Source: an optimization exercise on an open RTL-to-GDS flow (aim: small area, a short achievable clock period and few clock cycles per item). Production flows keep margins and buffers that such runs may drop. Where RTL was checked, it was by simulation tests only, not by an equivalence proof against the original. The series may have gaps, and a smaller design here may also do less where the tests do not look. Function not checked in runs 2, 3, 5 and 6: the RTL went through the layout flow alone.

### Layout detail, run 1

Region (131, 131) to (156, 156) um. Cells in grey, sequential cells in the stronger grey; small squares are vias.
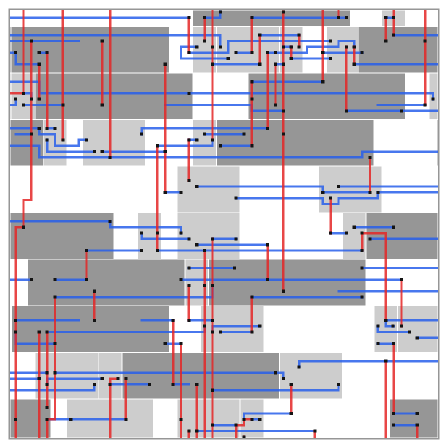
### M2 wires, run 1

(1.5 px per um) Cells faint in the background.
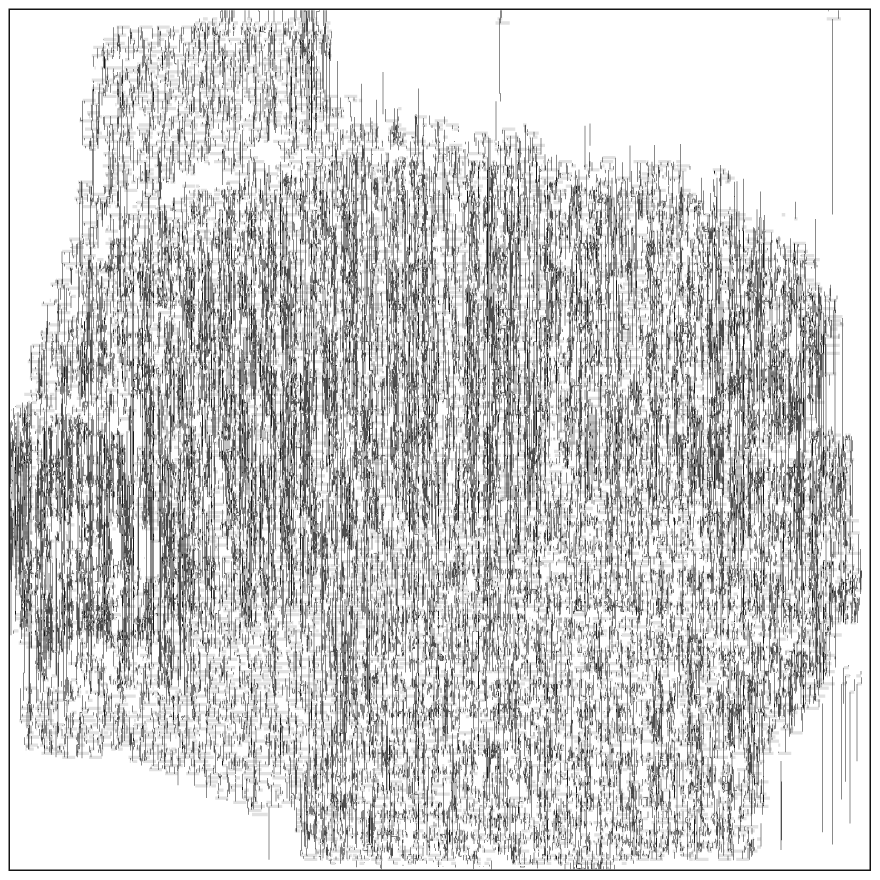
### I/O pins on the die edge, run 1

Pins as bars across the die edge, other pins in grey.
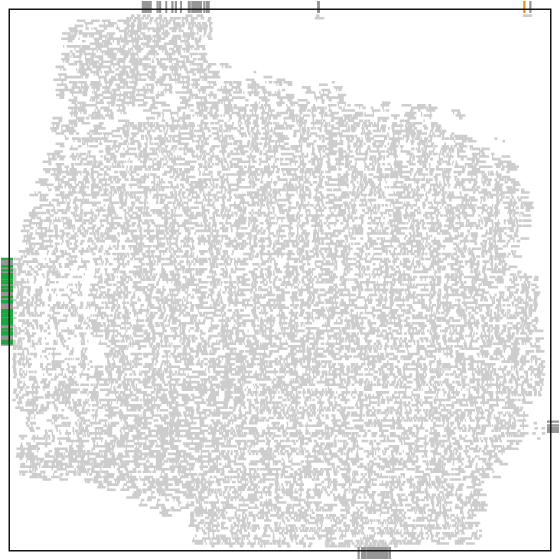
### I/O nets highlighted, run 1

(1 px per um)
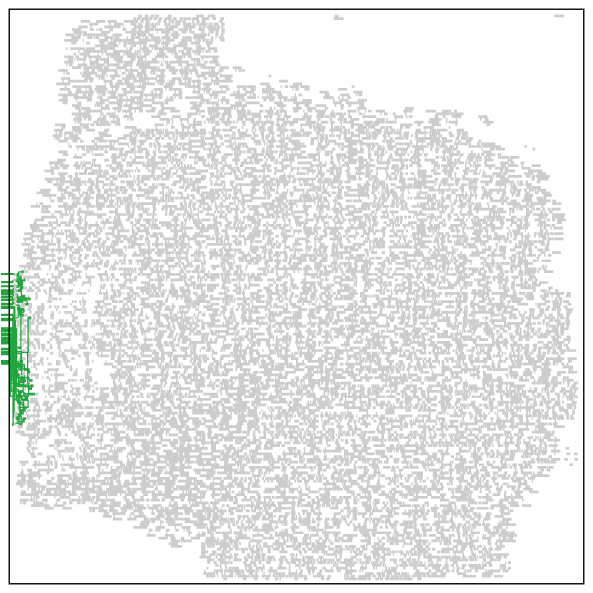
### flow/config.mk
export PLATFORM = sky130hd
export DESIGN_NAME = pipelined_div_radix2
export DESIGN_NICKNAME = pipelined_div_radix2
export VERILOG_FILES = /design/flow/design.v
export SDC_FILE = /design/flow/constraint.sdc
export NUM_CORES = 4
export LEC_CHECK = 0
export CAP_MARGIN = 20
export CORE_MARGIN = 2
export CORE_UTILIZATION = 40
export SLEW_MARGIN = 20
### flow/constraint.sdc
create_clock -name core_clock -period 10.0 [get_ports {iCLOCK}]
set_input_delay 2.0000 -clock core_clock [delete_from_list [all_inputs] [get_ports {iCLOCK}]]
set_output_delay 2.0000 -clock core_clock [all_outputs]
set_load 0.01 [all_outputs]
### flow/design.v
`default_nettype none
module radix2_linediv(
		input wire [1:0] iSOURCE_DIVIDEND,
		input wire [31:0] iSOURCE_DIVISOR,
		input wire [31:0] iSOURCE_R,
		output wire [1:0] oOUT_DATA_Q,
		output wire [31:0] oOUT_DATA_R
	);
	wire q0, q1;
	wire [31:0] r0, r1;
	assign {q0, r0} = func_radix2_linediv({iSOURCE_R, iSOURCE_DIVIDEND[1]}, iSOURCE_DIVISOR);
	assign {q1, r1} = func_radix2_linediv({r0, iSOURCE_DIVIDEND[0]}, iSOURCE_DIVISOR);
	function [32:0] func_radix2_linediv;
		input [32:0] func_dividend;
		input [31:0] func_divisor;
		reg [33:0] func_sub;
		begin
			func_sub = {1'b0, func_dividend} + (~{2'b00, func_divisor} + 34'h1);
			if(func_sub[33])begin
				func_radix2_linediv = {1'b0, func_dividend[31:0]};
			end
			else begin
				func_radix2_linediv = {1'b1, func_sub[31:0]};
			end
		end
	endfunction
	assign oOUT_DATA_Q = {q0, q1};
	assign oOUT_DATA_R = r1;
endmodule
`default_nettype wire
`default_nettype none
module div_pipelined_latch #(
		parameter N = 4
	)(
		input wire iCLOCK,
		input wire inRESET,
		input wire iREMOVE,
		input wire iPREVIOUS_VALID,
		output wire oPREVIOUS_BUSY,
		input wire [1:0] iPREVIOUS_SIGN,
		input wire [31:0] iPREVIOUS_DIVISOR,
		input wire [31:0] iPREVIOUS_DIVIDEND,
		input wire [N-1:0] iPREVIOUS_Q,
		input wire [31:0] iPREVIOUS_R,
		output wire oNEXT_VALID,
		input wire iNEXT_BUSY,
		output wire [1:0] oNEXT_SIGN,
		output wire [31:0] oNEXT_DIVISOR,
		output wire [31:0] oNEXT_DIVIDEND,
		output wire [N-1:0] oNEXT_Q,
		output wire [31:0] oNEXT_R
	);
	reg b_valid;
	reg [1:0] b_sign;
	reg [31:0] b_divisor;
	reg [31:0] b_dividend;
	reg [N-1:0] b_q;	
	reg [31:0] b_r;
	always@(posedge iCLOCK or negedge inRESET)begin
		if(!inRESET)begin
			b_valid <= 1'b0;
			b_sign <= 2'b00;
			b_divisor <= {32{1'b0}};
			b_dividend <= {32{1'b0}};	
			b_q <= {N{1'b0}};		
			b_r <= {32{1'b0}};		
		end
		else if(iREMOVE)begin
			b_valid <= 1'b0;
			b_sign <= 2'b00;
			b_divisor <= {32{1'b0}};
			b_dividend <= {32{1'b0}};	
			b_q	<= {N{1'b0}};		
			b_r	<= {32{1'b0}};	
		end
		else begin
			if(!iNEXT_BUSY)begin
				b_valid <= iPREVIOUS_VALID;
				b_sign <= iPREVIOUS_SIGN;
				b_divisor <= iPREVIOUS_DIVISOR;
				b_dividend <= iPREVIOUS_DIVIDEND;	
				b_q	<= iPREVIOUS_Q;		
				b_r	<= iPREVIOUS_R;
			end
		end
	end
	assign oPREVIOUS_BUSY = iNEXT_BUSY;
	assign oNEXT_VALID = b_valid;
	assign oNEXT_SIGN = b_sign;
	assign oNEXT_DIVISOR = b_divisor;
	assign oNEXT_DIVIDEND = b_dividend;
	assign oNEXT_Q = b_q;
	assign oNEXT_R = b_r;
endmodule
`default_nettype wire
`default_nettype none
module pipelined_div_radix2(
		input wire iCLOCK,
		input wire inRESET,
		input wire iREMOVE,
		output wire oSOURCE_BUSY,
		input wire iSOURCE_VALID,
		input wire iSOURCE_SIGN,
		input wire [31:0] iSOURCE_DIVIDEND,
		input wire [31:0] iSOURCE_DIVISOR,
		input wire iOUT_BUSY,
		output wire oOUT_VALID,
		output wire [31:0] oOUT_DATA_Q,
		output wire [31:0] oOUT_DATA_R
	);
	wire [1:0] line0_q;
	wire [1:0] line1_q;
	wire [1:0] line2_q;
	wire [1:0] line3_q;
	wire [1:0] line4_q;
	wire [1:0] line5_q;
	wire [1:0] line6_q;
	wire [1:0] line7_q;
	wire [1:0] line8_q;
	wire [1:0] line9_q;
	wire [1:0] line10_q;
	wire [1:0] line11_q;
	wire [1:0] line12_q;
	wire [1:0] line13_q;
	wire [1:0] line14_q;
	wire [1:0] line15_q;
	wire [31:0] line0_r;
	wire [31:0] line1_r;
	wire [31:0] line2_r;
	wire [31:0] line3_r;
	wire [31:0] line4_r;
	wire [31:0] line5_r;
	wire [31:0] line6_r;
	wire [31:0] line7_r;
	wire [31:0] line8_r;
	wire [31:0] line9_r;
	wire [31:0] line10_r;
	wire [31:0] line11_r;
	wire [31:0] line12_r;
	wire [31:0] line13_r;
	wire [31:0] line14_r;
	wire [31:0] line15_r;
	wire latch0_valid;
	wire latch0_busy;
	wire [1:0] latch0_sign;
	wire [31:0] latch0_divisor;
	wire [31:0] latch0_dividend;
	wire [1:0] latch0_q;
	wire [31:0] latch0_r;
	wire latch1_valid;
	wire latch1_busy;
	wire [1:0] latch1_sign;
	wire [31:0] latch1_divisor;
	wire [31:0] latch1_dividend;
	wire [3:0] latch1_q;
	wire [31:0] latch1_r;
	wire latch2_valid;
	wire latch2_busy;
	wire [1:0] latch2_sign;
	wire [31:0] latch2_divisor;
	wire [31:0] latch2_dividend;
	wire [5:0] latch2_q;
	wire [31:0] latch2_r;
	wire latch3_valid;
	wire latch3_busy;
	wire [1:0] latch3_sign;
	wire [31:0] latch3_divisor;
	wire [31:0] latch3_dividend;
	wire [7:0] latch3_q;
	wire [31:0] latch3_r;
	wire latch4_valid;
	wire latch4_busy;
	wire [1:0] latch4_sign;
	wire [31:0] latch4_divisor;
	wire [31:0] latch4_dividend;
	wire [9:0] latch4_q;
	wire [31:0] latch4_r;
	wire latch5_valid;
	wire latch5_busy;
	wire [1:0] latch5_sign;
	wire [31:0] latch5_divisor;
	wire [31:0] latch5_dividend;
	wire [11:0] latch5_q;
	wire [31:0] latch5_r;
	wire latch6_valid;
	wire latch6_busy;
	wire [1:0] latch6_sign;
	wire [31:0] latch6_divisor;
	wire [31:0] latch6_dividend;
	wire [13:0] latch6_q;
	wire [31:0] latch6_r;
	wire latch7_valid;
	wire latch7_busy;
	wire [1:0] latch7_sign;
	wire [31:0] latch7_divisor;
	wire [31:0] latch7_dividend;
	wire [15:0] latch7_q;
	wire [31:0] latch7_r;
	wire latch8_valid;
	wire latch8_busy;
	wire [1:0] latch8_sign;
	wire [31:0] latch8_divisor;
	wire [31:0] latch8_dividend;
	wire [17:0] latch8_q;
	wire [31:0] latch8_r;	
	wire latch9_valid;
	wire latch9_busy;
	wire [1:0] latch9_sign;
	wire [31:0] latch9_divisor;
	wire [31:0] latch9_dividend;
	wire [19:0] latch9_q;
	wire [31:0] latch9_r;
	wire latch10_valid;
	wire latch10_busy;
	wire [1:0] latch10_sign;
	wire [31:0] latch10_divisor;
	wire [31:0] latch10_dividend;
	wire [21:0] latch10_q;
	wire [31:0] latch10_r;
	wire latch11_valid;
	wire latch11_busy;
	wire [1:0] latch11_sign;
	wire [31:0] latch11_divisor;
	wire [31:0] latch11_dividend;
	wire [23:0] latch11_q;
	wire [31:0] latch11_r;
	wire latch12_valid;
	wire latch12_busy;
	wire [1:0] latch12_sign;
	wire [31:0] latch12_divisor;
	wire [31:0] latch12_dividend;
	wire [25:0] latch12_q;
	wire [31:0] latch12_r;
	wire latch13_valid;
	wire latch13_busy;
	wire [1:0] latch13_sign;
	wire [31:0] latch13_divisor;
	wire [31:0] latch13_dividend;
	wire [27:0] latch13_q;
	wire [31:0] latch13_r;
	wire latch14_valid;
	wire latch14_busy;
	wire [1:0] latch14_sign;
	wire [31:0] latch14_divisor;
	wire [31:0] latch14_dividend;
	wire [29:0] latch14_q;
	wire [31:0] latch14_r;
	wire latch15_valid;
	wire [1:0] latch15_sign;
	wire [31:0] latch15_divisor;
	wire [31:0] latch15_dividend;
	wire [31:0] latch15_q;
	wire [31:0] latch15_r;
	reg signed_flag;
	reg signed_r_flag;
	reg [31:0] diviend;
	reg [31:0] divider;
	always@* begin
		if(iSOURCE_SIGN)begin
			signed_flag = iSOURCE_DIVIDEND[31] ^ iSOURCE_DIVISOR[31];
			signed_r_flag = iSOURCE_DIVIDEND[31];
			if(iSOURCE_DIVIDEND[31])begin
				diviend = ~iSOURCE_DIVIDEND + 32'h1;
			end
			else begin
				diviend = iSOURCE_DIVIDEND;
			end
			if(iSOURCE_DIVISOR[31])begin
				divider = ~iSOURCE_DIVISOR + 32'h1;
			end
			else begin
				divider = iSOURCE_DIVISOR;
			end
		end
		else begin
			signed_flag = 1'b0;
			signed_r_flag = 1'b0;
			diviend = iSOURCE_DIVIDEND;
			divider = iSOURCE_DIVISOR;
		end
	end
	radix2_linediv LINEDIV0(
		.iSOURCE_DIVIDEND(diviend[31:30]),
		.iSOURCE_DIVISOR(divider),
		.iSOURCE_R({32{1'b0}}),
		.oOUT_DATA_Q(line0_q),
		.oOUT_DATA_R(line0_r)
	);
	div_pipelined_latch #(2) LATCH0(
		.iCLOCK(iCLOCK),
		.inRESET(inRESET),
		.iREMOVE(iREMOVE),
		.iPREVIOUS_VALID(iSOURCE_VALID),
		.oPREVIOUS_BUSY(),
		.iPREVIOUS_SIGN({signed_r_flag, signed_flag}),
		.iPREVIOUS_DIVISOR(diviend),
		.iPREVIOUS_DIVIDEND(divider),
		.iPREVIOUS_Q(line0_q),
		.iPREVIOUS_R(line0_r),
		.oNEXT_VALID(latch0_valid),
		.iNEXT_BUSY(latch0_busy),
		.oNEXT_SIGN(latch0_sign),
		.oNEXT_DIVISOR(latch0_divisor),
		.oNEXT_DIVIDEND(latch0_dividend),
		.oNEXT_Q(latch0_q),
		.oNEXT_R(latch0_r)
	);
	radix2_linediv LINEDIV1(
		.iSOURCE_DIVIDEND(latch0_divisor[29:28]),
		.iSOURCE_DIVISOR(latch0_dividend),
		.iSOURCE_R(latch0_r),
		.oOUT_DATA_Q(line1_q),
		.oOUT_DATA_R(line1_r)
	);
	div_pipelined_latch #(4) LATCH1(
		.iCLOCK(iCLOCK),
		.inRESET(inRESET),
		.iREMOVE(iREMOVE),
		.iPREVIOUS_VALID(latch0_valid),
		.oPREVIOUS_BUSY(latch0_busy),
		.iPREVIOUS_SIGN(latch0_sign),
		.iPREVIOUS_DIVISOR(latch0_divisor),
		.iPREVIOUS_DIVIDEND(latch0_dividend),
		.iPREVIOUS_Q({latch0_q, line1_q}),
		.iPREVIOUS_R(line1_r),
		.oNEXT_VALID(latch1_valid),
		.iNEXT_BUSY(latch1_busy),
		.oNEXT_SIGN(latch1_sign),
		.oNEXT_DIVISOR(latch1_divisor),
		.oNEXT_DIVIDEND(latch1_dividend),
		.oNEXT_Q(latch1_q),
		.oNEXT_R(latch1_r)
	);
	radix2_linediv LINEDIV2(
		.iSOURCE_DIVIDEND(latch1_divisor[27:26]),
		.iSOURCE_DIVISOR(latch1_dividend),
		.iSOURCE_R(latch1_r),
		.oOUT_DATA_Q(line2_q),
		.oOUT_DATA_R(line2_r)
	);
	div_pipelined_latch #(6) LATCH2(
		.iCLOCK(iCLOCK),
		.inRESET(inRESET),
		.iREMOVE(iREMOVE),
		.iPREVIOUS_VALID(latch1_valid),
		.oPREVIOUS_BUSY(latch1_busy),
		.iPREVIOUS_SIGN(latch1_sign),
		.iPREVIOUS_DIVISOR(latch1_divisor),
		.iPREVIOUS_DIVIDEND(latch1_dividend),
		.iPREVIOUS_Q({latch1_q, line2_q}),
		.iPREVIOUS_R(line2_r),
		.oNEXT_VALID(latch2_valid),
		.iNEXT_BUSY(latch2_busy),
		.oNEXT_SIGN(latch2_sign),
		.oNEXT_DIVISOR(latch2_divisor),
		.oNEXT_DIVIDEND(latch2_dividend),
		.oNEXT_Q(latch2_q),
		.oNEXT_R(latch2_r)
	);
	radix2_linediv LINEDIV3(
		.iSOURCE_DIVIDEND(latch2_divisor[25:24]),
		.iSOURCE_DIVISOR(latch2_dividend),
		.iSOURCE_R(latch2_r),
		.oOUT_DATA_Q(line3_q),
		.oOUT_DATA_R(line3_r)
	);
	div_pipelined_latch #(8) LATCH3(
		.iCLOCK(iCLOCK),
		.inRESET(inRESET),
		.iREMOVE(iREMOVE),
		.iPREVIOUS_VALID(latch2_valid),
		.oPREVIOUS_BUSY(latch2_busy),
		.iPREVIOUS_SIGN(latch2_sign),
		.iPREVIOUS_DIVISOR(latch2_divisor),
		.iPREVIOUS_DIVIDEND(latch2_dividend),
		.iPREVIOUS_Q({latch2_q, line3_q}),
		.iPREVIOUS_R(line3_r),
		.oNEXT_VALID(latch3_valid),
		.iNEXT_BUSY(latch3_busy),
		.oNEXT_SIGN(latch3_sign),
		.oNEXT_DIVISOR(latch3_divisor),
		.oNEXT_DIVIDEND(latch3_dividend),
		.oNEXT_Q(latch3_q),
		.oNEXT_R(latch3_r)
	);
	radix2_linediv LINEDIV4(
		.iSOURCE_DIVIDEND(latch3_divisor[23:22]),
		.iSOURCE_DIVISOR(latch3_dividend),
		.iSOURCE_R(latch3_r),
		.oOUT_DATA_Q(line4_q),
		.oOUT_DATA_R(line4_r)
	);
	div_pipelined_latch #(10) LATCH4(
		.iCLOCK(iCLOCK),
		.inRESET(inRESET),
		.iREMOVE(iREMOVE),
		.iPREVIOUS_VALID(latch3_valid),
		.oPREVIOUS_BUSY(latch3_busy),
		.iPREVIOUS_SIGN(latch3_sign),
		.iPREVIOUS_DIVISOR(latch3_divisor),
		.iPREVIOUS_DIVIDEND(latch3_dividend),
		.iPREVIOUS_Q({latch3_q, line4_q}),
		.iPREVIOUS_R(line4_r),
		.oNEXT_VALID(latch4_valid),
		.iNEXT_BUSY(latch4_busy),
		.oNEXT_SIGN(latch4_sign),
		.oNEXT_DIVISOR(latch4_divisor),
		.oNEXT_DIVIDEND(latch4_dividend),
		.oNEXT_Q(latch4_q),
		.oNEXT_R(latch4_r)
	);
	radix2_linediv LINEDIV5(
		.iSOURCE_DIVIDEND(latch4_divisor[21:20]),
		.iSOURCE_DIVISOR(latch4_dividend),
		.iSOURCE_R(latch4_r),
		.oOUT_DATA_Q(line5_q),
		.oOUT_DATA_R(line5_r)
	);
	div_pipelined_latch #(12) LATCH5(
		.iCLOCK(iCLOCK),
		.inRESET(inRESET),
		.iREMOVE(iREMOVE),
		.iPREVIOUS_VALID(latch4_valid),
		.oPREVIOUS_BUSY(latch4_busy),
		.iPREVIOUS_SIGN(latch4_sign),
		.iPREVIOUS_DIVISOR(latch4_divisor),
		.iPREVIOUS_DIVIDEND(latch4_dividend),
		.iPREVIOUS_Q({latch4_q, line5_q}),
		.iPREVIOUS_R(line5_r),
		.oNEXT_VALID(latch5_valid),
		.iNEXT_BUSY(latch5_busy),
		.oNEXT_SIGN(latch5_sign),
		.oNEXT_DIVISOR(latch5_divisor),
		.oNEXT_DIVIDEND(latch5_dividend),
		.oNEXT_Q(latch5_q),
		.oNEXT_R(latch5_r)
	);
	radix2_linediv LINEDIV6(
		.iSOURCE_DIVIDEND(latch5_divisor[19:18]),
		.iSOURCE_DIVISOR(latch5_dividend),
		.iSOURCE_R(latch5_r),
		.oOUT_DATA_Q(line6_q),
		.oOUT_DATA_R(line6_r)
	);
	div_pipelined_latch #(14) LATCH6(
		.iCLOCK(iCLOCK),
		.inRESET(inRESET),
		.iREMOVE(iREMOVE),
		.iPREVIOUS_VALID(latch5_valid),
		.oPREVIOUS_BUSY(latch5_busy),
		.iPREVIOUS_SIGN(latch5_sign),
		.iPREVIOUS_DIVISOR(latch5_divisor),
		.iPREVIOUS_DIVIDEND(latch5_dividend),
		.iPREVIOUS_Q({latch5_q, line6_q}),
		.iPREVIOUS_R(line6_r),
		.oNEXT_VALID(latch6_valid),
		.iNEXT_BUSY(latch6_busy),
		.oNEXT_SIGN(latch6_sign),
		.oNEXT_DIVISOR(latch6_divisor),
		.oNEXT_DIVIDEND(latch6_dividend),
		.oNEXT_Q(latch6_q),
		.oNEXT_R(latch6_r)
	);
	radix2_linediv LINEDIV7(
		.iSOURCE_DIVIDEND(latch6_divisor[17:16]),
		.iSOURCE_DIVISOR(latch6_dividend),
		.iSOURCE_R(latch6_r),
		.oOUT_DATA_Q(line7_q),
		.oOUT_DATA_R(line7_r)
	);
	div_pipelined_latch #(16) LATCH7(
		.iCLOCK(iCLOCK),
		.inRESET(inRESET),
		.iREMOVE(iREMOVE),
		.iPREVIOUS_VALID(latch6_valid),
		.oPREVIOUS_BUSY(latch6_busy),
		.iPREVIOUS_SIGN(latch6_sign),
		.iPREVIOUS_DIVISOR(latch6_divisor),
		.iPREVIOUS_DIVIDEND(latch6_dividend),
		.iPREVIOUS_Q({latch6_q, line7_q}),
		.iPREVIOUS_R(line7_r),
		.oNEXT_VALID(latch7_valid),
		.iNEXT_BUSY(latch7_busy),
		.oNEXT_SIGN(latch7_sign),
		.oNEXT_DIVISOR(latch7_divisor),
		.oNEXT_DIVIDEND(latch7_dividend),
		.oNEXT_Q(latch7_q),
		.oNEXT_R(latch7_r)
	);
	radix2_linediv LINEDIV8(
		.iSOURCE_DIVIDEND(latch7_divisor[15:14]),
		.iSOURCE_DIVISOR(latch7_dividend),
		.iSOURCE_R(latch7_r),
		.oOUT_DATA_Q(line8_q),
		.oOUT_DATA_R(line8_r)
	);
	div_pipelined_latch #(18) LATCH8(
		.iCLOCK(iCLOCK),
		.inRESET(inRESET),
		.iREMOVE(iREMOVE),
		.iPREVIOUS_VALID(latch7_valid),
		.oPREVIOUS_BUSY(latch7_busy),
		.iPREVIOUS_SIGN(latch7_sign),
		.iPREVIOUS_DIVISOR(latch7_divisor),
		.iPREVIOUS_DIVIDEND(latch7_dividend),
		.iPREVIOUS_Q({latch7_q, line8_q}),
		.iPREVIOUS_R(line8_r),
		.oNEXT_VALID(latch8_valid),
		.iNEXT_BUSY(latch8_busy),
		.oNEXT_SIGN(latch8_sign),
		.oNEXT_DIVISOR(latch8_divisor),
		.oNEXT_DIVIDEND(latch8_dividend),
		.oNEXT_Q(latch8_q),
		.oNEXT_R(latch8_r)
	);
	radix2_linediv LINEDIV9(
		.iSOURCE_DIVIDEND(latch8_divisor[13:12]),
		.iSOURCE_DIVISOR(latch8_dividend),
		.iSOURCE_R(latch8_r),
		.oOUT_DATA_Q(line9_q),
		.oOUT_DATA_R(line9_r)
	);
	div_pipelined_latch #(20) LATCH9(
		.iCLOCK(iCLOCK),
		.inRESET(inRESET),
		.iREMOVE(iREMOVE),
		.iPREVIOUS_VALID(latch8_valid),
		.oPREVIOUS_BUSY(latch8_busy),
		.iPREVIOUS_SIGN(latch8_sign),
		.iPREVIOUS_DIVISOR(latch8_divisor),
		.iPREVIOUS_DIVIDEND(latch8_dividend),
		.iPREVIOUS_Q({latch8_q, line9_q}),
		.iPREVIOUS_R(line9_r),
		.oNEXT_VALID(latch9_valid),
		.iNEXT_BUSY(latch9_busy),
		.oNEXT_SIGN(latch9_sign),
		.oNEXT_DIVISOR(latch9_divisor),
		.oNEXT_DIVIDEND(latch9_dividend),
		.oNEXT_Q(latch9_q),
		.oNEXT_R(latch9_r)
	);
	radix2_linediv LINEDIV10(
		.iSOURCE_DIVIDEND(latch9_divisor[11:10]),
		.iSOURCE_DIVISOR(latch9_dividend),
		.iSOURCE_R(latch9_r),
		.oOUT_DATA_Q(line10_q),
		.oOUT_DATA_R(line10_r)
	);
	div_pipelined_latch #(22) LATCH10(
		.iCLOCK(iCLOCK),
		.inRESET(inRESET),
		.iREMOVE(iREMOVE),
		.iPREVIOUS_VALID(latch9_valid),
		.oPREVIOUS_BUSY(latch9_busy),
		.iPREVIOUS_SIGN(latch9_sign),
		.iPREVIOUS_DIVISOR(latch9_divisor),
		.iPREVIOUS_DIVIDEND(latch9_dividend),
		.iPREVIOUS_Q({latch9_q, line10_q}),
		.iPREVIOUS_R(line10_r),
		.oNEXT_VALID(latch10_valid),
		.iNEXT_BUSY(latch10_busy),
		.oNEXT_SIGN(latch10_sign),
		.oNEXT_DIVISOR(latch10_divisor),
		.oNEXT_DIVIDEND(latch10_dividend),
		.oNEXT_Q(latch10_q),
		.oNEXT_R(latch10_r)
	);
	radix2_linediv LINEDIV11(
		.iSOURCE_DIVIDEND(latch10_divisor[9:8]),
		.iSOURCE_DIVISOR(latch10_dividend),
		.iSOURCE_R(latch10_r),
		.oOUT_DATA_Q(line11_q),
		.oOUT_DATA_R(line11_r)
	);
	div_pipelined_latch #(24) LATCH11(
		.iCLOCK(iCLOCK),
		.inRESET(inRESET),
		.iREMOVE(iREMOVE),
		.iPREVIOUS_VALID(latch10_valid),
		.oPREVIOUS_BUSY(latch10_busy),
		.iPREVIOUS_SIGN(latch10_sign),
		.iPREVIOUS_DIVISOR(latch10_divisor),
		.iPREVIOUS_DIVIDEND(latch10_dividend),
		.iPREVIOUS_Q({latch10_q, line11_q}),
		.iPREVIOUS_R(line11_r),
		.oNEXT_VALID(latch11_valid),
		.iNEXT_BUSY(latch11_busy),
		.oNEXT_SIGN(latch11_sign),
		.oNEXT_DIVISOR(latch11_divisor),
		.oNEXT_DIVIDEND(latch11_dividend),
		.oNEXT_Q(latch11_q),
		.oNEXT_R(latch11_r)
	);
	radix2_linediv LINEDIV12(
		.iSOURCE_DIVIDEND(latch11_divisor[7:6]),
		.iSOURCE_DIVISOR(latch11_dividend),
		.iSOURCE_R(latch11_r),
		.oOUT_DATA_Q(line12_q),
		.oOUT_DATA_R(line12_r)
	);
	div_pipelined_latch #(26) LATCH12(
		.iCLOCK(iCLOCK),
		.inRESET(inRESET),
		.iREMOVE(iREMOVE),
		.iPREVIOUS_VALID(latch11_valid),
		.oPREVIOUS_BUSY(latch11_busy),
		.iPREVIOUS_SIGN(latch11_sign),
		.iPREVIOUS_DIVISOR(latch11_divisor),
		.iPREVIOUS_DIVIDEND(latch11_dividend),
		.iPREVIOUS_Q({latch11_q, line12_q}),
		.iPREVIOUS_R(line12_r),
		.oNEXT_VALID(latch12_valid),
		.iNEXT_BUSY(latch12_busy),
		.oNEXT_SIGN(latch12_sign),
		.oNEXT_DIVISOR(latch12_divisor),
		.oNEXT_DIVIDEND(latch12_dividend),
		.oNEXT_Q(latch12_q),
		.oNEXT_R(latch12_r)
	);
	radix2_linediv LINEDIV13(
		.iSOURCE_DIVIDEND(latch12_divisor[5:4]),
		.iSOURCE_DIVISOR(latch12_dividend),
		.iSOURCE_R(latch12_r),
		.oOUT_DATA_Q(line13_q),
		.oOUT_DATA_R(line13_r)
	);
	div_pipelined_latch #(28) LATCH13(
		.iCLOCK(iCLOCK),
		.inRESET(inRESET),
		.iREMOVE(iREMOVE),
		.iPREVIOUS_VALID(latch12_valid),
		.oPREVIOUS_BUSY(latch12_busy),
		.iPREVIOUS_SIGN(latch12_sign),
		.iPREVIOUS_DIVISOR(latch12_divisor),
		.iPREVIOUS_DIVIDEND(latch12_dividend),
		.iPREVIOUS_Q({latch12_q, line13_q}),
		.iPREVIOUS_R(line13_r),
		.oNEXT_VALID(latch13_valid),
		.iNEXT_BUSY(latch13_busy),
		.oNEXT_SIGN(latch13_sign),
		.oNEXT_DIVISOR(latch13_divisor),
		.oNEXT_DIVIDEND(latch13_dividend),
		.oNEXT_Q(latch13_q),
		.oNEXT_R(latch13_r)
	);
	radix2_linediv LINEDIV14(
		.iSOURCE_DIVIDEND(latch13_divisor[3:2]),
		.iSOURCE_DIVISOR(latch13_dividend),
		.iSOURCE_R(latch13_r),
		.oOUT_DATA_Q(line14_q),
		.oOUT_DATA_R(line14_r)
	);
	div_pipelined_latch #(30) LATCH14(
		.iCLOCK(iCLOCK),
		.inRESET(inRESET),
		.iREMOVE(iREMOVE),
		.iPREVIOUS_VALID(latch13_valid),
		.oPREVIOUS_BUSY(latch13_busy),
		.iPREVIOUS_SIGN(latch13_sign),
		.iPREVIOUS_DIVISOR(latch13_divisor),
		.iPREVIOUS_DIVIDEND(latch13_dividend),
		.iPREVIOUS_Q({latch13_q, line14_q}),
		.iPREVIOUS_R(line14_r),
		.oNEXT_VALID(latch14_valid),
		.iNEXT_BUSY(latch14_busy),
		.oNEXT_SIGN(latch14_sign),
		.oNEXT_DIVISOR(latch14_divisor),
		.oNEXT_DIVIDEND(latch14_dividend),
		.oNEXT_Q(latch14_q),
		.oNEXT_R(latch14_r)
	);
	radix2_linediv LINEDIV15(
		.iSOURCE_DIVIDEND(latch14_divisor[1:0]),
		.iSOURCE_DIVISOR(latch14_dividend),
		.iSOURCE_R(latch14_r),
		.oOUT_DATA_Q(line15_q),
		.oOUT_DATA_R(line15_r)
	);
	div_pipelined_latch #(32) LATCH15(
		.iCLOCK(iCLOCK),
		.inRESET(inRESET),
		.iREMOVE(iREMOVE),
		.iPREVIOUS_VALID(latch14_valid),
		.oPREVIOUS_BUSY(latch14_busy),
		.iPREVIOUS_SIGN(latch14_sign),
		.iPREVIOUS_DIVISOR(latch14_divisor),
		.iPREVIOUS_DIVIDEND(latch14_dividend),
		.iPREVIOUS_Q({latch14_q, line15_q}),
		.iPREVIOUS_R(line15_r),
		.oNEXT_VALID(latch15_valid),
		.iNEXT_BUSY(iOUT_BUSY),
		.oNEXT_SIGN(latch15_sign),
		.oNEXT_DIVISOR(latch15_divisor),
		.oNEXT_DIVIDEND(latch15_dividend),
		.oNEXT_Q(latch15_q),
		.oNEXT_R(latch15_r)
	);
	assign oOUT_VALID = latch15_valid;
	assign oSOURCE_BUSY = iOUT_BUSY;
	assign oOUT_DATA_Q = (latch15_sign[0])? (~latch15_q + 32'b1) : latch15_q;
	assign oOUT_DATA_R = (latch15_sign[1])? (~latch15_r + 32'b1) : latch15_r;
endmodule
`default_nettype wire
### flow/run.sh
#!/bin/bash
# synth_recipe.tcl (not shown) runs the flow's synth.tcl, then flattens the netlist and writes it again
# the make line also repeats each setting of config.mk as NAME=value (left out here)
make -C /OpenROAD-flow-scripts/flow DESIGN_CONFIG=/design/flow/config.mk WORK_HOME=/design/flow/orfs CLKGATE_MAP_FILE= SYNTH_SCRIPT=/design/flow/synth_recipe.tcl finish
==> parameters.txt, run 1 <==
Parameter                              Value

Cells and area
  Nets ... 16200
  Proportion of layout cells with a drive suffix above 1 ... 0.0808

Clocking
  Clock buffer count from CTS ... 195
  Clock transition at path regs ... 60 ps
  Clock tree from TritonCTS ... done
  CTS root buffer ... sky130_fd_sc_hd__clkbuf_16
  Worst-skew pair later-pin latency ... 900 ps
  Number of buffers on the longest clock path ... 4
  Quantity of hold-fixing buffers added after cts ... 0
  CTS H-Tree Depth ... 4

Logic synthesis
  Avg Inst Size Synth ... 8.66 um^2
  Total of flip-flops plus latches after synthesis ... 1552
  Fraction of registers with async set/reset ... 1.00
  Synthesized area ... 0.130 mm^2
  Top cells by instance count after synthesis ... sky130_fd_sc_hd__nor2_1, sky130_fd_sc_hd__dfrtp_1, sky130_fd_sc_hd__nand2_1
  Proportion of synthesized chip area in sequential cells ... 0.300
  Distinct cells, synth ... 118
  Share of the synthesized area in the top cell type ... 0.300
  Cell type with the largest total area after synthesis ... sky130_fd_sc_hd__dfrtp_1
  Number of enable-type register cells in the synthesized netlist ... 0

Setup path
  Classification of the worst setup path ... reg2reg
  Crit path launch type ... flop
  Delay of the slowest critical-path stage ... 600 ps
  Required arrival time at the worst endpoint ... 10810 ps
  Critical Path Most Common Cell ... sky130_fd_sc_hd__a21oi_1
  Critical-path maximum fanout ... 37
  Depth of the worst register-to-register path ... 30
  Worst EP arrival ... 10450 ps

Timing
  Shortest clock period the worst path allows after layout ... 9640 ps
  Relative slew slack ... 0.255
  Final clock period utilization by the worst path ... 0.964
  Final setup violating endpoints ... 0
  Unrepaired setup endpoints after global routing ... false
  Final count of pins violating max slew ... 0
  Setup slack of the critical path after layout ... 359 ps
  Slew at the pin closest to its max-slew limit ... 1120 ps
  Highest attainable clock frequency ... 104 MHz

Detailed routing
  Uppermost layer routed ... met5
  Routed vias/inst ... 5.70
  Routed metal-1 wirelength ... 188000 um
  Routed wire per std cell ... 20.3 um
  Amount of wire on met3 after detailed routing ... 19100 um
  Count of antenna-violating nets left after detailed routing ... 0

Place
  Detailed placement HPWL ... 301000 um

Global routing
  Pin count of the biggest net entering global routing ... 177
  Overall routing resource usage ... 0.234
  Number of global-route vias before repair ... 107000

Worst hold path
  Number of cells on the worst hold path ... 2
  Hold/Removal Path Class ... reg2reg

Floorplan
  Number of placement rows ... 208
  Initial core utilization ... 0.403

Status
  Status ... no timing/DRC/antenna violations

Job
  Number of max-cap violations ... 0
Testbench counts for the RTL of run 1, summed over its fixed seeds: cycles 2,176, items 2,048.
## Picture notes: 'Layout detail'
legend:
  red:
    layer: met2
  blue:
    layer: met1
netlist names of flops here include: LATCH0.b_divisor (3), LATCH2.b_divisor (3), LATCH1.b_divisor (2)
sequential cells in the window: 10
most frequent: nor2_1 (11), dfrtp_1 (10), mux2i_1 (10)
cells with their middle in the window: 33

## Picture notes: 'M2 wires'
nets with wire on the layer: 13073
main direction: vertical
wire length on this layer: 176 mm
total routed wirelength: 397000 um
DR vias: 111000
met2 Resource Use GR: 0.371

## Picture notes: 'I/O pins on the die edge'
legend:
  green:
    port: iSOURCE_DIVIDEND
    pins: 32
    direction: input
    edge: left
  orange:
    port: iCLOCK
    pins: 1
    direction: input
    edge: top
all pins by edge: 68 left, 36 top, 26 bottom, 6 right
height of the die: 573 um
Die Width: 573 um
buffers added on ports: 135

## Picture notes: 'I/O nets highlighted'
legend:
  green:
    port: iSOURCE_DIVIDEND
    direction: input
    edge: left
    end_cells: 72
    buffers: 32
    wire: 1880 um
ports placed on the boundary: 136

-- run 1: worst max-delay path: cells and delay by family, from the launching register on --
kind,cells,cell delay [ps]
multiplexers,1,400
buffers and inverters,1,220
adder cells (fa/ha/maj),2,780
AO/OA/AOI/OAI,17,4840
XOR/XNOR,2,380
flip-flops,1,430
AND/OR/NAND/NOR,7,2460
-- run 1: worst paths after layout --
check	startpoint	to	slack, ps
setup / recovery	LATCH12.b_dividend[3]$_DFFE_PN0P_	LATCH13.b_r[30]$_DFFE_PN0P_	360
setup reg to reg	LATCH12.b_dividend[3]$_DFFE_PN0P_	LATCH13.b_r[30]$_DFFE_PN0P_	360
max in group asynchronous	inRESET	LATCH9.b_q[17]$_DFFE_PN0P_	6980
hold / removal	LATCH0.b_divisor[8]$_DFFE_PN0P_	LATCH0.b_divisor[8]$_DFFE_PN0P_	480
min in group asynchronous	inRESET	LATCH8.b_r[10]$_DFFE_PN0P_	1050
hold reg to reg	LATCH0.b_divisor[8]$_DFFE_PN0P_	LATCH0.b_divisor[8]$_DFFE_PN0P_	480
-- run 1: routing by layer --
| metal | up-vias | GRT usage |
|---|---|---|
| li1 | 54700 | - |
| met1 | 53700 | 0.328 |
| met2 | 2442 | 0.371 |
| met3 | 550 | 0.0275 |
| met4 | 6 | 0.0810 |
| met5 | - | 0 |
-- run 1: area by class of cell --
type	count	area (um^2)
Fill cell	31800	177000
Multi-Input combinational cell	12500	87300
Clock inverter	81	1080
Timing Repair Buffer	520	4830
Sequential cell	1552	38800
Antenna cell	9	22.5
Clock buffer	265	5610
Inverter	363	1370
Tap cell	4305	5390
-- run 1: cells in the final DEF, fill, tap and decap left out, types with 134 or more instances in the layout --
cell	instances
sky130_fd_sc_hd__nor2_1	1952
sky130_fd_sc_hd__dfrtp_1	1552
sky130_fd_sc_hd__nand2_1	1093
sky130_fd_sc_hd__ha_1	1045
sky130_fd_sc_hd__mux2i_1	1035
sky130_fd_sc_hd__a21oi_1	953
sky130_fd_sc_hd__xnor2_1	902
sky130_fd_sc_hd__o21ai_0	775
sky130_fd_sc_hd__nor3_1	475
sky130_fd_sc_hd__xor2_1	461
sky130_fd_sc_hd__a21o_1	450
sky130_fd_sc_hd__inv_1	358
sky130_fd_sc_hd__buf_4	341
sky130_fd_sc_hd__mux2_2	308
sky130_fd_sc_hd__nand3_1	287
sky130_fd_sc_hd__a211oi_1	234
sky130_fd_sc_hd__clkbuf_16	200
sky130_fd_sc_hd__nand2b_1	160
sky130_fd_sc_hd__or3_1	154
sky130_fd_sc_hd__o21a_1	144
sky130_fd_sc_hd__nor4_1	134
-- run 1: through the flow --
step / std cells / hold slack (ps) / TNS (ps) / instance area [um^2]
2_1_floorplan: 15000 / 445 / 0 / 130000
3_3_place_gp: 19200 / 462 / 0 / 138000
3_5_place_dp: 19200 / 469 / -9.71 / 138000
4_1_cts: 19500 / 483 / 0 / 144000
5_1_grt: 19500 / 510 / 0 / 144000
6_report: 19600 / 482 / 0 / 144000
-- run 1: what timing repair did --
item / CTS / global route
buffers inserted: 0 / 1
resized for setup: 0 / 18
setup endpoints to repair: 0 / 142
-- run 1: logic make-up after synthesis --
| group | synth area share |
|---|---|
| muxes | 0.107 |
| xor gates and xnor gates | 0.0936 |
| other | 0.0000290 |
| and+or+nand+nor | 0.179 |
| buffers and inverters | 0.0288 |
| adders and majority gates | 0.106 |
| AOI/OAI and AO/OA | 0.186 |
| DFF | 0.300 |
### Path with the least slack, run 1

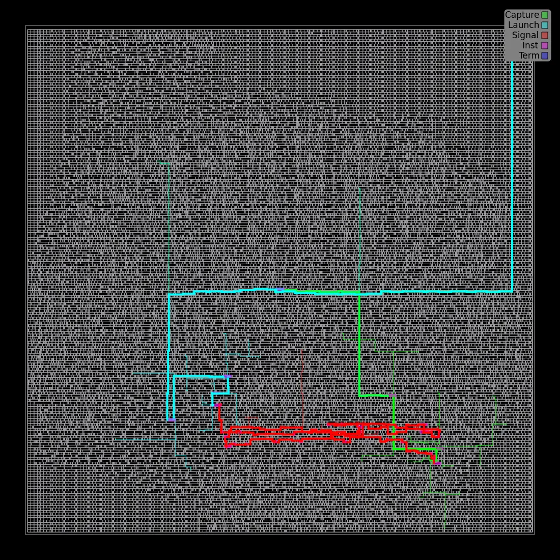

--- run 2 (changed files replaced; the others as in run 1) ---
==> flow/design.v <==
`default_nettype none
`default_nettype wire
`default_nettype none
`default_nettype wire
`default_nettype none
module pipelined_div_radix2(
		input wire iCLOCK,
		input wire inRESET,
		input wire iREMOVE,
		output wire oSOURCE_BUSY,
		input wire iSOURCE_VALID,
		input wire iSOURCE_SIGN,
		input wire [31:0] iSOURCE_DIVIDEND,
		input wire [31:0] iSOURCE_DIVISOR,
		input wire iOUT_BUSY,
		output wire oOUT_VALID,
		output wire [31:0] oOUT_DATA_Q,
		output wire [31:0] oOUT_DATA_R
	);
	localparam [2:0] PH_FIRST = 3'd0;
	localparam [2:0] PH_ITER  = 3'd1;
	localparam [2:0] PH_NEG1  = 3'd2;
	localparam [2:0] PH_NEG2  = 3'd3;
	localparam [2:0] PH_PSUB  = 3'd4;
	reg b_run;
	reg b_valid;
	reg [2:0] b_ph;
	reg b_post;			 
	reg b_an;			 
	reg b_bn;			 
	reg [5:0] b_sa;		 
	reg [5:0] b_cnt;	 
	reg [31:0] b_r;		 
	reg [32:0] b_d;		 
	reg [31:0] b_q;		 
	wire accept = iSOURCE_VALID && !oSOURCE_BUSY && !iREMOVE;
	wire src_an = iSOURCE_SIGN && iSOURCE_DIVIDEND[31];
	wire src_bn = iSOURCE_SIGN && iSOURCE_DIVISOR[31];
	function [5:0] func_clz;
		input [31:0] v;
		integer i;
		begin
			func_clz = 6'd32;
			for(i = 0; i < 32; i = i + 1)begin
				if(v[i])begin
					func_clz = 6'd31 - i[5:0];
				end
			end
		end
	endfunction
	wire qn = b_an ^ b_bn;
	wire [6:0] first_j = {1'b0, b_cnt} - {1'b0, b_sa} + {6'd0, b_an};
	wire first_skip = first_j[6];
	wire first_bz = (b_cnt == 6'd32) && !b_bn;
	wire ph_first = (b_ph == PH_FIRST);
	wire ph_iter = (b_ph == PH_ITER);
	wire ph_neg1 = (b_ph == PH_NEG1);
	wire ph_neg2 = (b_ph == PH_NEG2);
	wire ph_psub = (b_ph == PH_PSUB);
	wire amt_zero = qn && (ph_first || (ph_neg2 && !b_post));
	wire [5:0] sh_amt = amt_zero? 6'd0 : (ph_first? first_j[5:0] : b_cnt);
	wire [32:0] sh_d = {b_bn, b_q} << sh_amt;
	wire add_mode = b_bn && (ph_iter || ph_psub);
	wire [33:0] add_s = {2'b00, b_r} + {1'b0, (add_mode? b_d : ~b_d)} + {33'd0, !add_mode};
	wire step_ok = add_s[33];
	wire last_iter = (b_cnt == 6'd0);
	reg fin;
	always@* begin
		fin = 1'b0;
		case(b_ph)
			PH_FIRST : fin = first_bz || first_skip;
			PH_ITER  : fin = last_iter && !b_an;
			PH_NEG2  : fin = b_post;
			PH_PSUB  : fin = !step_ok && !b_an;
			default  : fin = 1'b0;
		endcase
	end
	assign oSOURCE_BUSY = b_run || (b_valid && iOUT_BUSY);
	always@(posedge iCLOCK or negedge inRESET)begin
		if(!inRESET)begin
			b_run <= 1'b0;
			b_valid <= 1'b0;
		end
		else if(iREMOVE)begin
			b_run <= 1'b0;
			b_valid <= 1'b0;
		end
		else if(accept)begin
			b_run <= 1'b1;
			b_valid <= 1'b0;
		end
		else if(b_run)begin
			if(fin)begin
				b_run <= 1'b0;
				b_valid <= 1'b1;
			end
		end
		else if(!iOUT_BUSY)begin
			b_valid <= 1'b0;
		end
	end
	always@(posedge iCLOCK)begin
		if(accept)begin
			b_ph <= PH_FIRST;
			b_post <= 1'b0;
			b_an <= src_an;
			b_bn <= src_bn;
			b_sa <= func_clz(iSOURCE_DIVIDEND ^ {32{src_an}});
			b_cnt <= func_clz(iSOURCE_DIVISOR ^ {32{src_bn}});
			b_r <= iSOURCE_DIVIDEND;
			b_q <= iSOURCE_DIVISOR;
		end
		else if(b_run)begin
			case(b_ph)
				PH_FIRST : begin
					b_cnt <= first_j[5:0];
					if(first_bz)begin
						b_q <= {{31{!b_an}}, 1'b1};
					end
					else if(first_skip)begin
						b_q <= 32'd0;
					end
					else if(b_an)begin
						b_d <= {b_r[31], b_r};
						b_r <= 32'd0;
						b_ph <= PH_NEG2;
					end
					else if(qn)begin
						b_d <= sh_d;
						b_ph <= PH_PSUB;
					end
					else begin
						b_d <= sh_d;
						b_q <= 32'd0;
						b_ph <= PH_ITER;
					end
				end
				PH_NEG1 : begin
					b_d <= {b_r[31], b_r};
					b_r <= 32'd0;
					b_ph <= PH_NEG2;
				end
				PH_NEG2 : begin
					b_r <= add_s[31:0];
					b_d <= sh_d;
					if(b_post)begin
						b_ph <= PH_NEG2;
					end
					else if(qn)begin
						b_ph <= PH_PSUB;
					end
					else begin
						b_q <= 32'd0;
						b_ph <= PH_ITER;
					end
				end
				PH_PSUB : begin
					b_d <= sh_d;
					if(step_ok)begin
						b_r <= add_s[31:0];
						b_q <= 32'hFFFFFFFF;
						b_ph <= PH_ITER;
					end
					else begin
						b_q <= 32'd0;
						b_post <= 1'b1;
						b_ph <= PH_NEG1;
					end
				end
				default : begin
					b_cnt <= b_cnt - 6'd1;
					b_d <= {b_d[32], b_d[32:1]};
					b_q <= {b_q[30:0], step_ok ^ qn};
					if(step_ok)begin
						b_r <= add_s[31:0];
					end
					if(last_iter)begin
						b_post <= 1'b1;
						b_ph <= PH_NEG1;
					end
				end
			endcase
		end
	end
	assign oOUT_VALID = b_valid;
	assign oOUT_DATA_Q = b_q;
	assign oOUT_DATA_R = b_r;
endmodule
`default_nettype wire
==> flow/config.mk <==
export PLATFORM = sky130hd
export DESIGN_NAME = pipelined_div_radix2
export DESIGN_NICKNAME = pipelined_div_radix2
export VERILOG_FILES = /design/flow/design.v
export SDC_FILE = /design/flow/constraint.sdc
export NUM_CORES = 4
export LEC_CHECK = 0
export ABC_CLOCK_PERIOD_IN_PS = 3500
export CAP_MARGIN = 20
export CORE_MARGIN = 2
export CORE_UTILIZATION = 40
export SETUP_SLACK_MARGIN = 5
export SLEW_MARGIN = 20
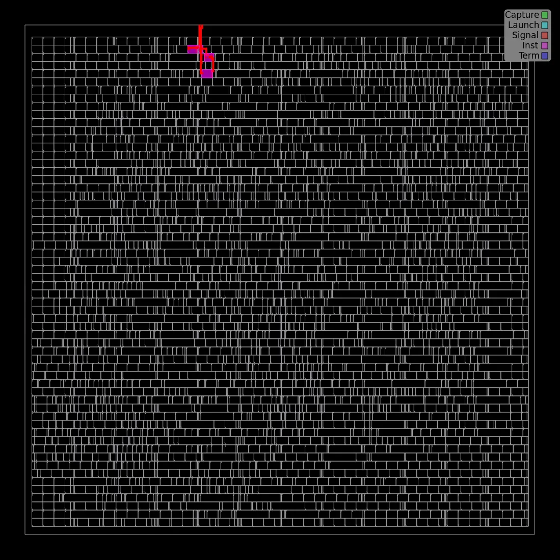
*Path with the least slack, run 2*
setup slack of the critical path after layout: 5080 ps
shortest clock period the worst path allows after layout: 4930 ps

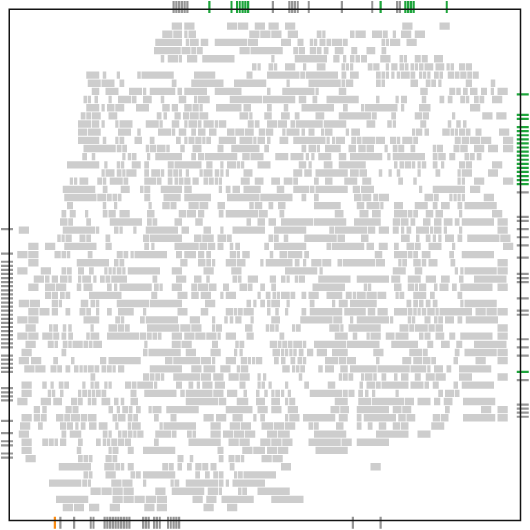
*I/O pins on the die edge, run 2*
(3 px per um) Pins as bars across the die edge, other pins in grey.
legend:
  orange:
    port: iCLOCK
    pins: 1
    direction: input
    edge: bottom
  green:
    port: iSOURCE_DIVIDEND
    pins: 32
    direction: input
    edge: 19 right, 13 top
height of the die: 170 um
Die Width: 170 um

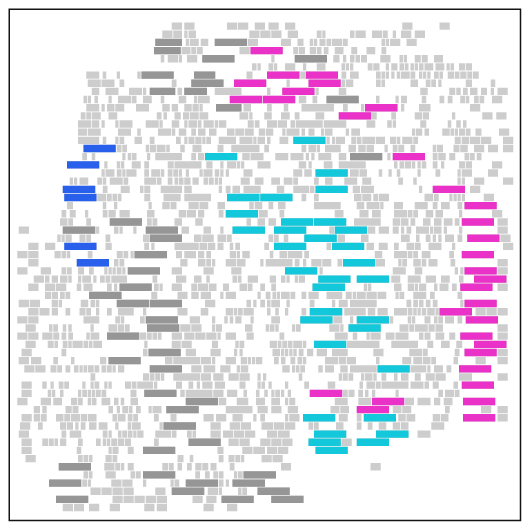
*Sequential cells coloured by netlist name, run 2*
(3 px per um) Other sequential cells in the stronger grey, the rest of the logic in the fainter grey.
legend:
  magenta:
    name_in_the_netlist: b_r
    placed_flops: 32
  cyan:
    name_in_the_netlist: b_d
    placed_flops: 33
  blue:
    name_in_the_netlist: b_cnt
    placed_flops: 6
not coloured: 46
final core area utilization: 0.490
flip-flop and latch area: 0.00347 mm^2
fraction of area in registers: 0.262

==> run 2 against run 1 <==
Synthesized cell count shrank 91%; fmax rose by 96%; setup slack improved by 4700 ps; hold slack improved by 98 ps; global-route usage increased by 1.0 points; critical path depth decreased by 26; core utilization is 4.1 points higher; routed wire length fell by 91%; first-iteration DRC count down 89%.
==> parameters.txt, run 2 <==
Parameter                              Value

Status
  Status ... no timing/DRC/antenna violations

Cells and area
  Proportion of layout cells with a drive suffix above 1 ... 0.0659 (-0.0149)
  Layout Cells excl Fill ... 1797 (-91%)
  Leading cell type in the layout, fill and taps excluded ... sky130_fd_sc_hd__nand2_1

Timing
  Slew at the pin closest to its max-slew limit ... 1070 ps (-52.2 ps)
  Highest attainable clock frequency ... 203 MHz (+96%)
  Final clock period utilization by the worst path ... 0.493 (-0.472)
  Unrepaired setup endpoints after global routing ... true
  Final setup violating endpoints ... 0 (unchanged)
  Relative slew slack ... 0.288 (+0.0331)

Clocking
  Clock transition at path regs ... 60 ps (about the same)
  Worst-skew pair later-pin latency ... 430 ps (-470 ps)
  CTS H-Tree Depth ... 4 (unchanged)
  Number of buffers on the longest clock path ... 2 (-2)
  Post-cts gate resize count ... 9 (+9)

Setup path
  Delay of the slowest critical-path stage ... 420 ps (-180 ps)
  Classification of the worst setup path ... in2out
  Critical-path maximum fanout ... 3 (-92%)
  Crit path launch type ... input pin

Detailed routing
  Total routed wirelength ... 35300 um (-91%)
  Routed wire per std cell ... 19.7 um (-3.1%)
  Routed vias/inst ... 5.95 (+4.4%)
  DR vias ... 10700 (-90%)

Logic synthesis
  Top cells by instance count after synthesis ... sky130_fd_sc_hd__nand2_1, sky130_fd_sc_hd__o21ai_0, sky130_fd_sc_hd__a21oi_1
  Synthesized area ... 0.0110 mm^2 (-91%)
  Avg Inst Size Synth ... 8.12 um^2 (-6.2%)
  Total of flip-flops plus latches after synthesis ... 117 (-92%)
  Distinct cells, synth ... 76 (-36%)
  Fraction of registers with async set/reset ... 0.0171 (-0.983)
  Cell type with the largest total area after synthesis ... sky130_fd_sc_hd__edfxtp_1

Worst hold path
  Hold/Removal Path Class ... reg2reg

Job
  Number of max-cap violations ... 0 (unchanged)

Floorplan
  Ports placed on the boundary ... 136 (unchanged)

Global routing
  Pin count of the biggest net entering global routing ... 43 (-76%)

Place
  Buffers added on ports ... 135 (unchanged)
run 2: area by class of cell:
| type | instances | share of cell area |
|---|---|---|
| clock buffers | 18 | 0.0324 |
| clock inverters | 14 | 0.0103 |
| inverters | 46 | 0.0132 |
| multi-input cells | 1108 | 0.536 |
| flip-flops and latches | 117 | 0.262 |
| well taps | 341 | 0.0322 |
| repair buffers | 153 | 0.114 |
run 2: cell families after synthesis:
logic type,Yosys count,share of synthesized area
buffers and inverters,131,0.0484
AOI/OAI and AO/OA,429,0.248
xor gates and xnor gates,73,0.0581
DFF,117,0.314
and+or+nand+nor,483,0.205
muxes,75,0.0701
adders and majority gates,48,0.0559
run 2: per-layer routing:
metal,up-vias,share of wire,track usage
li1,5184,-,-
met1,5104,0.46,0.339
met2,355,0.46,0.396
met3,48,0.056,0.0363
met4,0,0.022,0.0706
met5,-,0,0
run 2: final timing paths:
path	slack (ps)	end	depth (start not counted)	startpoint
setup / recovery	5080	oSOURCE_BUSY	4	iOUT_BUSY
setup reg to reg	5210	b_r[30]$_DFFE_PP_	16	b_bn$_DFFE_PP_
max in group asynchronous	8160	b_run$_DFF_PN0_	1	inRESET
min in group asynchronous	1730	b_valid$_DFFE_PN0P_	1	inRESET
hold / removal	580	b_valid$_DFFE_PN0P_	2	b_valid$_DFFE_PN0P_
hold reg to reg	580	b_valid$_DFFE_PN0P_	2	b_valid$_DFFE_PN0P_
run 2: metrics by stage:
stage | hold slack (ps) | setup slack (ps)
floorplan | 493 | 5030
global placement | 562 | 4260
detailed placement | 560 | 4210
CTS | 584 | 4860
global route | 610 | 4940
finish | 580 | 5080
run 2: critical path, delay by kind of cell:
family | cells | cell delay [ps]
buffers and inverters | 3 | 750
AO/OA/AOI/OAI | 1 | 180
==> run 3, diff against run 2 <==
--- a/flow/config.mk
+++ b/flow/config.mk
@@ -5,7 +5,6 @@
 export SDC_FILE = /design/flow/constraint.sdc
 export NUM_CORES = 4
 export LEC_CHECK = 0
-export ABC_CLOCK_PERIOD_IN_PS = 3500
 export CAP_MARGIN = 20
 export CORE_MARGIN = 2
 export CORE_UTILIZATION = 40
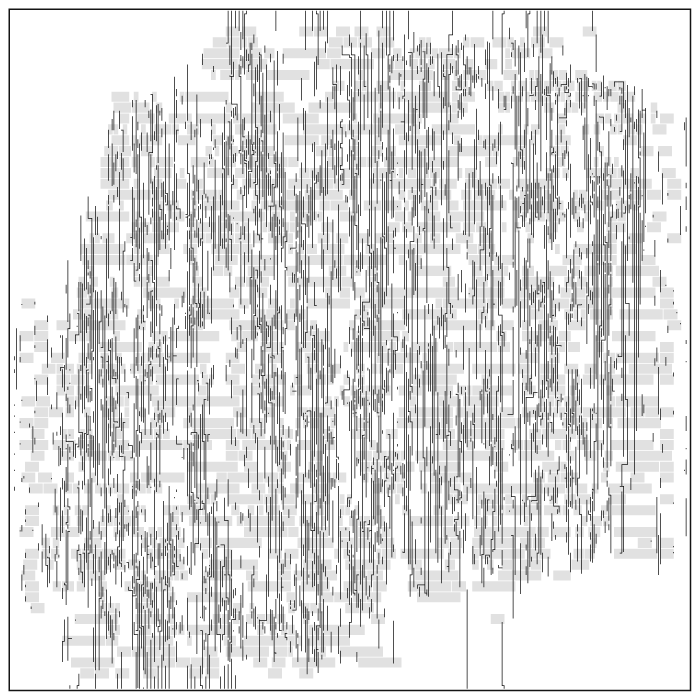
*M2 wires, run 3*
(4 px per um) Cells faint in the background.
main direction: vertical
longest straight run: 67.3 um
share of all routed wire: 46%
nets with wire on the layer: 1278
total routed wirelength: 35300 um
DR vias: 10700
met2 Resource Use GR: 0.396

==> run 3 against run 2 <==
Register-to-register slack hardly changed; critical path depth stayed put.
==> parameters.txt, run 3 <==
Parameter                              Value

Timing
  Relative slew slack ... 0.288 (unchanged)
  Final setup violating endpoints ... 0 (unchanged)
  Setup slack of the critical path after layout ... 5080 ps (unchanged)
  Slew at the pin closest to its max-slew limit ... 1070 ps (unchanged)
  Unrepaired setup endpoints after global routing ... true
  Post-route worst hold slack ... 580 ps (unchanged)
  Shortest clock period the worst path allows after layout ... 4930 ps (unchanged)

Setup path
  Classification of the worst setup path ... in2out
  Depth of the worst register-to-register path ... 16 (unchanged)

Logic synthesis
  Top cells by instance count after synthesis ... sky130_fd_sc_hd__nand2_1, sky130_fd_sc_hd__o21ai_0, sky130_fd_sc_hd__a21oi_1
  Cell type with the largest total area after synthesis ... sky130_fd_sc_hd__edfxtp_1
  Total of flip-flops plus latches after synthesis ... 117 (unchanged)
  Avg Inst Size Synth ... 8.12 um^2 (unchanged)
  Fraction of registers with async set/reset ... 0.0171 (unchanged)
  Synthesized area ... 0.0110 mm^2 (unchanged)

Detailed routing
  Routed vias/inst ... 5.95 (unchanged)
  Routed wire per std cell ... 19.7 um (unchanged)

Worst hold path
  Number of cells on the worst hold path ... 2 (unchanged)

Place
  Pre-CTS WS ... 4210 ps (unchanged)
  Buffers added on ports ... 135 (unchanged)

Clocking
  Number of buffers on the longest clock path ... 2 (unchanged)
  Worst-skew pair later-pin latency ... 430 ps (about the same)
  CTS H-Tree Depth ... 4 (unchanged)
  Clock transition at path regs ... 60 ps (about the same)

Cells and area
  Layout Cells excl Fill ... 1797 (unchanged)
  Final core area utilization ... 0.490 (unchanged)
  Flip-flop and latch area ... 0.00347 mm^2 (unchanged)
  Leading cell type in the layout, fill and taps excluded ... sky130_fd_sc_hd__nand2_1
  Proportion of layout cells with a drive suffix above 1 ... 0.0659 (unchanged)

Job
  Number of max-cap violations ... 0 (unchanged)

Status
  Status ... no timing/DRC/antenna violations
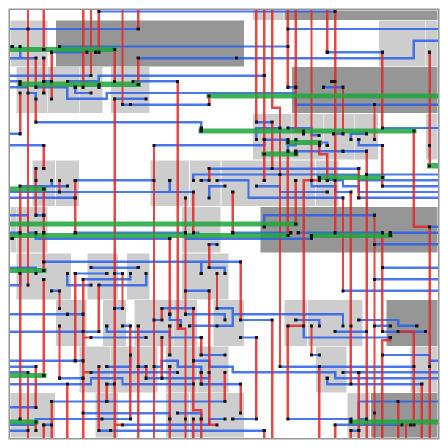
*Layout detail, run 3*
Region (30, 30) to (55, 55) um. Cells in grey, sequential cells in the stronger grey; small squares are vias.
legend:
  green:
    layer: met3
  red:
    layer: met2
  blue:
    layer: met1
most frequent: nand2_1 (8)
netlist names of flops here include: b_q (3)
sequential cells in the window: 3
cells with their middle in the window: 43

-- run 3: cell counts in the layout (fill, tap and decap cells not counted) --
Identical to the previous run, type by type.
-- run 3: timing repair --
action | CTS | global route
endpoints found under the setup margin | 73 | 68
gates resized for setup | 9 | 11
cloned | 0 | 0
-- run 3: cells by family (layout without fill, tap and decap cells) --
| family | count (synthesis) | count (layout) | share of synthesized area |
|---|---|---|---|
| buffers and inverters | 131 | 231 | 0.0484 |
| XOR/XNOR | 73 | 73 | 0.0581 |
| multiplexers | 75 | 75 | 0.0701 |
| flip-flops | 117 | 117 | 0.314 |
| adder cells (fa/ha/maj) | 48 | 48 | 0.0559 |
| AND/OR/NAND/NOR | 483 | 483 | 0.205 |
| AO/OA/AOI/OAI | 429 | 429 | 0.248 |
-- run 3: worst paths after layout --
check	from	slack [ps]	end
worst max-delay path	iOUT_BUSY	5080	oSOURCE_BUSY
worst min-delay path	b_valid$_DFFE_PN0P_	580	b_valid$_DFFE_PN0P_
worst max register to register	b_bn$_DFFE_PP_	5210	b_r[30]$_DFFE_PP_
worst min register to register	b_valid$_DFFE_PN0P_	580	b_valid$_DFFE_PN0P_
max in group asynchronous	inRESET	8160	b_run$_DFF_PN0_
min in group asynchronous	inRESET	1730	b_valid$_DFFE_PN0P_
-- run 3: worst max-delay path, stage by stage --
cell	delay (ps)
sky130_fd_sc_hd__clkdlybuf4s50_1	420
sky130_fd_sc_hd__a21oi_2	180
sky130_fd_sc_hd__inv_1	50
sky130_fd_sc_hd__dlygate4sd2_1	280
-- run 3: layout make-up --
cell class / instances / area share
clock buffers: 18 / 0.0324
clock inverters: 14 / 0.0103
inverters: 46 / 0.0132
multi-input cells: 1108 / 0.536
flip-flops and latches: 117 / 0.262
well taps: 341 / 0.0322
repair buffers: 153 / 0.114
-- run 3: per-layer routing --
layer | routed length (um) | GRT usage
met5 | 0 | 0
met4 | 787 | 0.0706
met3 | 1990 | 0.0363
met2 | 16200 | 0.396
met1 | 16300 | 0.339
==> run 4, diff against run 3 <==
==> flow/design.v (replaced) <==
`default_nettype none
`default_nettype wire
`default_nettype none
`default_nettype wire
`default_nettype none
module pipelined_div_radix2(
		input wire iCLOCK,
		input wire inRESET,
		input wire iREMOVE,
		output wire oSOURCE_BUSY,
		input wire iSOURCE_VALID,
		input wire iSOURCE_SIGN,
		input wire [31:0] iSOURCE_DIVIDEND,
		input wire [31:0] iSOURCE_DIVISOR,
		input wire iOUT_BUSY,
		output wire oOUT_VALID,
		output wire [31:0] oOUT_DATA_Q,
		output wire [31:0] oOUT_DATA_R
	);
	localparam [1:0] PH_ALIGN = 2'd0;
	localparam [1:0] PH_ITER  = 2'd1;
	localparam [1:0] PH_NEGQ  = 2'd2;
	localparam [1:0] PH_NEGR  = 2'd3;
	reg b_run;
	reg b_valid;
	reg [1:0] b_ph;
	reg b_an;			 
	reg b_bn;			 
	reg [5:0] b_sa;		 
	reg [5:0] b_sb;		 
	reg [5:0] b_cnt;	 
	reg [31:0] b_r;		 
	reg [32:0] b_d;		 
	reg [31:0] b_q;		 
	wire accept = iSOURCE_VALID && !oSOURCE_BUSY && !iREMOVE;
	wire src_an = iSOURCE_SIGN && iSOURCE_DIVIDEND[31];
	wire src_bn = iSOURCE_SIGN && iSOURCE_DIVISOR[31];
	function [5:0] func_clz;
		input [31:0] v;
		integer i;
		begin
			func_clz = 6'd32;
			for(i = 0; i < 32; i = i + 1)begin
				if(v[i])begin
					func_clz = 6'd31 - i[5:0];
				end
			end
		end
	endfunction
	wire [6:0] align_j = {1'b0, b_sb} - {1'b0, b_sa};
	wire align_skip = align_j[6];
	wire b_zero = (b_sb == 6'd32) && !b_bn;
	wire [32:0] align_d = b_d << align_j[5:0];
	wire qn = b_an ^ b_bn;
	wire add_mode = (b_ph == PH_ITER) && b_bn;
	wire [32:0] add_x = (b_ph == PH_NEGQ)? 33'd0 : {1'b0, b_r};
	wire [32:0] add_y = (b_ph == PH_ITER)? b_d : ((b_ph == PH_NEGQ)? {1'b0, b_q} : {b_r, 1'b0});
	wire [33:0] add_s = {1'b0, add_x} + {1'b0, (add_mode? add_y : ~add_y)} + {33'd0, !add_mode};
	wire step_ok = add_s[33];
	wire last_iter = (b_cnt == 6'd0);
	assign oSOURCE_BUSY = b_run || (b_valid && iOUT_BUSY);
	always@(posedge iCLOCK or negedge inRESET)begin
		if(!inRESET)begin
			b_run <= 1'b0;
			b_valid <= 1'b0;
		end
		else if(iREMOVE)begin
			b_run <= 1'b0;
			b_valid <= 1'b0;
		end
		else if(accept)begin
			b_run <= 1'b1;
			b_valid <= 1'b0;
		end
		else if(b_run)begin
			case(b_ph)
				PH_ALIGN : begin
					if(align_skip)begin
						b_run <= 1'b0;
						b_valid <= 1'b1;
					end
				end
				PH_ITER : begin
					if(last_iter && !qn && !b_an)begin
						b_run <= 1'b0;
						b_valid <= 1'b1;
					end
				end
				PH_NEGQ : begin
					if(!b_an)begin
						b_run <= 1'b0;
						b_valid <= 1'b1;
					end
				end
				default : begin
					b_run <= 1'b0;
					b_valid <= 1'b1;
				end
			endcase
		end
		else if(!iOUT_BUSY)begin
			b_valid <= 1'b0;
		end
	end
	always@(posedge iCLOCK)begin
		if(accept)begin
			b_ph <= PH_ALIGN;
			b_an <= src_an;
			b_bn <= src_bn;
			b_sa <= func_clz(iSOURCE_DIVIDEND ^ {32{src_an}}) - {5'd0, src_an};
			b_sb <= func_clz(iSOURCE_DIVISOR ^ {32{src_bn}});
			b_r <= iSOURCE_DIVIDEND;
			b_d <= {src_bn, iSOURCE_DIVISOR};
		end
		else if(b_run)begin
			case(b_ph)
				PH_ALIGN : begin
					b_ph <= PH_ITER;
					b_cnt <= align_j[5:0];
					b_d <= align_d;
					b_q <= {32{b_zero}};
					if(b_an && !align_skip)begin
						b_r <= add_s[31:0];
					end
					else if(align_skip)begin
						b_q <= 32'd0;
					end
				end
				PH_ITER : begin
					b_cnt <= b_cnt - 6'd1;
					b_d <= {b_d[32], b_d[32:1]};
					b_q <= {b_q[30:0], step_ok};
					if(step_ok)begin
						b_r <= add_s[31:0];
					end
					if(last_iter)begin
						b_ph <= qn? PH_NEGQ : PH_NEGR;
					end
				end
				PH_NEGQ : begin
					b_q <= add_s[31:0];
					b_ph <= PH_NEGR;
				end
				default : begin
					b_r <= add_s[31:0];
				end
			endcase
		end
	end
	assign oOUT_VALID = b_valid;
	assign oOUT_DATA_Q = b_q;
	assign oOUT_DATA_R = b_r;
endmodule
`default_nettype wire
--- a/flow/config.mk
+++ b/flow/config.mk
@@ -8,5 +8,4 @@
 export CAP_MARGIN = 20
 export CORE_MARGIN = 2
 export CORE_UTILIZATION = 40
-export SETUP_SLACK_MARGIN = 5
 export SLEW_MARGIN = 20
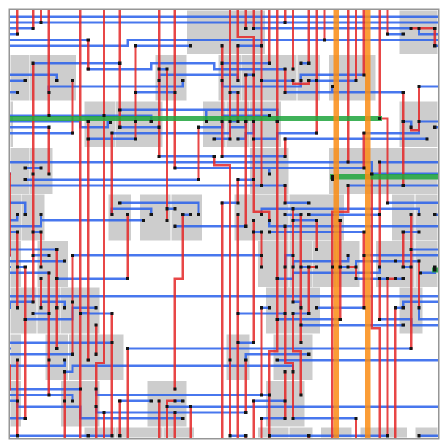
*Layout detail, run 4*
Region (32, 32) to (57, 57) um. Cells in grey, sequential cells in the stronger grey; small squares are vias.
legend:
  blue:
    layer: met1
  green:
    layer: met3
  red:
    layer: met2
  orange:
    layer: met4
sequential cells in the window: 0
most frequent: nor2_1 (8), nand2_1 (7), a21oi_1 (5)
cells with their middle in the window: 45

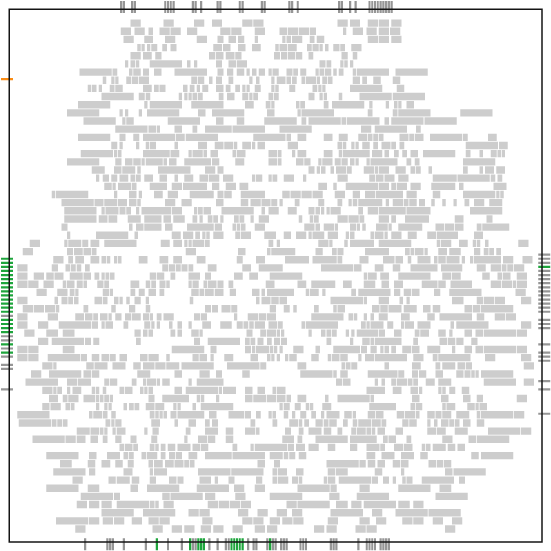
*I/O pins on the die edge, run 4*
(3 px per um) Pins as bars across the die edge, other pins in grey.
legend:
  orange:
    port: iCLOCK
    pins: 1
    direction: input
    edge: left
  green:
    port: iSOURCE_DIVIDEND
    pins: 32
    direction: input
    edge: 20 left, 11 bottom, 1 right
all pins by edge: 49 bottom, 33 top, 29 left, 25 right
Die Width: 177 um
height of the die: 177 um

==> run 4 against run 3 <==
Routed wire length increased by 18%; synthesized cell count increased by 3.2%; still clean; non-clock buffer count decreased by 2; synthesized area increased by 8.8%; largest cell class unchanged.
==> parameters.txt, run 4 <==
Parameter                              Value

Status
  Status ... no timing/DRC/antenna violations

Cells and area
  Layout Cells excl Fill ... 1875 (+4.3%)
  Proportion of layout cells with a drive suffix above 1 ... 0.0734 (+0.00747)

Clocking
  Clock transition at path regs ... 60 ps (about the same)
  Number of buffers on the longest clock path ... 2 (unchanged)
  Worst-skew pair later-pin latency ... 430 ps (about the same)
  CTS H-Tree Depth ... 4 (unchanged)

Timing
  Post-route worst hold slack ... 592 ps (+12.1 ps)
  Shortest clock period the worst path allows after layout ... 5360 ps (+438 ps)
  Slew at the pin closest to its max-slew limit ... 1130 ps (+64.9 ps)
  Unrepaired setup endpoints after global routing ... false

Detailed routing
  Routed vias/inst ... 6.21 (+4.3%)
  DR vias ... 11600 (+8.9%)

Setup path
  Critical path's top delay family ... buffers and inverters
  Critical Path Most Common Cell ... sky130_fd_sc_hd__nand2_1
  Worst path bufs/invs ... 2 (-1)
  Delay of the slowest critical-path stage ... 940 ps (+520 ps)
  Ordered cell list for the critical path ... clkdlybuf4s50_1 -> nand2_1 -> inv_1 -> nand2_1 -> a2bb2oi_1 -> a211oi_1 -> o221ai_1 -> nand3_1 -> o21ai_0 -> nand2_1 -> ha_1 -> ha_1 -> a31o_2 -> a21oi_1
  Slowest-stage cell, CP ... sky130_fd_sc_hd__clkdlybuf4s50_1
  Classification of the worst setup path ... in2reg
  Worst reg2reg setup slack ... 4780 ps (-430 ps)

Logic synthesis
  Avg Inst Size Synth ... 8.56 um^2 (+5.4%)
  Total of flip-flops plus latches after synthesis ... 121 (+3.4%)
  Synthesized area ... 0.0120 mm^2 (+8.8%)

Global routing
  Most crowded layer after global routing ... met2
  Met2 Resource Use GR ... 0.403 (+0.00711)
  GR met3 Demand/Resource ... 0.0305 (-0.00578)
  Met1 capacity usage during global routing ... 0.390 (+0.0518)

Place
  Buffers added on ports ... 135 (unchanged)
Testbench counts for the RTL of run 4, summed over its fixed seeds: cycles 30,832, items 2,048.
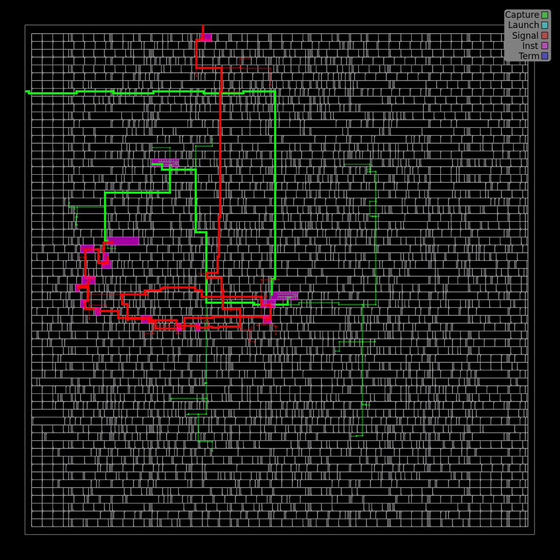
*Path with the least slack, run 4*
sum of negative setup slack: 0 ps
final core area utilization: 0.481
setup slack of the critical path after layout: 4640 ps

==> run 4: cell count changes after synthesis, moves of 15 or more <==
cell	delta
sky130_fd_sc_hd__o21ai_0	-63
sky130_fd_sc_hd__a21oi_1	-34
sky130_fd_sc_hd__nor2b_1	+30
sky130_fd_sc_hd__nand2_1	-28
sky130_fd_sc_hd__or3_1	-28
sky130_fd_sc_hd__a21o_1	+26
sky130_fd_sc_hd__a211oi_1	+25
sky130_fd_sc_hd__a22oi_1	-20
sky130_fd_sc_hd__o21a_1	+20
sky130_fd_sc_hd__a211o_1	+17
sky130_fd_sc_hd__nand3_1	+17
sky130_fd_sc_hd__mux4_2	+15
==> run 4: cells by family (layout without fill, tap and decap cells) <==
logic type,count (synthesis),count (layout),synth area share
simple gates,478,478,0.192
compound gates,447,447,0.261
buf+inv,143,228,0.0469
flops,121,121,0.301
mux,93,93,0.0966
xor+xnor,71,71,0.0519
fa+ha+maj,47,47,0.0503
==> run 4: area by class of cell <==
cell class | instances | area share
sequential | 121 | 0.253
inverter | 45 | 0.0119
multi-input combinational | 1136 | 0.555
clock buffer | 20 | 0.0307
tap | 390 | 0.0343
clock inverter | 12 | 0.0107
timing repair buffer | 151 | 0.104
==> run 4: per-layer routing <==
metal | part of all wire | vias up
met2 | 0.45 | 491
met1 | 0.46 | 5635
li1 | - | 5450
met3 | 0.066 | 63
met5 | 0 | -
met4 | 0.027 | 0
==> run 4: path summary, 6_finish.rpt <==
path,from,to,cells past startpoint
max,iSOURCE_SIGN,b_sa[4]$_DFFE_PP_,14
min,b_ph[1]$_SDFFE_PP0P_,b_ph[1]$_SDFFE_PP0P_,2
max reg2reg,b_ph[1]$_SDFFE_PP0P_,b_r[11]$_DFFE_PP_,14
min reg2reg,b_ph[1]$_SDFFE_PP0P_,b_ph[1]$_SDFFE_PP0P_,2
max in group asynchronous,inRESET,b_run$_DFF_PN0_,1
min in group asynchronous,inRESET,b_valid$_DFFE_PN0P_,1
==> run 4: worst reg2reg max path, delay by kind of cell, from the launching register on <==
kind                       cells  cell delay (ps)
AOI/OAI and AO/OA              9             2760
adders and majority gates      2              870
buffers and inverters          2              660
DFF                            1              350
and+or+nand+nor                1              200
==> run 4: per-stage QoR <==
| step | worst slack, ps |
|---|---|
| final | 4640 |
| after global routing | 4360 |
| after CTS | 4730 |
| after detailed placement | 4290 |
| after global placement | 4440 |
| after floorplan | 5370 |
### M2 wires, run 4

(4 px per um) Cells faint in the background.
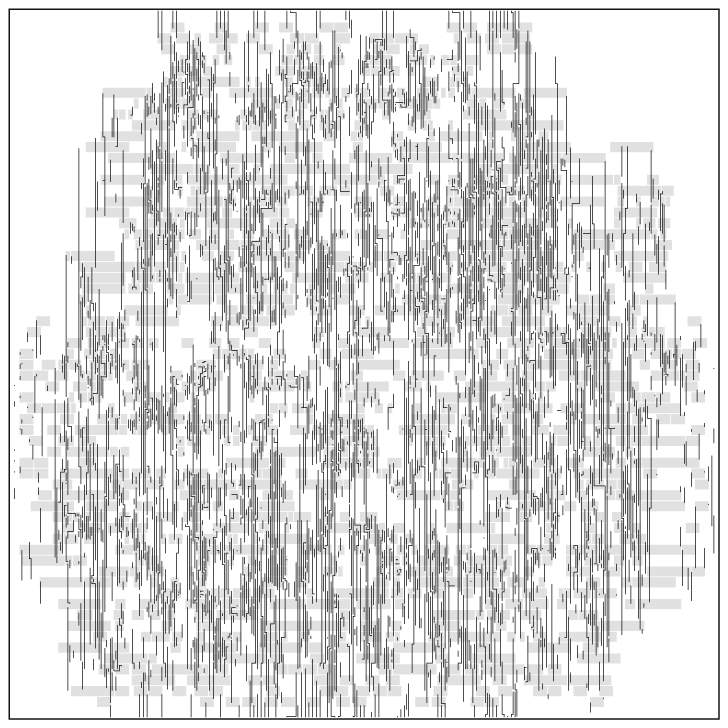

==> run 5: a larger rewrite; changed files in full <==
==> flow/design.v <==
`default_nettype none
`default_nettype wire
`default_nettype none
`default_nettype wire
`default_nettype none
module pipelined_div_radix2 #(
		parameter COMB_BUSY = 1
	)(
		input wire iCLOCK,
		input wire inRESET,
		input wire iREMOVE,
		output wire oSOURCE_BUSY,
		input wire iSOURCE_VALID,
		input wire iSOURCE_SIGN,
		input wire [31:0] iSOURCE_DIVIDEND,
		input wire [31:0] iSOURCE_DIVISOR,
		input wire iOUT_BUSY,
		output wire oOUT_VALID,
		output wire [31:0] oOUT_DATA_Q,
		output wire [31:0] oOUT_DATA_R
	);
	localparam [2:0] PH_FIRST = 3'd0;
	localparam [2:0] PH_ITER  = 3'd1;
	localparam [2:0] PH_NEG1  = 3'd2;
	localparam [2:0] PH_NEG2  = 3'd3;
	localparam [2:0] PH_PSUB  = 3'd4;
	reg b_run;
	reg b_valid;
	reg [2:0] b_ph;
	reg b_post;			 
	reg b_an;			 
	reg b_bn;			 
	reg b_cin;			 
	reg [5:0] b_sa;		 
	reg [5:0] b_cnt;	 
	reg [31:0] b_r;		 
	reg [31:0] b_y;		 
	reg [31:0] b_q;		 
	wire accept = iSOURCE_VALID && !oSOURCE_BUSY && !iREMOVE;
	wire src_an = iSOURCE_SIGN && iSOURCE_DIVIDEND[31];
	wire src_bn = iSOURCE_SIGN && iSOURCE_DIVISOR[31];
	function [5:0] func_clz;
		input [31:0] v;
		integer i;
		begin
			func_clz = 6'd32;
			for(i = 0; i < 32; i = i + 1)begin
				if(v[i])begin
					func_clz = 6'd31 - i[5:0];
				end
			end
		end
	endfunction
	wire qn = b_an ^ b_bn;
	wire [6:0] first_d = {1'b0, b_cnt} - {1'b0, b_sa};
	wire first_skip = first_d[6];
	wire [4:0] first_j = first_d[5]? 5'd31 : first_d[4:0];
	wire first_bz = (b_cnt == 6'd32) && !b_bn;
	wire ph_first = (b_ph == PH_FIRST);
	wire ph_iter = (b_ph == PH_ITER);
	wire amt_zero = qn && (ph_first || (b_ph == PH_NEG2));
	wire [4:0] sh_amt = amt_zero? 5'd0 : (ph_first? first_j : b_cnt[4:0]);
	wire [31:0] sh_y = (b_q << sh_amt) ^ {32{!b_bn}};
	wire [32:0] add_s = {1'b0, b_r} + {1'b0, b_y} + {32'd0, b_cin};
	wire step_ok = add_s[32];
	wire last_iter = (b_cnt == 6'd0);
	reg fin;
	always@* begin
		case(b_ph)
			PH_FIRST : fin = first_bz || first_skip;
			PH_ITER  : fin = last_iter && !b_an;
			PH_NEG2  : fin = b_post;
			PH_PSUB  : fin = !step_ok && !b_an;
			default  : fin = 1'b0;
		endcase
	end
	generate
		if(COMB_BUSY)begin : GEN_COMB_BUSY
			assign oSOURCE_BUSY = b_run || (b_valid && iOUT_BUSY);
		end
		else begin : GEN_REG_BUSY
			assign oSOURCE_BUSY = b_run || b_valid;
		end
	endgenerate
	always@(posedge iCLOCK or negedge inRESET)begin
		if(!inRESET)begin
			b_run <= 1'b0;
			b_valid <= 1'b0;
		end
		else if(iREMOVE)begin
			b_run <= 1'b0;
			b_valid <= 1'b0;
		end
		else if(accept)begin
			b_run <= 1'b1;
			b_valid <= 1'b0;
		end
		else if(b_run)begin
			if(fin)begin
				b_run <= 1'b0;
				b_valid <= 1'b1;
			end
		end
		else if(!iOUT_BUSY)begin
			b_valid <= 1'b0;
		end
	end
	always@(posedge iCLOCK)begin
		if(accept)begin
			b_ph <= PH_FIRST;
			b_post <= 1'b0;
			b_an <= src_an;
			b_bn <= src_bn;
			b_sa <= src_an? 6'd0 : func_clz(iSOURCE_DIVIDEND);
			b_cnt <= func_clz(iSOURCE_DIVISOR ^ {32{src_bn}});
			b_r <= iSOURCE_DIVIDEND;
			b_q <= iSOURCE_DIVISOR;
		end
		else if(b_run)begin
			case(b_ph)
				PH_FIRST : begin
					b_cnt <= {1'b0, first_j};
					b_y <= sh_y;
					b_cin <= !b_bn;
					if(first_bz)begin
						b_q <= {{31{!b_an}}, 1'b1};
					end
					else if(first_skip)begin
						b_q <= 32'd0;
					end
					else if(b_an)begin
						b_y <= ~b_r;
						b_cin <= 1'b1;
						b_r <= 32'd0;
						b_ph <= PH_NEG2;
					end
					else if(qn)begin
						b_ph <= PH_PSUB;
					end
					else begin
						b_q <= 32'd0;
						b_ph <= PH_ITER;
					end
				end
				PH_NEG1 : begin
					b_y <= ~b_r;
					b_cin <= 1'b1;
					b_r <= 32'd0;
					b_ph <= PH_NEG2;
				end
				PH_NEG2 : begin
					b_r <= add_s[31:0];
					b_y <= sh_y;
					b_cin <= !b_bn;
					if(b_post)begin
						b_ph <= PH_NEG2;
					end
					else if(qn)begin
						b_ph <= PH_PSUB;
					end
					else begin
						b_q <= 32'd0;
						b_ph <= PH_ITER;
					end
				end
				PH_PSUB : begin
					b_y <= sh_y;
					if(step_ok)begin
						b_r <= add_s[31:0];
						b_q <= 32'hFFFFFFFF;
						b_ph <= PH_ITER;
					end
					else begin
						b_q <= 32'd0;
						b_post <= 1'b1;
						b_ph <= PH_NEG1;
					end
				end
				default : begin
					b_cnt <= b_cnt - 6'd1;
					b_y <= {1'b1, b_y[31:1]};
					b_q <= {b_q[30:0], step_ok ^ qn};
					if(step_ok)begin
						b_r <= add_s[31:0];
					end
					if(last_iter)begin
						b_post <= 1'b1;
						b_ph <= PH_NEG1;
					end
				end
			endcase
		end
	end
	assign oOUT_VALID = b_valid;
	assign oOUT_DATA_Q = b_q;
	assign oOUT_DATA_R = b_r;
endmodule
`default_nettype wire
==> flow/config.mk <==
export PLATFORM = sky130hd
export DESIGN_NAME = pipelined_div_radix2
export DESIGN_NICKNAME = pipelined_div_radix2
export VERILOG_FILES = /design/flow/design.v
export SDC_FILE = /design/flow/constraint.sdc
export NUM_CORES = 4
export LEC_CHECK = 0
export CAP_MARGIN = 20
export CORE_MARGIN = 2
export CORE_UTILIZATION = 40
export SETUP_SLACK_MARGIN = 5
export SLEW_MARGIN = 20
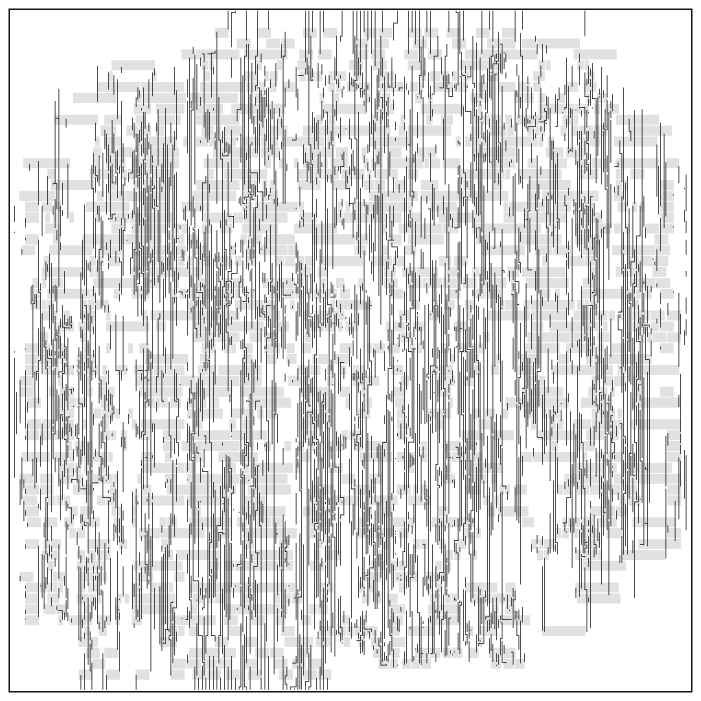
*M2 wires, run 5*
(4 px per um) Cells faint in the background.
longest straight run: 64.9 um
share of all routed wire: 47%
main direction: vertical
wire length on this layer: 19000 um
nets with wire on the layer: 1298
met2 Resource Use GR: 0.454
DR vias: 11300
total routed wirelength: 40700 um

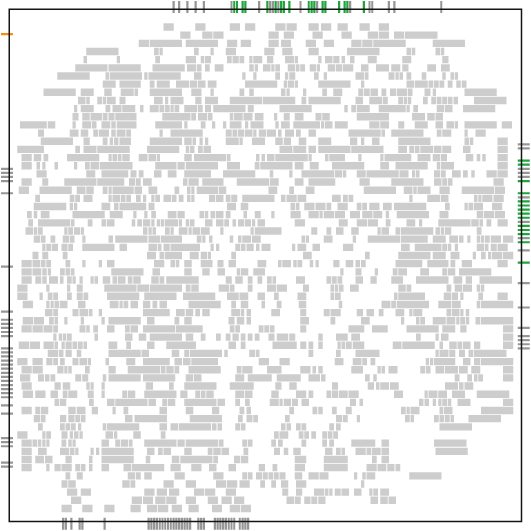
*I/O pins on the die edge, run 5*
(3 px per um) Pins as bars across the die edge, other pins in grey.
legend:
  orange:
    port: iCLOCK
    pins: 1
    direction: input
    edge: left
  green:
    port: iSOURCE_DIVIDEND
    pins: 32
    direction: input
    edge: 18 top, 14 right
height of the die: 170 um
Die Width: 170 um

==> run 5 against run 4 <==
Core utilization grew 1.6 points; clock-buffer cell count down 3; highest routed layer unchanged.
==> parameters.txt, run 5 <==
Parameter                              Value

Job
  Number of max-cap violations ... 0

Floorplan
  Number of placement rows ... 60

Setup path
  Worst reg2reg setup slack ... 5260 ps (+480 ps)
  Ordered cell list for the critical path ... clkdlybuf4s50_1 -> nand2_1 -> nand2_1 -> clkdlybuf4s15_1
  Critical Path Most Common Cell ... sky130_fd_sc_hd__nand2_1
  Slowest-stage cell, CP ... sky130_fd_sc_hd__clkdlybuf4s50_1
  Crit path launch type ... input pin
  Critical path's top delay family ... buffers and inverters
  Critical-path maximum fanout ... 3
  Delay of the slowest critical-path stage ... 450 ps (-490 ps)
  Worst path bufs/invs ... 2 (unchanged)
  Classification of the worst setup path ... in2out

Clocking
  Worst-skew pair later-pin latency ... 430 ps (about the same)
  Number of clock sinks ... 117
  Number of buffers on the longest clock path ... 2 (unchanged)
  CTS H-Tree Depth ... 4 (unchanged)
  Quantity of hold-fixing buffers added after cts ... 0
  Clock transition at path regs ... 60 ps (about the same)

Worst hold path
  Hold/Removal Path Class ... reg2reg

Place
  Buffers added on ports ... 135 (unchanged)
  Dpl cell area ... 0.0127 mm^2
  Final RePlAce weighted congestion ... 0.954
  Detailed placement HPWL ... 31100 um

Timing
  Final count of pins violating max slew ... 0
  Shortest clock period the worst path allows after layout ... 4930 ps (-429 ps)
  Sum of negative setup slack ... 0 ps (unchanged)
  Relative slew slack ... 0.265
  Endpoints failing hold ... 0
  Slew at the pin closest to its max-slew limit ... 1090 ps (-36.9 ps)
  Unrepaired setup endpoints after global routing ... true

Logic synthesis
  Total of flip-flops plus latches after synthesis ... 117 (-3.3%)
  Avg Inst Size Synth ... 8.22 um^2 (-4.0%)
  Synthesized area ... 0.0111 mm^2 (-7.8%)
  Top cells by instance count after synthesis ... sky130_fd_sc_hd__nand2_1, sky130_fd_sc_hd__edfxtp_1, sky130_fd_sc_hd__a21oi_1
  Cell type with the largest total area after synthesis ... sky130_fd_sc_hd__edfxtp_1
  Most frequent cell after synthesis ... sky130_fd_sc_hd__nand2_1
  Number of cells produced by synthesis ... 1345

Status
  Status ... no timing/DRC/antenna violations

Cells and area
  Layout Cells excl Fill ... 1794 (-4.3%)
  Leading cell type in the layout, fill and taps excluded ... sky130_fd_sc_hd__clkdlybuf4s50_1
  Proportion of layout cells with a drive suffix above 1 ... 0.0757 (+0.00230)
  Final design instance area without fill ... 0.0134 mm^2

Global routing
  Met1 capacity usage during global routing ... 0.378 (-0.0128)
  Antenna violations before repair ... 0
  Most crowded layer after global routing ... met2
  GR met3 Demand/Resource ... 0.0358 (+0.00532)
  Number of global-route vias before repair ... 10600

Detailed routing
  Routed vias/inst ... 6.30 (+1.4%)
  Total iterations of the first detailed-routing run ... 5
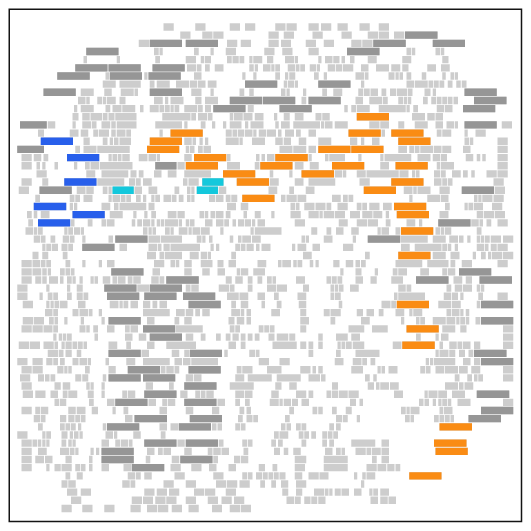
*Sequential cells coloured by netlist name, run 5*
(3 px per um) Other sequential cells in the stronger grey, the rest of the logic in the fainter grey.
legend:
  cyan:
    name_in_the_netlist: b_ph
    placed_flops: 3
  orange:
    name_in_the_netlist: b_y
    placed_flops: 32
  blue:
    name_in_the_netlist: b_cnt
    placed_flops: 6
not coloured: 76
flip-flop and latch area: 0.00346 mm^2
fraction of area in registers: 0.258
final core area utilization: 0.497

## run 5: changes by cell type in the layout (fill, tap and decap cells not counted), moves of 21 or more
cell	previous run	this run
sky130_fd_sc_hd__a21oi_1	78	109
sky130_fd_sc_hd__nor3b_1	7	35
sky130_fd_sc_hd__nand3_1	46	77
sky130_fd_sc_hd__nor2_1	85	107
sky130_fd_sc_hd__nand2_1	165	133
sky130_fd_sc_hd__xnor2_1	56	35
sky130_fd_sc_hd__o211ai_1	9	35
sky130_fd_sc_hd__mux2i_1	56	22
sky130_fd_sc_hd__nor2b_1	47	12
sky130_fd_sc_hd__o21ai_0	73	107
## run 5: path summary, 6_finish.rpt
| path | from | endpoint | cells past startpoint |
|---|---|---|---|
| min reg2reg | b_valid$_DFFE_PN0P_ | b_valid$_DFFE_PN0P_ | 2 |
| min in group asynchronous | inRESET | b_run$_DFF_PN0_ | 1 |
| max in group asynchronous | inRESET | b_valid$_DFFE_PN0P_ | 1 |
| max reg2reg | b_bn$_DFFE_PP_ | b_y[31]$_DFFE_PP_ | 12 |
| min | b_valid$_DFFE_PN0P_ | b_valid$_DFFE_PN0P_ | 2 |
| max | iOUT_BUSY | oSOURCE_BUSY | 4 |
## run 5: kinds of logic (layout without fill, tap and decap cells)
logic type	count (synthesis)	in the layout	synth area share
simple gates	486	486	0.211
buf+inv	121	229	0.0441
fa+ha+maj	43	43	0.0507
flops	117	117	0.313
compound gates	489	489	0.295
xor+xnor	51	51	0.0404
mux	38	38	0.0446
## run 5: metal layers
layer,routed length [um],share of wire,vias to the layer above
met5,0,0,-
met4,1390,0.034,0
met3,2580,0.063,78
met2,19000,0.47,446
met1,17700,0.44,5420
li1,-,-,5350
## run 5: cell type report
class / count / area (um^2) / share of cell area
multi-input combinational: 1107 / 7180 / 0.535
sequential: 117 / 3460 / 0.258
timing repair buffer: 160 / 1610 / 0.120
tap: 341 / 427 / 0.0318
clock buffer: 17 / 425 / 0.0317
clock inverter: 15 / 179 / 0.0133
inverter: 36 / 139 / 0.0103
timing repair inverter: 1 / 5.00 / 0.000373
## run 5: worst min-delay path, delay by kind of cell, from the launching register on
| family | cells | cell delay [ps] |
|---|---|---|
| DFF | 1 | 360 |
| AOI/OAI and AO/OA | 2 | 130 |
## run 5: timing repair
item	in CTS	in global routing
setup endpoints to repair	40	51
pin swaps	0	2
buffers inserted	0	4
resized for setup	6	8
gates cloned	0	1
## run 5: stage by stage
step / setup slack [ps] / hold WS [ps]
floorplan: 5430 / 478
global placement: 4670 / 520
detailed placement: 4680 / 513
CTS: 5030 / 526
global route: 5000 / 543
finish: 5070 / 529
### Path with the least slack, run 5

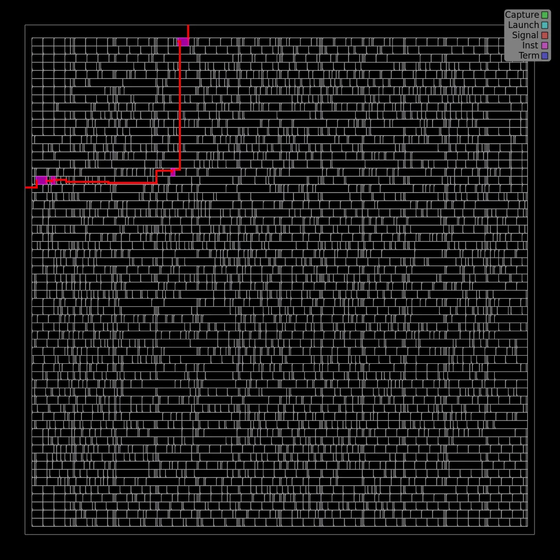

==> run 6, diff against run 5 <==
--- a/flow/design.v
+++ b/flow/design.v
@@ -4,7 +4,7 @@
 `default_nettype wire
 `default_nettype none
 module pipelined_div_radix2 #(
-		parameter COMB_BUSY = 1
+		parameter COMB_BUSY = 0
 	)(
 		input wire iCLOCK,
 		input wire inRESET,
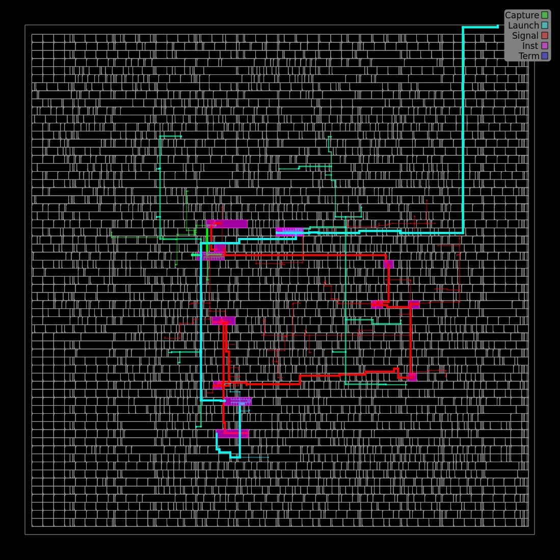
*Path with the least slack, run 6*
Layout Cells excl Fill: 1838
shortest clock period the worst path allows after layout: 4650 ps

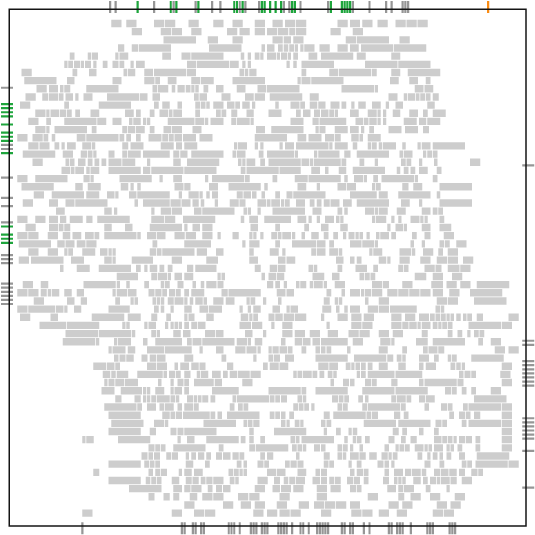
*I/O pins on the die edge, run 6*
(3 px per um) Pins as bars across the die edge, other pins in grey.
legend:
  orange:
    port: iCLOCK
    pins: 1
    direction: input
    edge: top
  green:
    port: iSOURCE_DIVIDEND
    pins: 32
    direction: input
    edge: 19 top, 13 left
all pins by edge: 48 bottom, 41 top, 29 left, 18 right
height of the die: 172 um
Die Width: 172 um

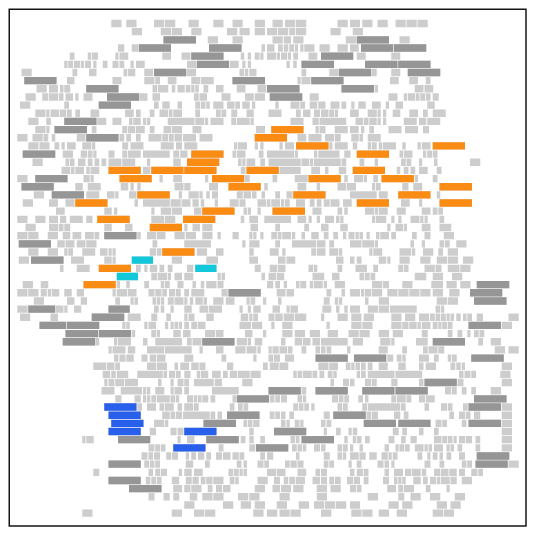
*Sequential cells coloured by netlist name, run 6*
(3 px per um) Other sequential cells in the stronger grey, the rest of the logic in the fainter grey.
legend:
  blue:
    name_in_the_netlist: b_cnt
    placed_flops: 6
    where: lower left
  cyan:
    name_in_the_netlist: b_ph
    placed_flops: 3
  orange:
    name_in_the_netlist: b_y
    placed_flops: 32
not coloured: 76
final core area utilization: 0.483

==> run 6 against run 5 <==
Synthesized area increased by 1.9%; first-iteration DRC count is 0.49% lower; global-route usage down 1.8 points; die area grew 1.8%; register-to-register slack better by 90 ps; flip-flop and latch count did not move; routed wire length is 6.3% lower; fmax rose by 6.1%; via count fell by 0.39%; highest routed layer unchanged.
==> parameters.txt, run 6 <==
Parameter                              Value

Setup path
  Depth of the worst register-to-register path ... 10 (-2)
  Critical-path maximum fanout ... 26 (+23)
  Sort of element at the end of the critical path ... flop
  Delay of the slowest critical-path stage ... 770 ps (+320 ps)
  Worst reg2reg setup slack ... 5350 ps (+90 ps)
  Critical Path Most Common Cell ... sky130_fd_sc_hd__mux2i_1
  Ordered cell list for the critical path ... ha_1 -> a211o_1 -> a21boi_1 -> and2_2 -> mux2i_1 -> nand2_1 -> and3_1 -> o32ai_1 -> mux2i_1 -> a211oi_1
  Crit path launch type ... flop
  Slowest-stage cell, CP ... sky130_fd_sc_hd__edfxtp_1
  Classification of the worst setup path ... reg2reg

Logic synthesis
  Top cells by instance count after synthesis ... sky130_fd_sc_hd__nand2_1, sky130_fd_sc_hd__o21ai_0, sky130_fd_sc_hd__a21oi_1
  Cell type with the largest total area after synthesis ... sky130_fd_sc_hd__edfxtp_1
  Most frequent cell after synthesis ... sky130_fd_sc_hd__nand2_1
  Avg Inst Size Synth ... 8.26 um^2 (+0.53%)
  Total of flip-flops plus latches after synthesis ... 117 (unchanged)
  Number of cells produced by synthesis ... 1363 (+1.3%)
  Synthesized area ... 0.0113 mm^2 (+1.9%)

Worst hold path
  Hold/Removal Path Class ... reg2reg
  Number of cells on the worst hold path ... 1 (-1)

Timing
  Unrepaired setup endpoints after global routing ... false
  Endpoints failing hold ... 0 (unchanged)
  Final count of pins violating max slew ... 0 (unchanged)
  Slew at the pin closest to its max-slew limit ... 1070 ps (-27.4 ps)
  Relative slew slack ... 0.287 (+0.0221)
  Sum of negative setup slack ... 0 ps (unchanged)

Status
  Status ... no timing/DRC/antenna violations

Global routing
  Number of global-route vias before repair ... 10500 (-0.60%)
  Antenna violations before repair ... 0 (unchanged)

Cells and area
  Combined area of the multi-input logic cells ... 0.00725 mm^2 (+0.99%)
  Proportion of layout cells with a drive suffix above 1 ... 0.0582 (-0.0175)
  Final design instance area without fill ... 0.0134 mm^2 (-0.12%)

Clocking
  Number of buffers on the longest clock path ... 2 (unchanged)
  Setup fix buffers added after clock tree synthesis ... 0 (unchanged)
  Worst-skew pair later-pin latency ... 440 ps (about the same)
  CTS H-Tree Depth ... 4 (unchanged)
  Number of clock sinks ... 117 (unchanged)
  Clock transition at path regs ... 60 ps (about the same)

Detailed routing
  DR vias ... 11300 (-0.39%)
  Total iterations of the first detailed-routing run ... 7 (+2)
  Routed vias/inst ... 6.12 (-2.8%)
  Total routed wirelength ... 38200 um (-6.3%)

Job
  Number of max-cap violations ... 0 (unchanged)

Place
  Final RePlAce weighted congestion ... 0.896 (-6.1%)
  Dpl cell area ... 0.0128 mm^2 (+1.1%)
  Buffers added on ports ... 135 (unchanged)
  Detailed placement HPWL ... 28300 um (-8.9%)

Floorplan
  Number of placement rows ... 61 (+1.7%)
[run 6: cell types whose count changed after synthesis, moves of 9 or more]
cell,change
sky130_fd_sc_hd__a22o_1,+20
sky130_fd_sc_hd__o211ai_1,-25
sky130_fd_sc_hd__nor3b_1,-26
sky130_fd_sc_hd__a211o_1,-9
sky130_fd_sc_hd__inv_1,+9
sky130_fd_sc_hd__a21o_1,-10
sky130_fd_sc_hd__or3_1,+21
sky130_fd_sc_hd__mux2i_1,+49
sky130_fd_sc_hd__nand3_1,-34
sky130_fd_sc_hd__o21ai_0,+12
sky130_fd_sc_hd__a211oi_1,-10
sky130_fd_sc_hd__nor2b_1,+26
[run 6: per-layer routing]
layer  vias to the layer above  track usage  part of all wire
met5                         -            0                 0
met4                         0       0.0745             0.020
met1                      5442        0.377              0.46
met2                       440        0.404              0.45
met3                        51       0.0359             0.068
li1                       5317            -                 -
[run 6: layout make-up]
type,count,area share
inverters,43,0.0120
well taps,378,0.0353
clock inverters,13,0.0111
multi-input cells,1116,0.541
clock buffers,19,0.0323
flip-flops and latches,117,0.258
repair buffers,152,0.110
[run 6: worst max-delay path: cells and delay by family (launching register included)]
family	cells	cell delay (ps)
AO/OA/AOI/OAI	4	1470
AND/OR/NAND/NOR	3	950
flip-flops	1	770
multiplexers	2	730
adder cells (fa/ha/maj)	1	480
[run 6: what timing repair did]
item / in CTS / in global routing
endpoints found under the setup margin: 0 / 14
hold buffers: 0 / 0
gates resized for setup: 0 / 2
[run 6: logic make-up (layout without fill, tap and decap cells)]
logic type               after synthesis  after routing  share of synthesized area
AND/OR/NAND/NOR                      470            470                      0.204
AO/OA/AOI/OAI                        467            467                      0.272
buffers and inverters                130            227                     0.0498
flip-flops                           117            117                      0.308
multiplexers                          85             85                     0.0781
XOR/XNOR                              51             51                     0.0397
adder cells (fa/ha/maj)               43             43                     0.0498
[run 6: worst paths after layout]
check	start	to
max	b_bn$_DFFE_PP_	b_y[18]$_DFFE_PP_
min	b_post$_SDFFE_PP0P_	b_post$_SDFFE_PP0P_
max reg2reg	b_bn$_DFFE_PP_	b_y[18]$_DFFE_PP_
min reg2reg	b_post$_SDFFE_PP0P_	b_post$_SDFFE_PP0P_
max in group asynchronous	inRESET	b_run$_DFF_PN0_
min in group asynchronous	inRESET	b_valid$_DFFE_PN0P_
[run 6: stage by stage]
stage	setup WS, ps	utilization	std cells	hold slack (ps)
after floorplan	6050	-	1363	487
after global placement	5020	0.461	1806	515
after detailed placement	4980	0.461	1806	534
after CTS	5190	0.482	1838	547
after global routing	5040	0.483	1838	568
final	5350	0.483	1838	543

## static timing again, ports no longer ideal
How much do the figures lean on ideal ports? The routed layouts below were timed once more, with nothing changed but the port constraints. Step 1 assumes that a clkbuf_16 drives the clock port and a buf_2 every other input. Step 2, shift: input delay + t, output delay - t, t = (earliest + latest rising clock arrival at the registers) / 2. This alone moves slack from input paths to output paths. Three values: ideal ports, drivers, drivers and shift; two values: the first two.
| run | t (ns) | slack for setup (ns) | clock arrival spread, ns | worst slew at a driven data input, ns |
|---|---|---|---|---|
| run 1 | 0.989 | 0.359 / 0.359 / -0.089 | 0.070 / 0.071 | 0.10 |
| run 2 | 0.474 | 5.075 / 5.046 / 4.785 | 0.013 / 0.013 | 0.04 |
| run 3 | 0.474 | 5.075 / 5.046 / 4.785 | 0.013 / 0.013 | 0.04 |
| run 4 | 0.479 | 4.637 / 4.667 / 4.188 | 0.012 / 0.012 | 0.05 |
| run 5 | 0.474 | 5.066 / 5.043 / 4.813 | 0.015 / 0.016 | 0.04 |
| run 6 | 0.478 | 5.350 / 5.350 / 4.910 | 0.017 / 0.017 | 0.04 |
Met with ideal ports but missed after step 2: setup timing in run 1. For run 4, which loses most, drivers alone change the setup slack by +0.030 ns; drivers and shift together by -0.449 ns.
